Background: an optimization exercise with open tools, aiming at small area. Do not read the settings as production practice.
RTL that was checked went through simulation tests only; none was proved equivalent to the original.
The series may have gaps, and a smaller design here may also do less where the tests do not look.
For run 2, only the layout was checked, not whether the RTL still works.
Power figures rest on the tool's default switching activity, not on a simulated workload.

`design/flow/constraint.sdc`:
```
create_clock -name core_clock -period 18.0 [get_ports {clk}]
set_input_delay 3.6000 -clock core_clock [delete_from_list [all_inputs] [get_ports {clk}]]
set_output_delay 3.6000 -clock core_clock [all_outputs]
set_load 0.01 [all_outputs]
```
`design/flow/run.sh`:
```
#!/bin/bash
# synth_recipe.tcl (not shown) runs the flow's synth.tcl, then flattens the netlist and writes it again
# the make line also repeats each setting of config.mk as NAME=value (left out here)
make -C /OpenROAD-flow-scripts/flow DESIGN_CONFIG=/design/flow/config.mk WORK_HOME=/design/flow/orfs CLKGATE_MAP_FILE= SYNTH_SCRIPT=/design/flow/synth_recipe.tcl finish
```
`design/flow/design.v`:
```
`timescale 1ns / 1ps
module parking_meter(
    input add1,
    input add2,
    input add3,
    input add4,
    input rst1,
    input rst2,
    input clk,
    input rst,
    output [6:0] led_seg,
    output a0,
    output a1,
    output a2,
    output a3,
    output [3:0] val0,
    output [3:0] val1,
    output [3:0] val2,
    output [3:0] val3
    );
	reg [2:0] scan;
	reg [4:0] div;
	reg [1:0] mode;      
	reg [3:0] d0, d1, d2, d3;
	wire disp = ~scan[0];
	wire [1:0] digit = scan[2:1];
	wire [1:0] j = scan[1:0] - div[1:0] - 2'd1;
	wire one = j[0];
	wire half = j[1] ^ j[0];
	wire wrap = div[4] & div[3];
	wire tick = wrap & ~disp;
	always @(posedge clk) begin
		if (rst) begin
			scan <= 1;
			div <= 0;
		end else begin
			scan <= scan + 1;
			div <= wrap ? 5'd0 : div + 1;
		end
	end
	wire tz = (d0 == 0) && (d1 == 0) && (d2 == 0) && (d3 == 0);
	wire le180 = (d3 == 0) && ((d2 == 0) || ((d2 == 1) && ((d1 < 8) || ((d1 == 8) && (d0 == 0)))));
	wire add = add1 | add2 | add3 | add4;
	wire c0 = |d0;
	wire [3:0] k1a = add1 ? 4'd5 : add2 ? 4'd1 : add3 ? 4'd7 : 4'd9;
	wire [3:0] k2a = add1 ? 4'd0 : (add2 | add3) ? 4'd1 : add4 ? 4'd2 : 4'd9;
	wire [3:0] k3a = add ? 4'd0 : 4'd9;
	wire [4:0] s1 = d1 + k1a + c0;
	wire k1 = s1 >= 10;
	wire [3:0] r1 = k1 ? s1 - 10 : s1[3:0];
	wire [4:0] s2 = d2 + k2a + k1;
	wire k2 = s2 >= 10;
	wire [3:0] r2 = k2 ? s2 - 10 : s2[3:0];
	wire [4:0] s3 = d3 + k3a + k2;
	wire k3 = s3 >= 10;
	wire [3:0] r3 = k3 ? s3 - 10 : s3[3:0];
	wire [3:0] r0 = c0 ? d0 - 1 : 4'd9;
	wire sat = add & k3;
	wire stay0 = ~add & ~k3;
	always @(posedge clk) begin
		if (rst) begin
			mode <= 0;
			{d3, d2, d1, d0} <= 0;
		end else if (rst1)
			{d3, d2, d1, d0} <= 16'h0015;
		else if (rst2)
			{d3, d2, d1, d0} <= 16'h0149;
		else if (tick) begin
			mode <= tz ? 2'b00 : le180 ? 2'b01 : 2'b10;
			if (sat)
				{d3, d2, d1, d0} <= 16'h9999;
			else if (stay0)
				{d3, d2, d1, d0} <= 16'h0000;
			else
				{d3, d2, d1, d0} <= {r3, r2, r1, r0};
		end
	end
	wire on = mode[1] | (mode[0] ? half : one);
	reg [3:0] sel;
	always @(*) begin
		case (digit)
			2'd0: sel = d0;
			2'd1: sel = d1;
			2'd2: sel = d2;
			default: sel = d3;
		endcase
	end
	reg [6:0] seg;
	always @(*) begin
		case (sel)
			4'd1: seg = 7'b1001111;
			4'd2: seg = 7'b0010010;
			4'd3: seg = 7'b0000110;
			4'd4: seg = 7'b1001100;
			4'd5: seg = 7'b0100100;
			4'd6: seg = 7'b0100000;
			4'd7: seg = 7'b0001111;
			4'd8: seg = 7'b0000000;
			4'd9: seg = 7'b0000100;
			default: seg = 7'b0000001;
		endcase
	end
	assign led_seg = on ? seg : 7'b0;
	assign {a3, a2, a1, a0} = on ? (4'b0001 << digit) : 4'b0000;
	assign val0 = d0;
	assign val1 = d1;
	assign val2 = d2;
	assign val3 = d3;
endmodule
```
`design/flow/config.mk`:
```
export PLATFORM = sky130hd
export DESIGN_NAME = parking_meter
export DESIGN_NICKNAME = parking_meter
export VERILOG_FILES = /design/flow/design.v
export SDC_FILE = /design/flow/constraint.sdc
export NUM_CORES = 4
export LEC_CHECK = 0
export CAP_MARGIN = 20
export CORE_MARGIN = 2
export CORE_UTILIZATION = 40
export SLEW_MARGIN = 20
```
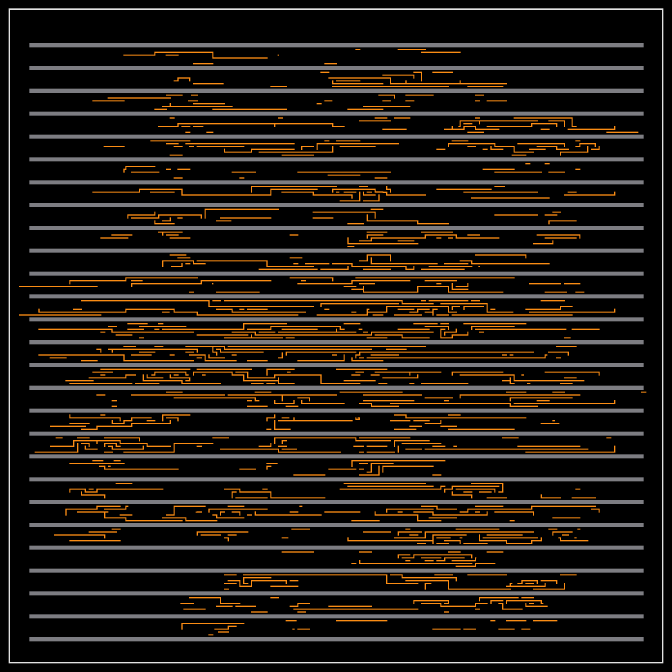
(run_1/layer_met1.png)
Supply wires on this layer in grey.
wire length on this layer = 2630 microns
longest straight run = 23.5 microns

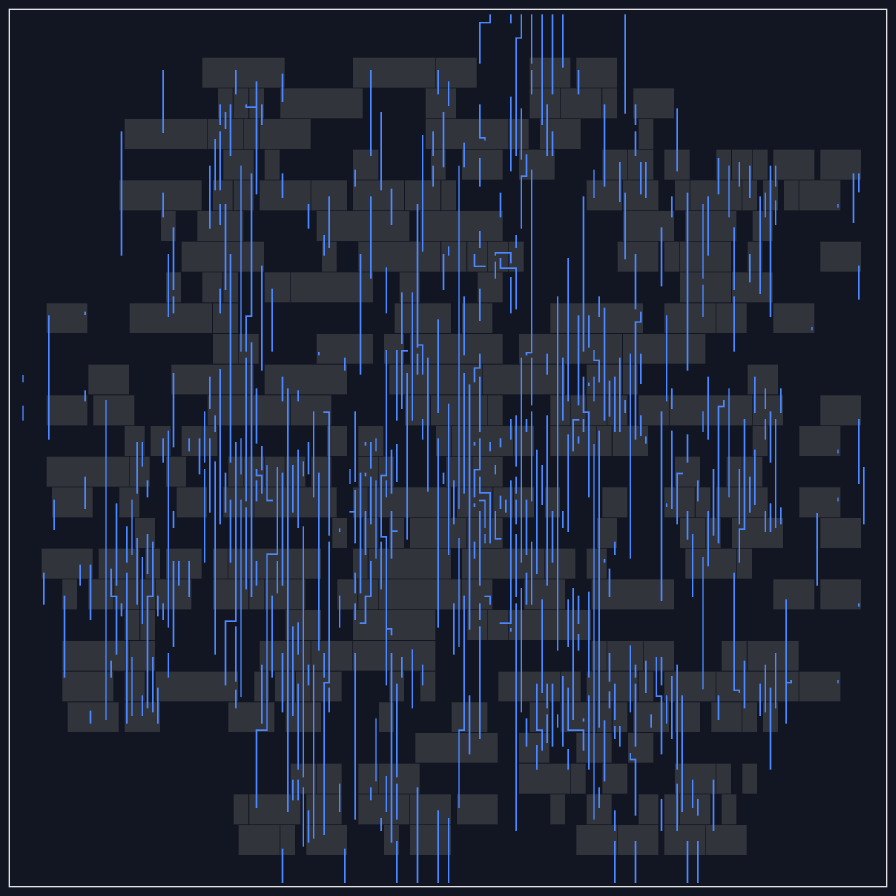
(run_1/layer_met2.png)
nets with wire on the layer = 266
main direction = vertical
share of all routed wire = 45%
longest straight run = 37.4 microns
wire length on this layer = 2350 microns

==> notes.md, run 1 <==
Rows=26; Placed Cells=about 350; DR vias/cell=~5.5; die width=just under 80 microns; largest net degree at the start of global routing=16; depth of the worst register-to-register path=30; DR vias=between 1500 and 2000; Hold Path Class=reg -> reg; # port buffers=34; cell depth of the worst hold path=1; post-route cell area=approximately 2600 sq um; hold_buf cts=0; wire length on met2=2350 microns; Combinational Power Share=0.288; Synth area leaders=dfxtp_1 24%, ha_1 13%, nor2_1 5.5%; fmax=between 100 and 150 MHz; final setup fails=0; Placed Area=2560 sq um; switching share of power=0.293; met3 wire length=approximately 200 microns; DP HPWL=slightly above 4000 microns; Starting Density=0.419; final wirelength=~5200 microns; Worst Path Required=approximately 18 ns; combinational family with the most area after synthesis=compound AO/OA/AOI/OAI gates; FF-to-FF Start=d0[0]$_SDFFE_PP0P_; CTS Buf Count=3; Synth Area in Simple Gates=0.186; layout cells sized above 1=0.0697; clock skew=roughly 0.0072 ns; mux cell area share after synthesis=0.0819; Bufs on Longest Clock Path=2; post-synthesis sequential area ratio=0.240; min-delay src=scan[0]$_SDFF_PP1_; Int Pwr=slightly above 100 uW; Top FF cell, synth=dfxtp_1; Met1 Wirelength=between 2000 and 3000 microns; postcts setup bufs=0; vias in the first global route=1819; NetSw=~42 uW; Worst-path clk slew=0.09 ns; Core Region=around 5200 sq um; Worst setup startpoint=add2; FF+latch count, synth=26; outcome=no timing/DRC/antenna violations; Area Growth Syn to Fin=20.8%; Max-Cap Viols=0; CTS tree=built; XOR/XNOR Fraction of Synth Area=0.0623; Critical path destination=d0[2]$_SDFFE_PP0P_; Pre-Repair DR Iteration Count=4; RSZ-0062 raised after global routing=false; Mapped Area=approximately 2200 sq um; Worst Setup End Kind=register; EDFF count, synth=0; Remaining DRCs=0
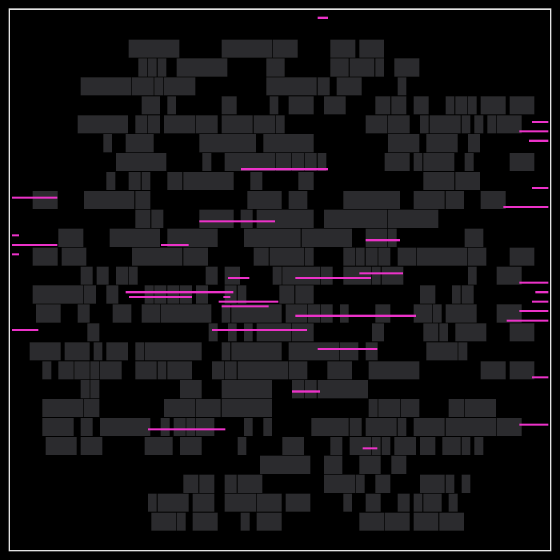
(run_1/layer_met3.png)
share of all routed wire = 3.9%
main direction = horizontal
wire length on this layer = 202 microns
longest straight run = 17.0 microns

[run 1: power by group through the flow]
stage / combinational (mW) / sequential (mW) / clock [mW]
CTS: 0.0414 / 0.0638 / 0.0385
global placement: 0.0409 / 0.0650 / 0
floorplan: 0.0291 / 0.0630 / 0
finish: 0.0411 / 0.0638 / 0.0376
global route: 0.0463 / 0.0643 / 0.0406
detailed placement: 0.0412 / 0.0651 / 0
[run 1: registers in the layout (all words and copies together), names as in the netlist]
signal  flops
d3          4
d2          4
scan        3
d0          4
mode        2
d1          4
div         5
[run 1: critical path: stages]
cell	delay (ns)
clkdlybuf4s50_1	0.47
nor2_1	0.12
nand2_1	0.09
fa_1	0.44
xor2_1	0.30
ha_1	0.27
inv_1	0.07
a31o_2	0.22
nand3b_1	0.10
o2111ai_2	0.19
fa_1	0.43
inv_1	0.08
fa_1	0.21
xor2_1	0.23
ha_1	0.22
a21boi_0	0.17
o21ai_0	0.20
fa_1	0.45
ha_1	0.24
xnor2_2	0.18
ha_1	0.20
inv_1	0.06
a31oi_1	0.22
o21a_2	0.25
mux2i_4	0.32
o21ai_2	0.09
a221oi_2	0.21
[run 1: Yosys cell counts (2+ instances only)]
master and number:
nor2_1 32, dfxtp_1 26, inv_1 24, ha_1 22, a21oi_1 18, o21ai_0 14, nand2_1 12, nor2b_1 8
xnor2_1 7, nand2b_1 6, nor3_1 6, nand3_1 5, o31ai_1 5, a31oi_1 4, fa_1 4, mux2i_1 4
nor3b_1 4, xor2_1 4, a22oi_1 3, clkbuf_1 3, mux4_2 3, a21o_1 2, a31o_2 2, buf_2 2
maj3_1 2, mux2_2 2, o21ai_2 2, o22ai_1 2, or3_1 2
[run 1: stage by stage]
stage,setup WS [ns],total power [mW]
after floorplan,9.33,0.0921
after global placement,8.52,0.106
after detailed placement,8.33,0.106
after CTS,8.58,0.144
after global routing,8.04,0.151
final,8.56,0.142
[run 1: layer usage]
metal,vias up,global-route usage
met2,52,0.284
met4,0,0.0286
met3,4,0.0163
met1,928,0.273
met5,-,0
li1,967,-
[run 1: area by class of cell]
type,instances,area [sq um],area share
clock buffer,4,55.1,0.0210
tap,70,87.6,0.0334
timing repair buffer,34,340,0.130
multi-input combinational,199,1530,0.582
inverter,24,90.1,0.0344
sequential,26,520,0.199
==> inputs of run 2 (changes only) <==
==> design/flow/design.v (replaced) <==
`timescale 1ns / 1ps
module parking_meter(
    input add1,
    input add2,
    input add3,
    input add4,
    input rst1,
    input rst2,
    input clk,
    input rst,
    output [6:0] led_seg,
    output a0,
    output a1,
    output a2,
    output a3,
    output [3:0] val0,
    output [3:0] val1,
    output [3:0] val2,
    output [3:0] val3
    );
	parameter ZERO = 2'b00;
	parameter LESSTHAN180 = 2'b01;
	parameter GREATERTHAN180 = 2'b10;
	reg [1:0] current_state;
	reg [1:0] next_state;
	reg OneHzClk;
	reg HalfHzClk;
	reg DisplayClk;
	reg [13:0] counter;
	reg [4:0] clkCounter;
	reg [1:0] digitCounter;
	wire OneHzTick = (clkCounter == 24) && (OneHzClk == 0);
	wire DisplayTick = (DisplayClk == 0);
	reg [3:0] valReg[0:3];
	assign val0 = valReg[0];
	assign val1 = valReg[1];
	assign val2 = valReg[2];
	assign val3 = valReg[3];
	reg [3:0] aReg;
	assign a0 = aReg[0];
	assign a1 = aReg[1];
	assign a2 = aReg[2];
	assign a3 = aReg[3];
	reg [6:0] sevenSeg;
	assign led_seg = sevenSeg;
	always@(posedge clk) begin
		if (rst) begin
			clkCounter <= 0;
			OneHzClk <= 0;
			HalfHzClk <= 0;
			DisplayClk <= 0;
		end
		else begin
			DisplayClk <= ~DisplayClk;
			if (clkCounter == 24) begin
				OneHzClk <= ~OneHzClk;
				clkCounter <= 0;
				if (OneHzClk == 0)
					HalfHzClk <= ~HalfHzClk;
			end
			else
				clkCounter <= clkCounter + 1;
		end
	end
	always @(*) begin
		if (counter == 0)
			next_state = ZERO;
		else if (counter <= 180)
			next_state = LESSTHAN180;
		else
			next_state = GREATERTHAN180;
	end
	function [13:0] min (input [13:0] a, input [13:0] b);
		begin
			if (a < b)
				min = a;
			else
				min = b;
		end
	endfunction
	always@(posedge clk) begin
		if (rst) begin
			current_state <= ZERO;
			counter <= 0;
		end 
		else if (rst1)
			counter <= 15;
		else if (rst2)
			counter <= 149;
		else if (OneHzTick) begin
			current_state <= next_state;
			if (add1) begin
				counter <= min(counter+59, 9999);
			end
			else if (add2) begin
				counter <= min(counter+119, 9999);
			end
			else if (add3) begin
				counter <= min(counter+179, 9999);
			end
			else if (add4) begin
				counter <= min(counter+299, 9999);
			end
			else if (counter != 0)
				counter <= counter - 1;
		end
	end
	function [6:0] numToSegment (input [3:0] a);
		begin
			 case(a)  
				 4'b0001: numToSegment = 7'b1001111;  
				 4'b0010: numToSegment = 7'b0010010;  
				 4'b0011: numToSegment = 7'b0000110;  
				 4'b0100: numToSegment = 7'b1001100;  
				 4'b0101: numToSegment = 7'b0100100;  
				 4'b0110: numToSegment = 7'b0100000;  
				 4'b0111: numToSegment = 7'b0001111;  
				 4'b1000: numToSegment = 7'b0000000;  
				 4'b1001: numToSegment = 7'b0000100;  
				 default: numToSegment = 7'b0000001;  
			endcase
		end
	endfunction
	function [3:0] stateToAVal(input [1:0] state);
		begin
			case (state)
				2'b00: stateToAVal = 4'b0001;
				2'b01: stateToAVal = 4'b0010;
				2'b10: stateToAVal = 4'b0100;
				2'b11: stateToAVal = 4'b1000;
				default: stateToAVal = 0;
			endcase
		end	
	endfunction
	always@(posedge clk) begin
		if (rst) begin
			digitCounter <= 0;
		end
		else if (DisplayTick) begin
			digitCounter <= digitCounter + 1;
		end
	end
	always @(*) begin 
		valReg[0] = (((counter % 1000) % 100) % 10);
		valReg[1] = ((counter % 1000) % 100) / 10;
		valReg[2] = (counter % 1000) / 100;
		valReg[3] = counter / 1000;
		case(current_state)
			ZERO : begin
				if (OneHzClk) begin
					aReg = stateToAVal(digitCounter);
					sevenSeg = numToSegment(valReg[digitCounter]);
				end else begin
					aReg = 4'b0000;
					sevenSeg = 0;
				end
			end
			LESSTHAN180 : begin
				if (HalfHzClk) begin
					aReg = stateToAVal(digitCounter);
					sevenSeg = numToSegment(valReg[digitCounter]);
				end else begin
					aReg = 0;
					sevenSeg = 0;
				end
			end
			default : begin
				aReg = stateToAVal(digitCounter);
				sevenSeg = numToSegment(valReg[digitCounter]);
			end
		endcase
	end
endmodule
==> run 2 against run 1 <==
Net effect: combinational power grew to 2.7 times the previous value; clock skew shrank 0.0055 ns; fmax shrank 43%; area after synthesis grew to 2.9 times the previous value; core utilization shrank 6.0 points; register-to-register slack gained 1.9 ns.
==> notes.md, run 2 <==
Worst Setup End Kind=output pin; most common cell in the netlist=nor2_1; CP top delay family=compound AO/OA/AOI/OAI gates; NetSw=90.2 uW (+120%); Largest regs=counter: 14 flops, clkCounter: 5 flops; # port buffers=34 (unchanged); CTS tree=built; largest net degree at the start of global routing=36 (+20); vias in the first global route=6430 (+250%); die width=129 microns (+67%); Core Region=15300 sq um (+190%); hold_buf cts=0 (unchanged); DP Worst Slack=1.93 ns (-6.40 ns); Placed Area=6710 sq um (+160%); Combinational Power Share=0.466 (+0.178); Mapped Area=6280 sq um (+190%); final setup fails=0 (unchanged); Worst-path clk slew=0.06 ns (-0.03 ns); postcts setup bufs=0 (unchanged); CP max stage delay=0.93 ns (+0.46 ns); Area Growth Syn to Fin=8.57%; switching share of power=0.381 (+0.0879); CTS Buf Count=3 (unchanged); Biggest register=counter; DR vias/cell=6.36 (+16%); total power=237 uW (+66%); Rows=45 (+73%); Top FF cell, synth=dfxtp_1; Int Pwr=146 uW (+46%); max reg flops=14 (+9); WP buf/inv=3 (-1); crit-path most repeated cell=a31oi_1; outcome=no timing/DRC/antenna violations; top post-synthesis cells by count=119 x nor2_1, 88 x nand2_1, 74 x a21oi_1; Worst Path Required=14.40 ns (-3.78 ns); clock skew=0.00169 ns (-0.00550 ns); fmax=60.3 MHz (-43%); register area=520 sq um (unchanged); Multi-input gate area=5390 sq um (+250%)
## run 2: power groups by stage
stage | Clock, mW | Combinational, mW | Sequential (mW)
finish | 0.0643 | 0.110 | 0.0621
global route | 0.0681 | 0.121 | 0.0624
CTS | 0.0656 | 0.109 | 0.0621
detailed placement | 0 | 0.108 | 0.0634
global placement | 0 | 0.109 | 0.0634
floorplan | 0 | 0.0812 | 0.0628
## run 2: layout make-up
class,count,area share
clock inverters,1,0.00441
flip-flops and latches,26,0.0764
repair buffers,46,0.0632
well taps,211,0.0387
multi-input cells,833,0.790
clock buffers,3,0.0110
inverters,29,0.0160
## run 2: cell families after synthesis
| kind of cell | share of synthesized area |
|---|---|
| buf+inv | 0.0590 |
| xor+xnor | 0.0698 |
| fa+ha+maj | 0.0411 |
| mux | 0.0181 |
| compound gates | 0.408 |
| simple gates | 0.321 |
| flops | 0.0829 |
## run 2: final timing paths
check,to,slack [ns],cells after the start,from
worst min-delay path,clkCounter[0]$_SDFF_PP0_,0.47,1,clkCounter[0]$_SDFF_PP0_
worst max-delay path,led_seg[2],1.42,36,counter[9]$_SDFFE_PP0P_
worst min register to register,clkCounter[0]$_SDFF_PP0_,0.47,1,clkCounter[0]$_SDFF_PP0_
worst max register to register,counter[4]$_SDFFE_PP0P_,13.19,22,counter[2]$_SDFFE_PP0P_
## run 2: worst register-to-register path, delay by kind of cell (launching register included)
family | cells | cell delay, ns
AND/OR/NAND/NOR | 11 | 2.03
buffers and inverters | 2 | 0.75
flip-flops | 1 | 0.31
AO/OA/AOI/OAI | 9 | 1.58
## run 2: stage by stage
step	cells	utilization	hold WS [ns]
6_report	1149	0.447	0.465
5_1_grt	1149	0.447	0.491
4_1_cts	1149	0.447	0.471
3_5_place_dp	1145	0.440	0.456
3_3_place_gp	1145	0.440	0.447
2_1_floorplan	952	-	0.430
## run 2: layer usage
metal,vias up,share of wire,track usage,routed length (microns)
met5,-,0,0,0
met4,0,0.018,0.0486,364
met3,31,0.056,0.0145,1130
met2,296,0.45,0.382,9020
met1,3386,0.48,0.345,9690
li1,3593,-,-,-
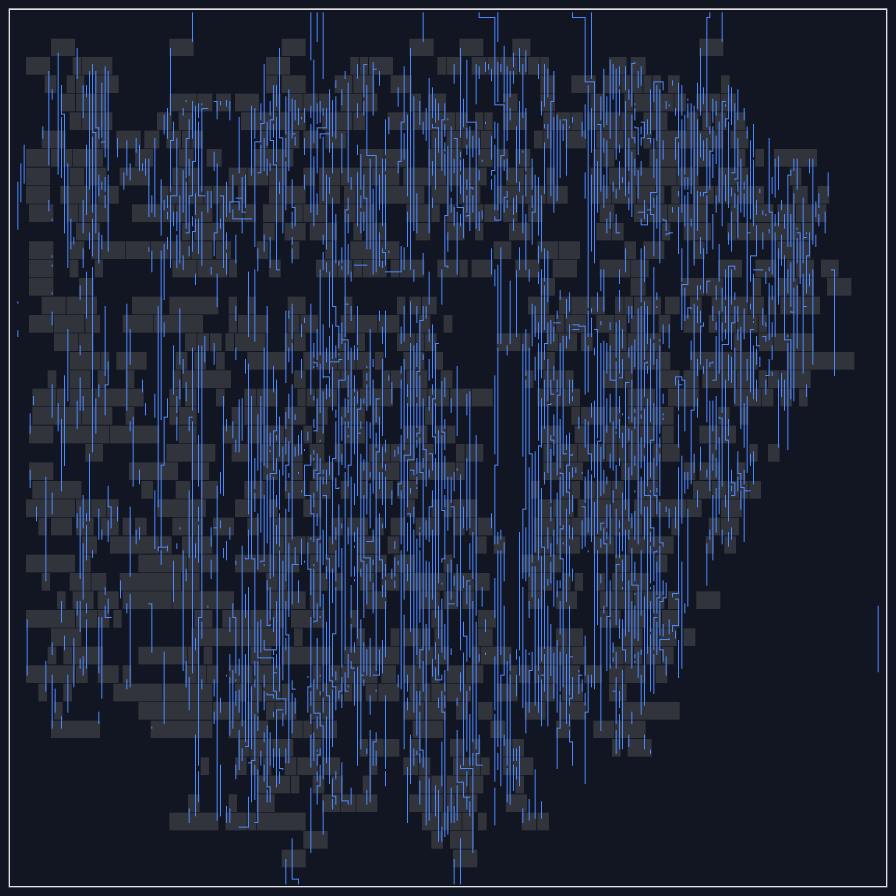
(run_2/layer_met2.png)
longest straight run = 49.3 microns
nets with wire on the layer = 786
main direction = vertical
share of all routed wire = 45%
wire length on this layer = 9020 microns

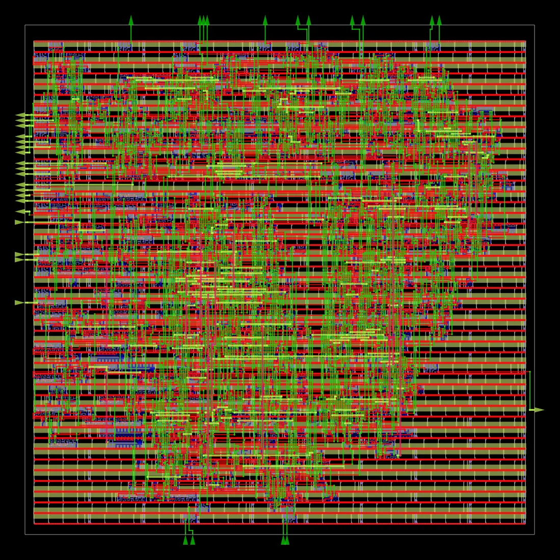
(run_2/routing.png)
wire length on met2: 9020 microns
Met1 Wirelength: 9690 microns
DR vias: 7306
final wirelength: 20200 microns

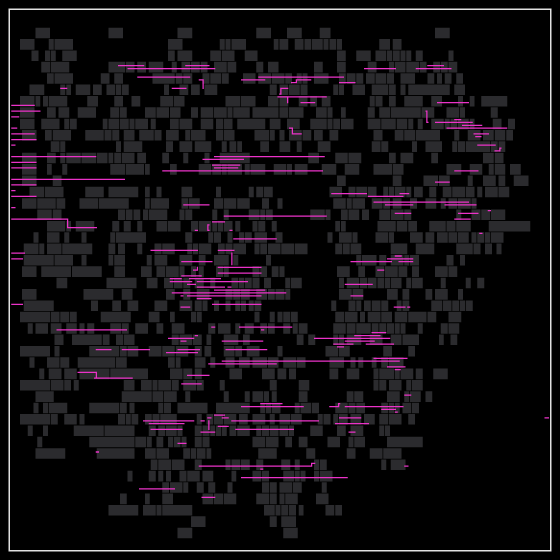
(run_2/layer_met3.png)
wire length on this layer = 1130 microns
share of all routed wire = 5.6%
nets with wire on the layer = 126
longest straight run = 42.3 microns
main direction = horizontal

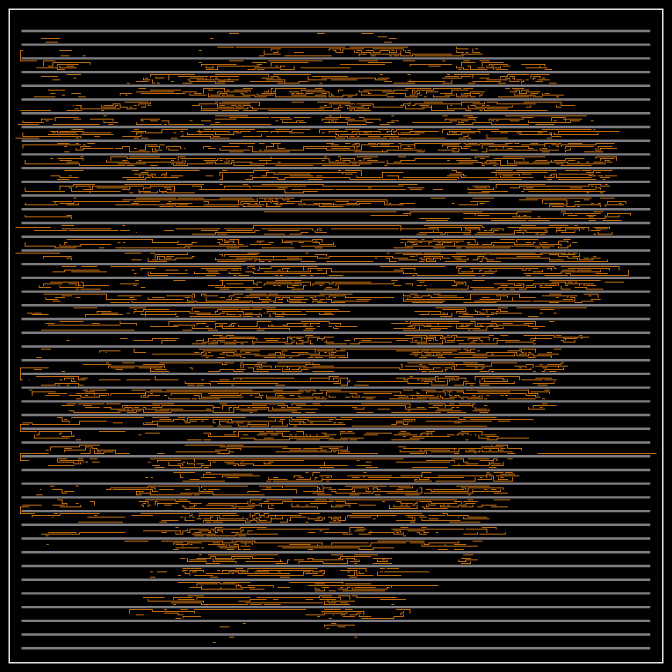
(run_2/layer_met1.png)
Supply wires on this layer in grey.
nets with wire on the layer = 897
main direction = horizontal
share of all routed wire = 48%
wire length on this layer = 9690 microns
longest straight run = 50.1 microns

--- run 3 (changed files replaced; the others as in run 2) ---
removed: design/flow/run.sh
==> design/flow/design.v <==
`timescale 1ns / 1ps
module parking_meter(
    input add1,
    input add2,
    input add3,
    input add4,
    input rst1,
    input rst2,
    input clk,
    input rst,
    output [6:0] led_seg,
    output a0,
    output a1,
    output a2,
    output a3,
    output [3:0] val0,
    output [3:0] val1,
    output [3:0] val2,
    output [3:0] val3
    );
	reg [2:0] scan;
	reg [4:0] div;
	reg [1:0] mode;      
	reg [3:0] d0, d1, d2, d3;
	wire [1:0] j = scan[1:0] + ~div[1:0];
	wire one = j[0];
	wire half = j[1] ^ j[0];
	wire wrap = div[4] & div[3];
	wire tick = wrap & scan[0];
	wire [4:0] div_n;
	assign div_n[0] = ~div[0] & ~wrap;
	assign div_n[1] = div[0] ^ div[1];
	assign div_n[2] = div[2] ^ (div[1] & div[0]);
	assign div_n[3] = (div[0] & div[1] & div[2] & ~div[3]) | (~div[1] & div[3] & ~div[4]) | (div[1] & ~div[2] & div[3]) | (~div[0] & div[1] & div[3]);
	assign div_n[4] = (div[0] & div[1] & div[2] & div[3]) | (~div[3] & div[4]);
	always @(posedge clk) begin
		if (rst) begin
			scan <= 3'd1;
			div <= 5'd0;
		end else begin
			scan <= {scan[2] ^ (scan[1] & scan[0]), scan[1] ^ scan[0], ~scan[0]};
			div <= div_n;
		end
	end
	wire z0 = ~|d0, z1 = ~|d1, z2 = ~|d2, z3 = ~|d3;
	wire tz = z0 & z1 & z2 & z3;
	wire le180 = z3 & ~d2[3] & ~d2[2] & ~d2[1] & (~d2[0] | ~d1[3] | (~d1[0] & z0));
	wire add = add1 | add2 | add3 | add4;
	wire c0 = ~z0;
	wire [3:0] k1a = add1 ? 4'd5 : add2 ? 4'd1 : add3 ? 4'd7 : 4'd9;
	wire [3:0] k2a = add1 ? 4'd0 : (add2 | add3) ? 4'd1 : add4 ? 4'd2 : 4'd9;
	wire [3:0] k3a = add ? 4'd0 : 4'd9;
	wire [4:0] s1 = d1 + k1a + c0;
	wire k1 = s1 >= 10;
	wire [3:0] r1 = k1 ? s1 - 10 : s1[3:0];
	wire [4:0] s2 = d2 + k2a + k1;
	wire k2 = s2 >= 10;
	wire [3:0] r2 = k2 ? s2 - 10 : s2[3:0];
	wire [4:0] s3 = d3 + k3a + k2;
	wire k3 = s3 >= 10;
	wire [3:0] r3 = k3 ? s3 - 10 : s3[3:0];
	wire [3:0] r0;
	assign r0[0] = ~d0[0];
	assign r0[1] = (~d0[0] & d0[3]) | (d0[0] & d0[1]) | (~d0[0] & ~d0[1] & d0[2]);
	assign r0[2] = (~d0[0] & d0[3]) | (d0[0] & d0[2]) | (d0[1] & d0[2]);
	assign r0[3] = z0 | (d0[0] & d0[3]);
	wire sat = add & k3;
	wire stay0 = ~add & ~k3;
	wire [15:0] r = {r3, r2, r1, r0};
	wire [15:0] nine = 16'h9999;
	wire [15:0] tn = sat ? nine : (r & ~{16{stay0}});
	always @(posedge clk) begin
		if (rst) begin
			mode <= 2'b00;
			{d3, d2, d1, d0} <= 16'h0000;
		end else if (rst1)
			{d3, d2, d1, d0} <= 16'h0015;
		else if (rst2)
			{d3, d2, d1, d0} <= 16'h0149;
		else if (tick) begin
			mode <= {~le180, le180 & ~tz};
			{d3, d2, d1, d0} <= tn;
		end
	end
	wire on = mode[1] | (j[0] ^ (mode[0] & j[1]));
	wire [3:0] an;
	assign an[0] = on & ~scan[2] & ~scan[1];
	assign an[1] = on & ~scan[2] & scan[1];
	assign an[2] = on & scan[2] & ~scan[1];
	assign an[3] = on & scan[2] & scan[1];
	wire [3:0] sel = ({4{an[0]}} & d0) | ({4{an[1]}} & d1) | ({4{an[2]}} & d2) | ({4{an[3]}} & d3);
	wire [6:0] sg;
	assign sg[0] = on & ((~sel[1] & ~sel[2] & ~sel[3]) | (sel[0] & sel[1] & sel[2]));
	assign sg[1] = (sel[0] & ~sel[2] & ~sel[3]) | (sel[1] & ~sel[2]) | (sel[0] & sel[1]);
	assign sg[2] = sel[0] | (~sel[1] & sel[2]);
	assign sg[3] = (sel[0] & ~sel[1] & ~sel[2] & ~sel[3]) | (~sel[0] & ~sel[1] & sel[2]) | (sel[0] & sel[1] & sel[2]);
	assign sg[4] = ~sel[0] & sel[1] & ~sel[2];
	assign sg[5] = (sel[0] & ~sel[1] & sel[2]) | (~sel[0] & sel[1] & sel[2]);
	assign sg[6] = (sel[0] & ~sel[1] & ~sel[2] & ~sel[3]) | (~sel[0] & ~sel[1] & sel[2]);
	assign led_seg = sg;
	assign {a3, a2, a1, a0} = an;
	assign val0 = d0;
	assign val1 = d1;
	assign val2 = d2;
	assign val3 = d3;
endmodule
==> design/flow/flow/run.sh <==
#!/bin/bash
# Standard synthesis, then the combinational logic re-mapped for area with a
# deeper ABC script (registers untouched), then the standard layout with
# minimum-size port buffers.
set -euo pipefail
W=$(pwd)
R=$W/orfs/results/$FLOW_PLATFORM/parking_meter/base
LIB=$FLOW_HOME/platforms/$FLOW_PLATFORM/lib/sky130_fd_sc_hd__tt_025C_1v80.lib

bash standard.sh synth > std_synth.log 2>&1

mkdir -p resyn
cp $R/1_2_yosys.v resyn/std_synth.v
cp $LIB resyn/lib.lib
python3 flow/lib2v.py $LIB resyn/cells.v > resyn/lib2v.log 2>&1
DU=""; for c in $(cat flow/dontuse.txt); do DU="$DU -dont_use $c"; done
echo "yosys abc -liberty lib.lib $DU -script $W/flow/abc.script" > resyn/resyn_abc.tcl
( cd resyn && yosys -s $W/flow/resyn.ys ) > resyn.log 2>&1
cp resyn/resyn.v $R/1_2_yosys.v
rm -f $R/1_synth.odb $R/1_synth.sdc

bash standard.sh "BUFFER_PORTS_ARGS=-buffer_cell sky130_fd_sc_hd__buf_1" finish > layout.log 2>&1
==> design/flow/flow/abc.script <==
strash
&get -n
&deepsyn -T 60
&put
dch -f
amap
topo
==> design/flow/flow/dontuse.txt <==
sky130_fd_sc_hd__probe_p_8 sky130_fd_sc_hd__probec_p_8 sky130_fd_sc_hd__lpflow_bleeder_1 sky130_fd_sc_hd__lpflow_clkbufkapwr_1 sky130_fd_sc_hd__lpflow_clkbufkapwr_16 sky130_fd_sc_hd__lpflow_clkbufkapwr_2 sky130_fd_sc_hd__lpflow_clkbufkapwr_4 sky130_fd_sc_hd__lpflow_clkbufkapwr_8 sky130_fd_sc_hd__lpflow_clkinvkapwr_1 sky130_fd_sc_hd__lpflow_clkinvkapwr_16 sky130_fd_sc_hd__lpflow_clkinvkapwr_2 sky130_fd_sc_hd__lpflow_clkinvkapwr_4 sky130_fd_sc_hd__lpflow_clkinvkapwr_8 sky130_fd_sc_hd__lpflow_decapkapwr_12 sky130_fd_sc_hd__lpflow_decapkapwr_3 sky130_fd_sc_hd__lpflow_decapkapwr_4 sky130_fd_sc_hd__lpflow_decapkapwr_6 sky130_fd_sc_hd__lpflow_decapkapwr_8 sky130_fd_sc_hd__lpflow_inputiso0n_1 sky130_fd_sc_hd__lpflow_inputiso0p_1 sky130_fd_sc_hd__lpflow_inputiso1n_1 sky130_fd_sc_hd__lpflow_inputiso1p_1 sky130_fd_sc_hd__lpflow_inputisolatch_1 sky130_fd_sc_hd__lpflow_isobufsrc_1 sky130_fd_sc_hd__lpflow_isobufsrc_16 sky130_fd_sc_hd__lpflow_isobufsrc_2 sky130_fd_sc_hd__lpflow_isobufsrc_4 sky130_fd_sc_hd__lpflow_isobufsrc_8 sky130_fd_sc_hd__lpflow_isobufsrckapwr_16 sky130_fd_sc_hd__lpflow_lsbuf_lh_hl_isowell_tap_1 sky130_fd_sc_hd__lpflow_lsbuf_lh_hl_isowell_tap_2 sky130_fd_sc_hd__lpflow_lsbuf_lh_hl_isowell_tap_4 sky130_fd_sc_hd__lpflow_lsbuf_lh_isowell_4 sky130_fd_sc_hd__lpflow_lsbuf_lh_isowell_tap_1 sky130_fd_sc_hd__lpflow_lsbuf_lh_isowell_tap_2 sky130_fd_sc_hd__lpflow_lsbuf_lh_isowell_tap_4 sky130_fd_sc_hd__fill_1 sky130_fd_sc_hd__fill_2 sky130_fd_sc_hd__fill_4 sky130_fd_sc_hd__fill_8 
==> design/flow/flow/lib2v.py <==
# Write Verilog models of the combinational cells of a liberty file.
import re, sys
txt = open(sys.argv[1]).read()
out = []
for p in re.split(r'\n\s*cell\s*\(', txt)[1:]:
    name = re.match(r'\s*"?(\w+)"?', p).group(1)
    seq = re.search(r'\b(ff|latch|statetable)\s*\(', p)
    pins = []
    for m in re.finditer(r'\n\s*pin\s*\(\s*"?(\w+)"?\s*\)\s*\{', p):
        body = p[m.end():]
        # find end of this pin group (balanced braces)
        d = 1; i = 0
        while d:
            if body[i] == '{': d += 1
            elif body[i] == '}': d -= 1
            i += 1
        body = body[:i]
        dirm = re.search(r'direction\s*:\s*"?(\w+)"?', body)
        fm = re.search(r'function\s*:\s*"([^"]*)"', body)
        tri = re.search(r'three_state', body)
        pins.append((m.group(1), dirm.group(1) if dirm else None, fm.group(1) if fm else None, tri))
    seen = set(); pins = [x for x in pins if not (x[0] in seen or seen.add(x[0]))]
    if seq:
        ps = [x for x in pins if x[1] in ('input', 'output')]
        s = "(* blackbox *)\nmodule %s(%s);\n" % (name, ', '.join(x[0] for x in ps))
        for x in ps: s += "  %s %s;\n" % (x[1], x[0])
        out.append(s + "endmodule\n"); continue
    seen = set(); pins = [x for x in pins if not (x[0] in seen or seen.add(x[0]))]
    outs = [x for x in pins if x[1] == 'output']
    ins = [x for x in pins if x[1] == 'input']
    if not outs or any(o[2] is None or o[3] for o in outs): continue
    if any('VPWR' in (o[2] or '') for o in outs): continue
    ports = [x[0] for x in ins] + [o[0] for o in outs]
    s = f"module {name}({', '.join(ports)});\n"
    for x in ins: s += f"  input {x[0]};\n"
    for o in outs:
        f = o[2].replace('!', '~').replace('*', '&').replace('+', '|')
        s += f"  output {o[0]};\n  assign {o[0]} = {f};\n"
    s += "endmodule\n"
    out.append(s)
open(sys.argv[2], 'w').write("".join(out))
print(len(out), "cells")
==> design/flow/flow/resyn.ys <==
# re-map the combinational logic of the standard synthesis; registers are kept as they are
read_verilog cells.v
read_verilog std_synth.v
hierarchy -top parking_meter
flatten
proc
techmap
opt -fast
opt_clean -purge
tcl resyn_abc.tcl
opt_clean -purge
hilomap -singleton -hicell sky130_fd_sc_hd__conb_1 HI -locell sky130_fd_sc_hd__conb_1 LO
splitnets
opt_clean -purge
tee -o resyn_stat.txt stat -liberty lib.lib
write_verilog -noattr -noexpr -nohex -nodec resyn.v
==> design/flow/standard.sh <==
#!/bin/bash
# synth_recipe.tcl (not shown) runs the flow's synth.tcl, then flattens the netlist and writes it again
# the make line also repeats each setting of config.mk as NAME=value (left out here)
make -C /OpenROAD-flow-scripts/flow DESIGN_CONFIG=/design/flow/config.mk WORK_HOME=/design/flow/orfs CLKGATE_MAP_FILE= SYNTH_SCRIPT=/design/flow/synth_recipe.tcl "${@:-finish}"
==> run 3 against run 2 <==
Net effect: largest power group is now sequential cells; design area is 73% lower; hold slack worse by 0.048 ns; critical path depth is 17 lower; area after synthesis is 75% lower; first-iteration DRC count is 87% lower; via count is 76% lower.
==> notes.md, run 3 <==
crit-path most repeated cell=nor2_1; largest net degree at the start of global routing=16 (-56%); Multi-input gate area=923 sq um (-83%); Area Growth Syn to Fin=16.5%; critical path depth=19 (-47%); CTS Buf Count=3 (unchanged); vias in the first global route=1491 (-77%); CP top delay family=compound AO/OA/AOI/OAI gates; CP max stage delay=0.50 ns (-0.43 ns); Core Region=3720 sq um (-76%); CTS tree=built; Mapped Area=1570 sq um (-75%); total power=134 uW (-43%); postcts setup bufs=0 (unchanged); Worst-path clk slew=0.09 ns (+0.03 ns); Rows=22 (-51%); hold_ws=0.418 ns (-0.0477 ns); Ports=35; Synth Area per Inst=~6.5 sq um; hold_buf cts=0 (unchanged); # port buffers=34 (unchanged); worst-path cell chain=buf_1 -> or2_0 -> nor2b_1 -> nor2_1 -> a21oi_1 -> a21oi_1 -> nand2_1 -> nor2_1 -> o21ai_0 -> nor2_1 -> o21ai_0 -> clkinv_1 -> a21oi_1 -> o21ai_0 -> o21bai_1 -> nor4_1 -> o22ai_1 -> nor2_1 -> o221a_1; Worst Path Required=18.23 ns (+3.83 ns); WP buf/inv=2 (-1); Worst Setup End Kind=register; fmax=139 MHz (+130%); post-synthesis net count=between 200 and 250; register area=520 sq um (unchanged); final wirelength=4170 microns (-79%); depth of the worst register-to-register path=15 (-32%); DR vias/cell=5.31 (-16%); die width=66.6 microns (-48%); Final #Nets=287; outcome=no timing/DRC/antenna violations; final setup fails=0 (unchanged); cell depth of the worst hold path=1 (unchanged); initial antenna violation count=0; clock skew=0.00605 ns (+0.00436 ns)
-- run 3: power by group --
part           switching, mW  leakage (nW)  internal, mW
combinational         0.0154         0.366       0.00813
clock                 0.0193        0.0357        0.0298
sequential           0.00225         0.212        0.0594
total                 0.0369         0.614        0.0973
-- run 3: final cells by class --
| type | count | share of cell area |
|---|---|---|
| flip-flops and latches | 26 | 0.285 |
| well taps | 48 | 0.0329 |
| inverters | 33 | 0.0678 |
| repair buffers | 34 | 0.0699 |
| clock buffers | 3 | 0.0226 |
| multi-input cells | 181 | 0.505 |
| clock inverters | 1 | 0.0164 |
-- run 3: through the flow --
step	std cells	utilization	area (sq um)	setup slack, ns
detailed placement	322	0.472	1760	10.59
CTS	326	0.492	1830	10.87
floorplan	240	-	1570	11.22
global route	326	0.492	1830	10.23
global placement	322	0.472	1760	10.63
finish	326	0.492	1830	10.81
-- run 3: layer usage --
metal	wire (microns)	GRT usage	part of all wire	up-vias
li1	-	-	-	917
met1	1930	0.256	0.46	763
met2	1930	0.329	0.46	40
met3	176	0.0389	0.042	11
met4	121	0.0842	0.029	0
met5	0	0	0	-
-- run 3: worst paths after layout --
check,from,endpoint,slack [ns]
worst max-delay path,add1,d3[3]$_SDFFE_PP0P_,10.81
worst min-delay path,scan[0]$_SDFF_PP1_,scan[0]$_SDFF_PP1_,0.42
worst max register to register,d0[2]$_SDFFE_PP0P_,d3[3]$_SDFFE_PP0P_,13.96
worst min register to register,scan[0]$_SDFF_PP1_,scan[0]$_SDFF_PP1_,0.42
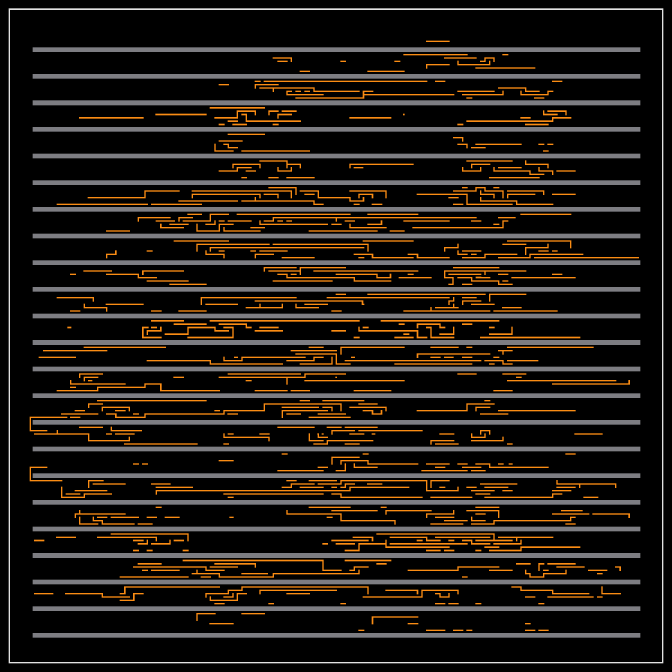
(run_3/layer_met1.png)
Supply wires on this layer in grey.
share of all routed wire = 46%
longest straight run = 20.7 microns
main direction = horizontal
nets with wire on the layer = 262
wire length on this layer = 1930 microns

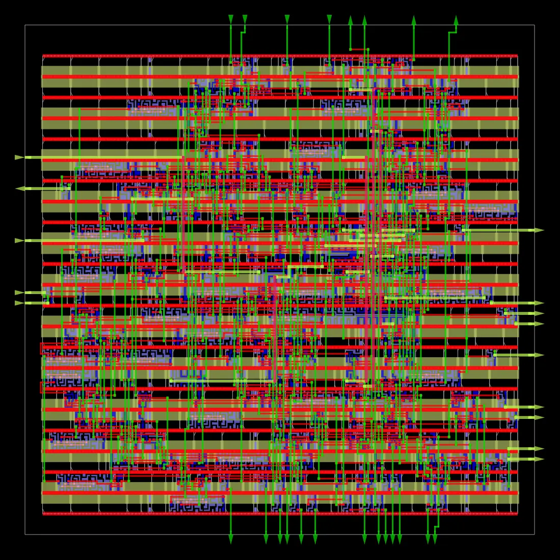
(run_3/routing.png)
Top Layer Used: met4
DR vias: 1731
wire length on met2: 1930 microns

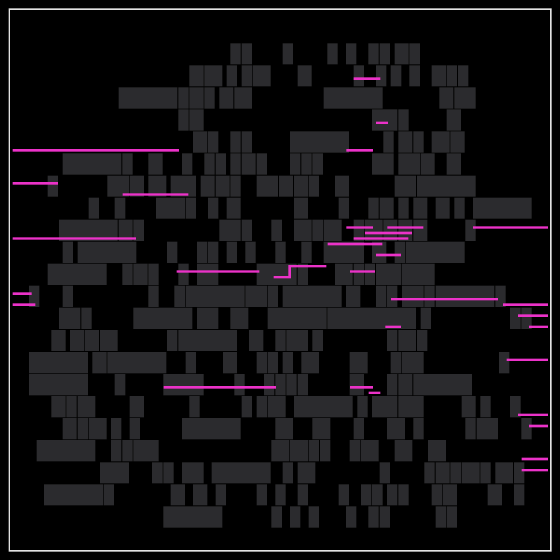
(run_3/layer_met3.png)
main direction = horizontal
share of all routed wire = 4.2%
longest straight run = 20.2 microns
wire length on this layer = 176 microns

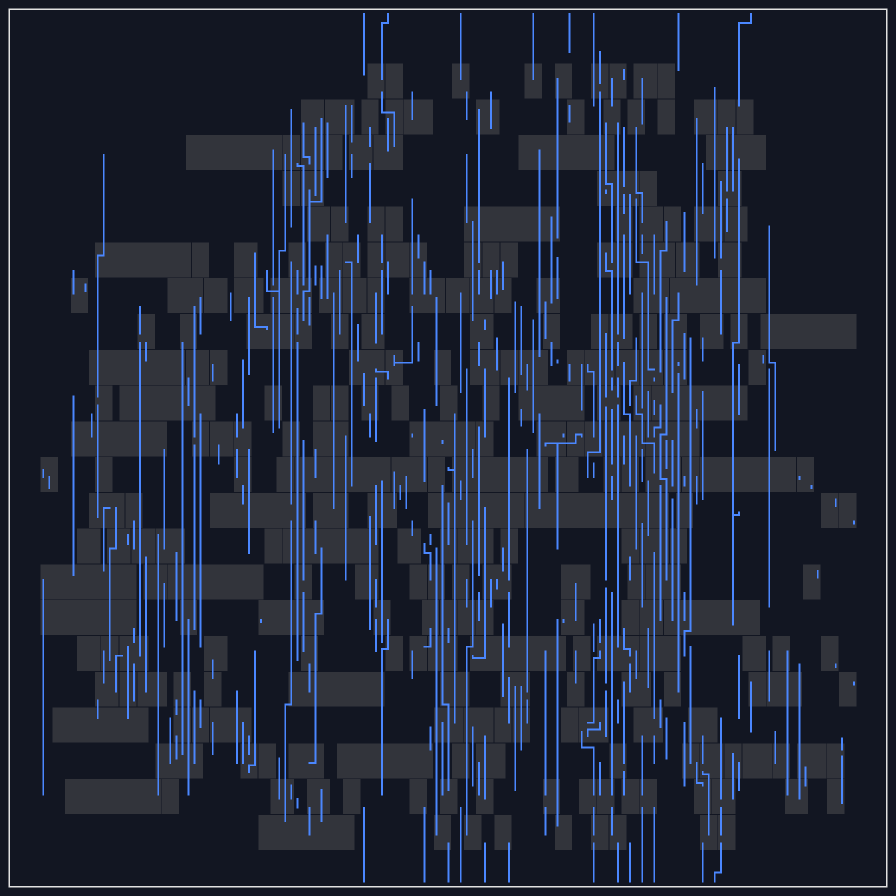
(run_3/layer_met2.png)
nets with wire on the layer = 234
main direction = vertical

==> inputs of run 4 (changes only) <==
--- a/design/flow/flow/run.sh
+++ b/design/flow/flow/run.sh
@@ -19,4 +19,4 @@
 cp resyn/resyn.v $R/1_2_yosys.v
 rm -f $R/1_synth.odb $R/1_synth.sdc
 
-bash standard.sh "BUFFER_PORTS_ARGS=-buffer_cell sky130_fd_sc_hd__buf_1" finish > layout.log 2>&1
+bash standard.sh "BUFFER_PORTS_ARGS=-buffer_cell sky130_fd_sc_hd__buf_1" "CTS_ARGS=-sink_clustering_enable -repair_clock_nets -dont_use_dummy_load" finish > layout.log 2>&1
==> run 4 against run 3 <==
Net effect: still clean; sequential power is essentially flat; design area shrank 1.6%; combinational power is essentially flat; hold slack is essentially flat; critical endpoint unchanged; highest routed layer unchanged.
==> notes.md, run 4 <==
CP top delay family=compound AO/OA/AOI/OAI gates; Critical path destination=d3[3]$_SDFFE_PP0P_; Worst Path Required=18.21 ns (-0.02 ns); fmax=139 MHz (-0.14%); Ant. Diodes=0; Area Growth Syn to Fin=14.6%; Hold Path Class=reg -> reg; Ports=35 (unchanged); die width=66.6 microns (unchanged); Worst setup SP type=primary input; outcome=no timing/DRC/antenna violations; total power=118 uW (-12%); hold_buf cts=0 (unchanged); Multi-input gate area=923 sq um (unchanged); WP buf/inv=2 (unchanged); worst vdd ir=between 0.05 and 0.06 mV; first-pass GRT wire length=around 6700 microns; Starting Density=0.422; # port buffers=34 (unchanged); reg2reg end=d3[3]$_SDFFE_PP0P_; worst-path cell chain=buf_1 -> or2_0 -> nor2b_1 -> nor2_1 -> a21oi_1 -> a21oi_1 -> nand2_1 -> nor2_1 -> o21ai_0 -> nor2_1 -> o21ai_0 -> clkinv_1 -> a21oi_1 -> o21ai_0 -> o21bai_1 -> nor4_1 -> o22ai_1 -> nor2_1 -> o221a_1; PwrDens=around 66 nW/um^2; Final #Nets=287 (unchanged); critical path depth=19 (unchanged); crit-path most repeated cell=nor2_1; DR vias/cell=5.32 (+0.25%); CP max stage delay=0.51 ns (about the same); postcts setup bufs=0 (unchanged); Placed Cells=322 (unchanged); Post-Layout Cell Count=325 (-0.31%); RD Place Congestion=between 0.8 and 0.9; Worst Setup End Kind=register; die area=4440 sq um; CTS Buf Count=3 (unchanged); FF-to-FF Start=d0[2]$_SDFFE_PP0P_; initial antenna violation count=0 (unchanged); cell depth of the worst hold path=1 (unchanged); Rows=22 (unchanged); Mapped Area=1570 sq um (unchanged); Core Region=3720 sq um (unchanged); largest net degree at the start of global routing=16 (unchanged); Worst-path clk slew=0.09 ns (about the same); Worst setup startpoint=add1; final setup fails=0 (unchanged); Clk Latency, worst-skew pair=between 0.2 and 0.3 ns; Synth Area per Inst=6.53 sq um (unchanged); depth of the worst register-to-register path=16 (+1); r2r setup slk=13.97 ns (about the same); post-synthesis net count=248 (unchanged); vias in the first global route=1484 (-0.47%); Fin. Hold Viols=0
-- run 4: changes by cell type in the layout (fill, tap and decap cells not counted), sizes merged --
cell    delta
bufinv     -1
-- run 4: cell type report --
type	instances	share of cell area
clock buffer	3	0.0230
inverter	33	0.0689
multi-input combinational	181	0.514
sequential	26	0.290
tap	48	0.0334
timing repair buffer	34	0.0710
-- run 4: routing by layer --
| metal | track usage | vias to the layer above | part of all wire |
|---|---|---|---|
| li1 | - | 917 | - |
| met4 | 0.0740 | 0 | 0.029 |
| met3 | 0.0389 | 12 | 0.046 |
| met5 | 0 | - | 0 |
| met2 | 0.323 | 43 | 0.45 |
| met1 | 0.256 | 758 | 0.47 |
-- run 4: where the power goes --
group | switching, mW | total, mW | leakage, nW | internal, mW
Sequential | 0.00224 | 0.0616 | 0.212 | 0.0594
Clock | 0.0177 | 0.0327 | 0.0216 | 0.0150
Combinational | 0.0154 | 0.0235 | 0.366 | 0.00813
Total | 0.0353 | 0.118 | 0.600 | 0.0825
-- run 4: stage by stage --
stage / setup WS, ns / hold slack [ns] / utilization / cell area [sq um]
5_1_grt: 10.22 / 0.469 / 0.484 / 1800
3_5_place_dp: 10.59 / 0.399 / 0.472 / 1760
3_3_place_gp: 10.63 / 0.396 / 0.472 / 1760
2_1_floorplan: 11.22 / 0.375 / - / 1570
6_report: 10.80 / 0.418 / 0.484 / 1800
4_1_cts: 10.86 / 0.422 / 0.484 / 1800
-- run 4: how the worst min path moves through the flow --
stage,start,to,slack (ns)
floorplan,scan[0]$_SDFF_PP1_,scan[0]$_SDFF_PP1_,0.38
global placement,scan[0]$_SDFF_PP1_,scan[0]$_SDFF_PP1_,0.40
detailed placement,scan[0]$_SDFF_PP1_,scan[0]$_SDFF_PP1_,0.40
CTS,scan[0]$_SDFF_PP1_,scan[0]$_SDFF_PP1_,0.42
global route,scan[0]$_SDFF_PP1_,scan[0]$_SDFF_PP1_,0.47
finish,scan[0]$_SDFF_PP1_,scan[0]$_SDFF_PP1_,0.42
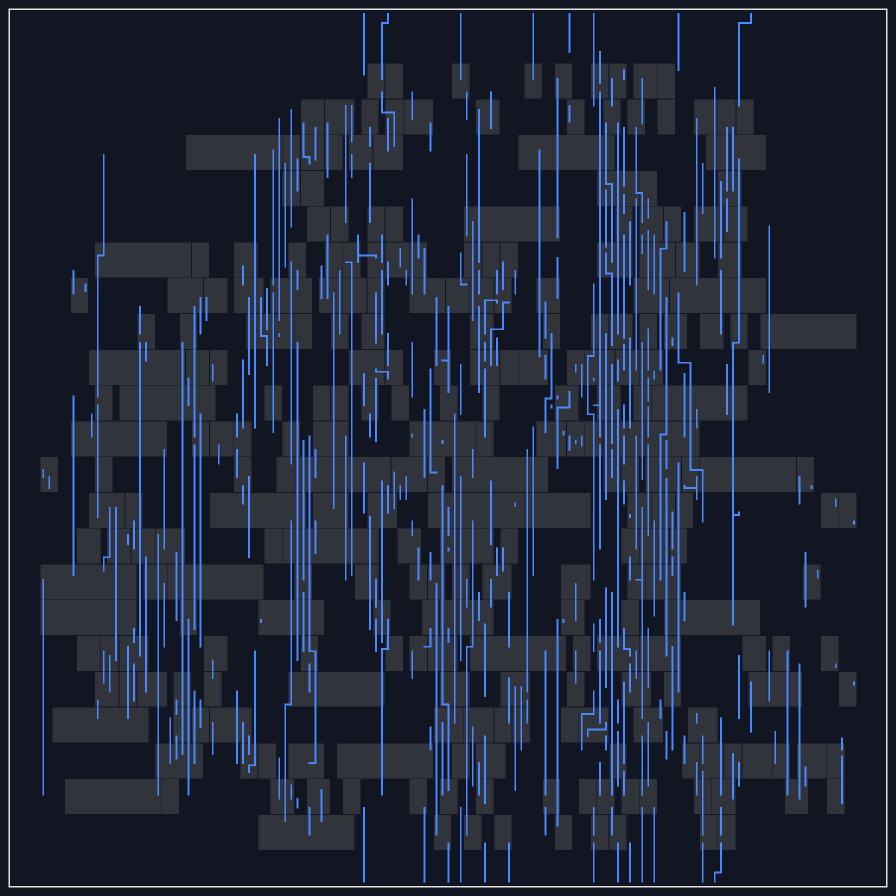
(run_4/layer_met2.png)
wire length on this layer = 1870 microns
longest straight run = 31.3 microns
nets with wire on the layer = 232

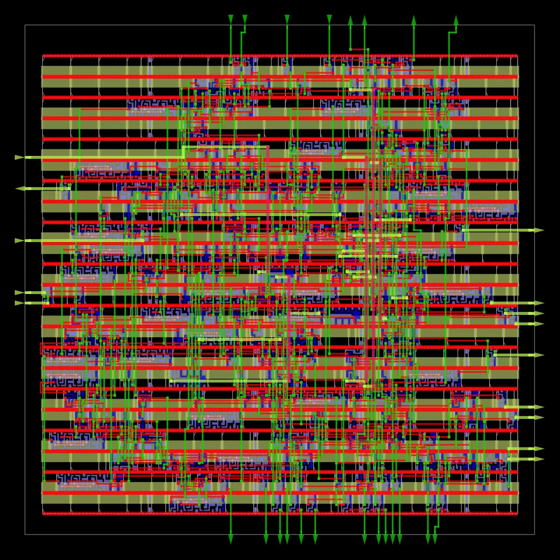
(run_4/routing.png)
WL/cell: 12.6 microns
final wirelength: 4110 microns
DR vias: 1730

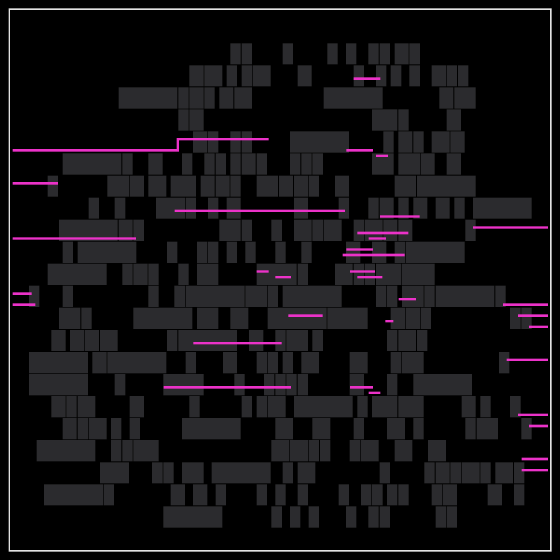
(run_4/layer_met3.png)
share of all routed wire = 4.6%
wire length on this layer = 188 microns
longest straight run = 20.7 microns
main direction = horizontal

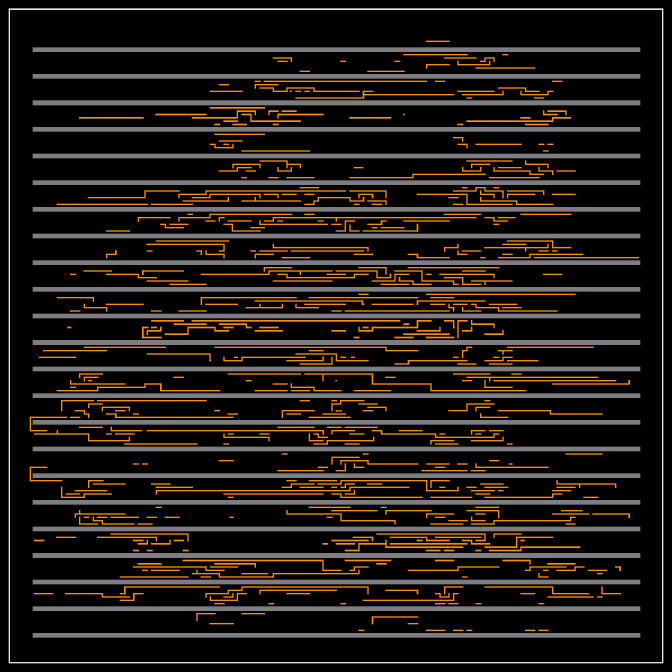
(run_4/layer_met1.png)
Supply wires on this layer in grey.
wire length on this layer = 1930 microns
nets with wire on the layer = 262
main direction = horizontal
share of all routed wire = 47%

==> inputs of run 5 (changes only) <==
--- a/design/flow/design.v
+++ b/design/flow/design.v
@@ -46,29 +46,24 @@
 	wire tz = z0 & z1 & z2 & z3;
 	wire le180 = z3 & ~d2[3] & ~d2[2] & ~d2[1] & (~d2[0] | ~d1[3] | (~d1[0] & z0));
 	wire add = add1 | add2 | add3 | add4;
-	wire c0 = ~z0;
-	wire [3:0] k1a = add1 ? 4'd5 : add2 ? 4'd1 : add3 ? 4'd7 : 4'd9;
+	wire [3:0] r0;
+	assign r0[0] = ~d0[0];
+	assign r0[1] = ~(d0[1] ^ d0[0]) & ~z0;
+	assign r0[2] = (d0[2] & (d0[1] | d0[0])) | (d0[3] & ~d0[0]);
+	assign r0[3] = z0 | (d0[3] & d0[0]);
+	wire cc = d1[0] | ~z0;
+	wire [2:0] ap = add1 ? 3'd2 : add2 ? 3'd0 : add3 ? 3'd3 : 3'd4;
+	wire [3:0] hs = d1[3:1] + ap + cc;
+	wire k1 = hs >= 5;
+	wire [2:0] hr = k1 ? hs - 5 : hs[2:0];
+	wire [3:0] r1 = {hr, d1[0] ^ z0};
 	wire [3:0] k2a = add1 ? 4'd0 : (add2 | add3) ? 4'd1 : add4 ? 4'd2 : 4'd9;
-	wire [3:0] k3a = add ? 4'd0 : 4'd9;
-	wire [4:0] s1 = d1 + k1a + c0;
-	wire k1 = s1 >= 10;
-	wire [3:0] r1 = k1 ? s1 - 10 : s1[3:0];
 	wire [4:0] s2 = d2 + k2a + k1;
 	wire k2 = s2 >= 10;
 	wire [3:0] r2 = k2 ? s2 - 10 : s2[3:0];
-	wire [4:0] s3 = d3 + k3a + k2;
-	wire k3 = s3 >= 10;
-	wire [3:0] r3 = k3 ? s3 - 10 : s3[3:0];
-	wire [3:0] r0;
-	assign r0[0] = ~d0[0];
-	assign r0[1] = (~d0[0] & d0[3]) | (d0[0] & d0[1]) | (~d0[0] & ~d0[1] & d0[2]);
-	assign r0[2] = (~d0[0] & d0[3]) | (d0[0] & d0[2]) | (d0[1] & d0[2]);
-	assign r0[3] = z0 | (d0[0] & d0[3]);
-	wire sat = add & k3;
-	wire stay0 = ~add & ~k3;
-	wire [15:0] r = {r3, r2, r1, r0};
-	wire [15:0] nine = 16'h9999;
-	wire [15:0] tn = sat ? nine : (r & ~{16{stay0}});
+	wire [3:0] r3 = add ? d3 + k2 : d3 - !k2;
+	wire sat = add & k2 & d3[3] & d3[0];
+	wire upd = add | ~tz;
 	always @(posedge clk) begin
 		if (rst) begin
 			mode <= 2'b00;
@@ -79,7 +74,10 @@
 			{d3, d2, d1, d0} <= 16'h0149;
 		else if (tick) begin
 			mode <= {~le180, le180 & ~tz};
-			{d3, d2, d1, d0} <= tn;
+			if (sat)
+				{d3, d2, d1, d0} <= 16'h9999;
+			else if (upd)
+				{d3, d2, d1, d0} <= {r3, r2, r1, r0};
 		end
 	end
 	wire on = mode[1] | (j[0] ^ (mode[0] & j[1]));
==> design/flow/flow/run.sh (replaced) <==
#!/bin/bash
# Standard synthesis, then the combinational logic re-mapped for area with
# ABC's deepsyn (four seeds, the smallest mapping is kept; registers are
# untouched), then the standard layout with minimum-size port buffers and no
# CTS dummy loads.
set -euo pipefail
W=$(pwd)
R=$W/orfs/results/$FLOW_PLATFORM/parking_meter/base
LIB=$FLOW_HOME/platforms/$FLOW_PLATFORM/lib/sky130_fd_sc_hd__tt_025C_1v80.lib

bash standard.sh synth > std_synth.log 2>&1

DU=""; for c in $(cat flow/dontuse.txt); do DU="$DU -dont_use $c"; done
for S in 1 2 3 4; do
  D=$W/resyn$S
  mkdir -p $D
  cp $R/1_2_yosys.v $D/std_synth.v
  cp $LIB $D/lib.lib
  python3 flow/lib2v.py $LIB $D/cells.v > $D/lib2v.log 2>&1
  printf 'strash\n&get -n\n&deepsyn -T 90 -S %d\n&put\ndch -f\namap\ntopo\n' $S > $D/abc.script
  echo "yosys abc -liberty lib.lib $DU -script $D/abc.script" > $D/resyn_abc.tcl
  ( cd $D && yosys -s $W/flow/resyn.ys > $W/resyn$S.log 2>&1 ) &
done
wait
best=""; besta=""
for S in 1 2 3 4; do
  a=$(awk '/Chip area/ {print $NF}' $W/resyn$S/resyn_stat.txt 2>/dev/null || true)
  echo "seed $S: $a" >> resyn_summary.log
  if [[ -n "$a" ]] && { [[ -z "$besta" ]] || awk -v a="$a" -v b="$besta" 'BEGIN{exit !(a<b)}'; }; then best=$S; besta=$a; fi
done
echo "kept seed $best: $besta" >> resyn_summary.log
cp $W/resyn$best/resyn.v $R/1_2_yosys.v
rm -f $R/1_synth.odb $R/1_synth.sdc

bash standard.sh "BUFFER_PORTS_ARGS=-buffer_cell sky130_fd_sc_hd__buf_1" "CTS_ARGS=-sink_clustering_enable -repair_clock_nets -dont_use_dummy_load" finish > layout.log 2>&1
removed: design/flow/flow/abc.script
==> run 5 against run 4 <==
Net effect: synthesized cell count shrank 2.5%; flip-flop and latch count stayed put; area after synthesis is 2.2% lower; count of clock-buffer cells in the layout did not move; sequential power is essentially flat; critical path depth grew 3; non-clock buffer count unchanged; register-to-register slack got worse by 0.15 ns; setup slack improved by 0.29 ns; largest cell class unchanged; highest routed layer unchanged.
==> notes.md, run 5 <==
outcome=no timing/DRC/antenna violations; Worst-Margin Slew=0.703 ns; Combinational Power Share=0.196 (-0.003); Starting Density=0.419 (-0.00323); Rows=22 (unchanged); Synth Area per Inst=6.55 sq um (+0.27%); DRT antenna net count=0; Worst Setup End Kind=register; # fillers=408; NetSw=34.0 uW (-3.6%); WL/cell=12.8 microns (+1.7%); # port buffers=34 (unchanged); Final WS setup=11.10 ns (+0.293 ns); postcts setup bufs=0 (unchanged); Worst setup SP type=primary input; GR Layer Usage met3=0.0307 (-0.00819); DR vias/cell=5.45 (+2.4%); worst vdd ir=0.0575 mV (-1.6%); GR met2 Demand/Resource=0.304 (-0.0182); Pre-Repair DR Iteration Count=5; switching share of power=0.292 (-0.00733); post-synthesis net count=242 (-2.4%); Worst-path clk slew=0.09 ns (about the same); number of gates resized after cts=0; Final Cycle Share=0.384; clock network fraction of design power=0.274 (-0.004); GRT Total Usage=0.200; Int Pwr=82.4 uW (-0.15%); Clk Latency, worst-skew pair=0.27 ns (about the same); DR vias=1739 (+0.52%); Worst Path Required=18.16 ns (-0.05 ns); Bufs on Longest Clock Path=2; final wirelength=4100 microns (-0.15%); DP Worst Slack=10.88 ns (+0.282 ns); Area Growth Syn to Fin=14.9%; Ant. Diodes=0 (unchanged); die width=65.9 microns (-1.1%); Fin. Hold Viols=0 (unchanged); CTS Buf Count=3 (unchanged); Mapped Area=1530 sq um (-2.2%); fmax=145 MHz (+4.2%); initial antenna violation count=0 (unchanged); hold_buf cts=0 (unchanged); Ports=35 (unchanged); Max FO, Critical Path=5; layout cells sized above 1=0.0111; GRT met1 Usage=0.287 (+0.0304); first-pass GRT wire length=6710 microns (-0.10%); Remaining DRCs=0; RD Place Congestion=0.900 (+2.0%); die area=4340 sq um (-2.1%); part of the power in registers=0.530 (+0.007); Final #Nets=281 (-2.1%); largest net degree at the start of global routing=15 (-1); Hold Path Class=reg -> reg; final setup fails=0 (unchanged); vias in the first global route=1459 (-1.7%); Core Region=3660 sq um (-1.5%); PwrDens=66.1 nW/um^2 (+0.78%); gr busiest metal=met2
==> run 5: per-stage QoR <==
stage / hold slack [ns] / cells / power [mW] / util / area (sq um)
5_1_grt: 0.467 / 319 / 0.124 / 0.481 / 1760
4_1_cts: 0.443 / 319 / 0.117 / 0.481 / 1760
3_5_place_dp: 0.423 / 316 / 0.0857 / 0.470 / 1720
2_1_floorplan: 0.401 / 234 / 0.0788 / - / 1530
3_3_place_gp: 0.414 / 316 / 0.0857 / 0.470 / 1720
6_report: 0.441 / 319 / 0.116 / 0.481 / 1760
==> run 5: area by class of cell <==
class	count	area [sq um]	area share
multi-input combinational	178	900	0.511
tap	48	60.1	0.0341
sequential	26	520	0.295
inverter	30	113	0.0639
timing repair buffer	34	128	0.0724
clock buffer	3	41.3	0.0234
==> run 5: final timing paths <==
kind	start	end	slack, ns	cells after the start
worst max-delay path	add1	d3[2]$_SDFFE_PP0P_	11.10	22
worst min register to register	scan[0]$_SDFF_PP1_	scan[0]$_SDFF_PP1_	0.44	1
worst max register to register	d0[1]$_SDFFE_PP0P_	d3[2]$_SDFFE_PP0P_	13.82	22
worst min-delay path	scan[0]$_SDFF_PP1_	scan[0]$_SDFF_PP1_	0.44	1
==> run 5: critical path, cell delays in order <==
cell	delay, ns
buf_1	0.12
or3_1	0.44
o21a_1	0.13
o21ai_0	0.20
nor2_1	0.08
nor2_1	0.22
clkinv_1	0.14
nor2_1	0.11
nor2_1	0.04
a21oi_1	0.21
nor3_1	0.14
nor2_1	0.11
nor2_1	0.05
a21oi_1	0.37
nand3_1	0.20
clkinv_1	0.09
nand2_1	0.15
clkinv_1	0.13
nor2_1	0.10
clkinv_1	0.14
nor3_1	0.08
a31o_1	0.19
==> run 5: power by group through the flow <==
stage | clock, mW | combinational, mW | sequential, mW
global route | 0.0354 | 0.0261 | 0.0621
CTS | 0.0330 | 0.0228 | 0.0617
finish | 0.0319 | 0.0228 | 0.0617
floorplan | 0 | 0.0161 | 0.0627
detailed placement | 0 | 0.0226 | 0.0630
global placement | 0 | 0.0226 | 0.0631
==> run 5: per-layer routing <==
layer	wire length (microns)	share of wire	vias up
li1	-	-	897
met1	2010	0.49	773
met2	1760	0.43	64
met3	285	0.070	5
met4	47	0.011	0
met5	0	0	-
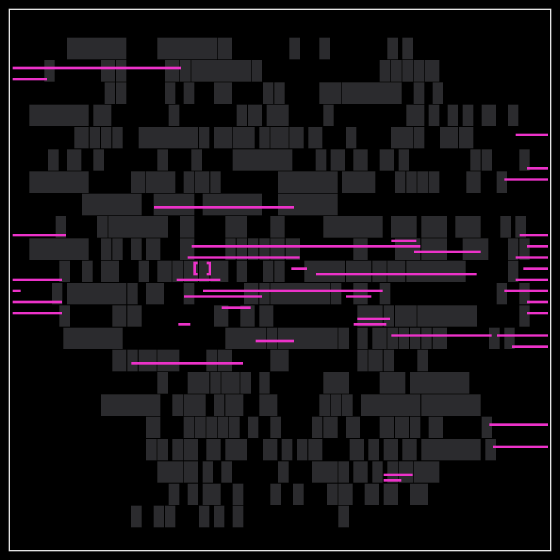
(run_5/layer_met3.png)
nets with wire on the layer = 41
share of all routed wire = 7.0%
longest straight run = 27.6 microns

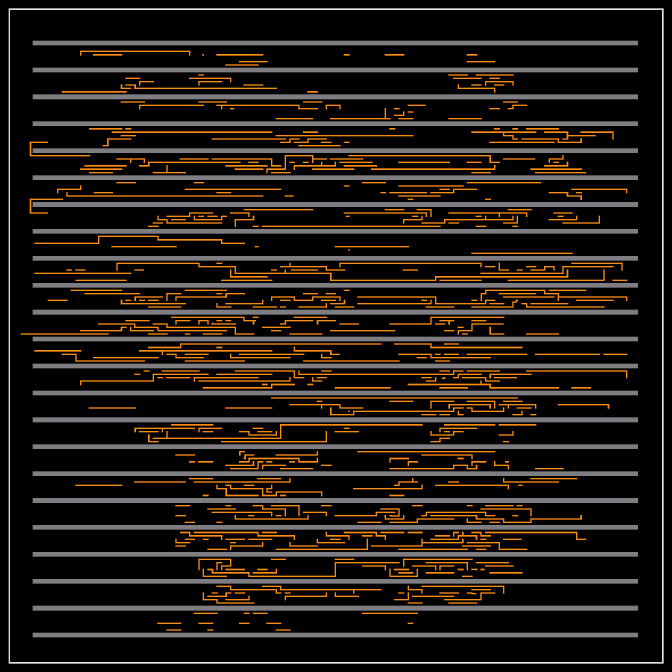
(run_5/layer_met1.png)
Supply wires on this layer in grey.
longest straight run = 24.8 microns
share of all routed wire = 49%
nets with wire on the layer = 249
main direction = horizontal

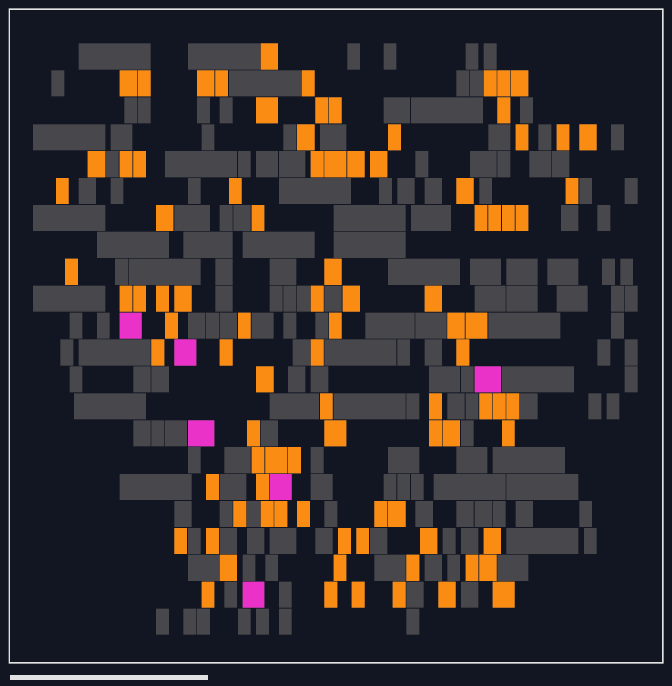
(run_5/logic_types.png)
The bar under the picture is 20 microns long.
orange -> NOR gates  # cells 92, most used nor2_1
magenta -> AND and OR gates  # cells 6, most used or3_1

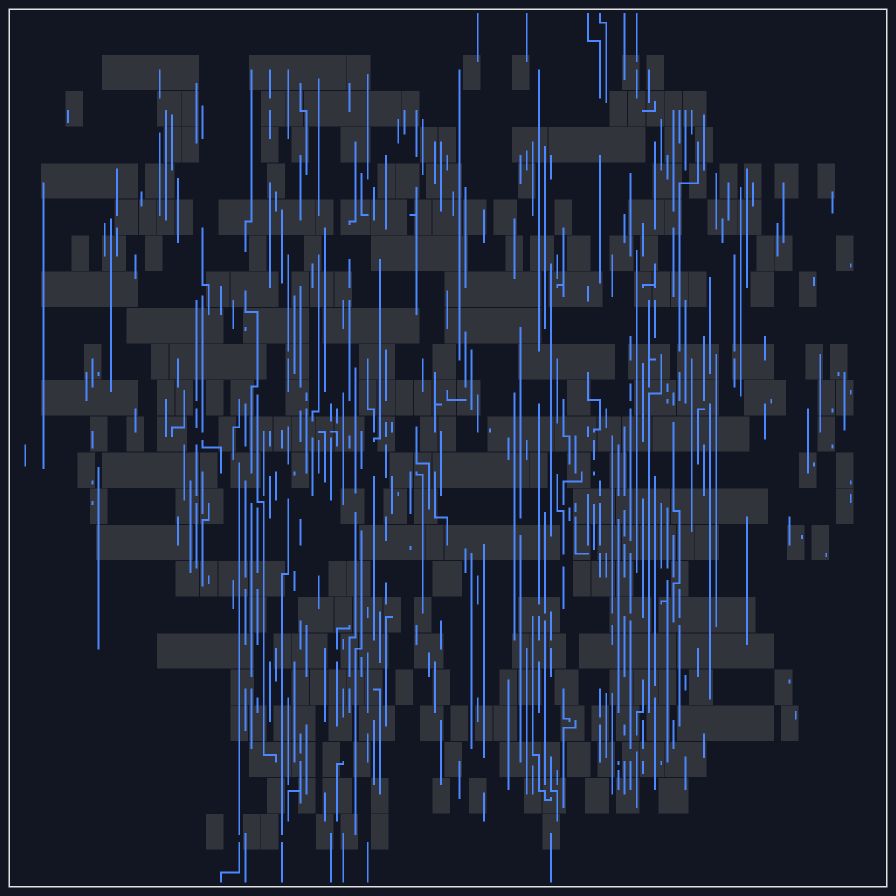
(run_5/layer_met2.png)
share of all routed wire = 43%
main direction = vertical
wire length on this layer = 1760 microns
longest straight run = 27.9 microns
nets with wire on the layer = 234

## separate check: timing with driven ports
How much do the figures lean on ideal ports? The routed layouts below were timed once more, with nothing changed but the port constraints. Step 1 sets driving cells, clkbuf_16 on the clock port and buf_2 on the other inputs (assumed; they add their load-dependent delay and slew). Step 2 times the ports against the registers' clock, not the clock port: input delays grow and output delays shrink by t, the midpoint of the rising clock arrivals with the driver on. Slacks: no drivers / after step 1 / after step 2; pairs: no drivers / after step 1.
run	t (ns)	setup WS [ns]	worst data-port slew with drivers (ns)
run 1	0.288	8.565 / 8.568 / 8.280	0.03
run 2	0.289	1.417 / 1.385 / 1.674	0.03
run 3	0.298	10.814 / 10.819 / 10.521	0.03
run 4	0.292	10.804 / 10.809 / 10.517	0.03
run 5	0.292	11.097 / 11.105 / 10.812	0.03
After both steps every run listed still meets setup and hold. For run 3, which loses most, drivers alone change the setup slack by +0.005 ns; drivers and shift together by -0.293 ns.
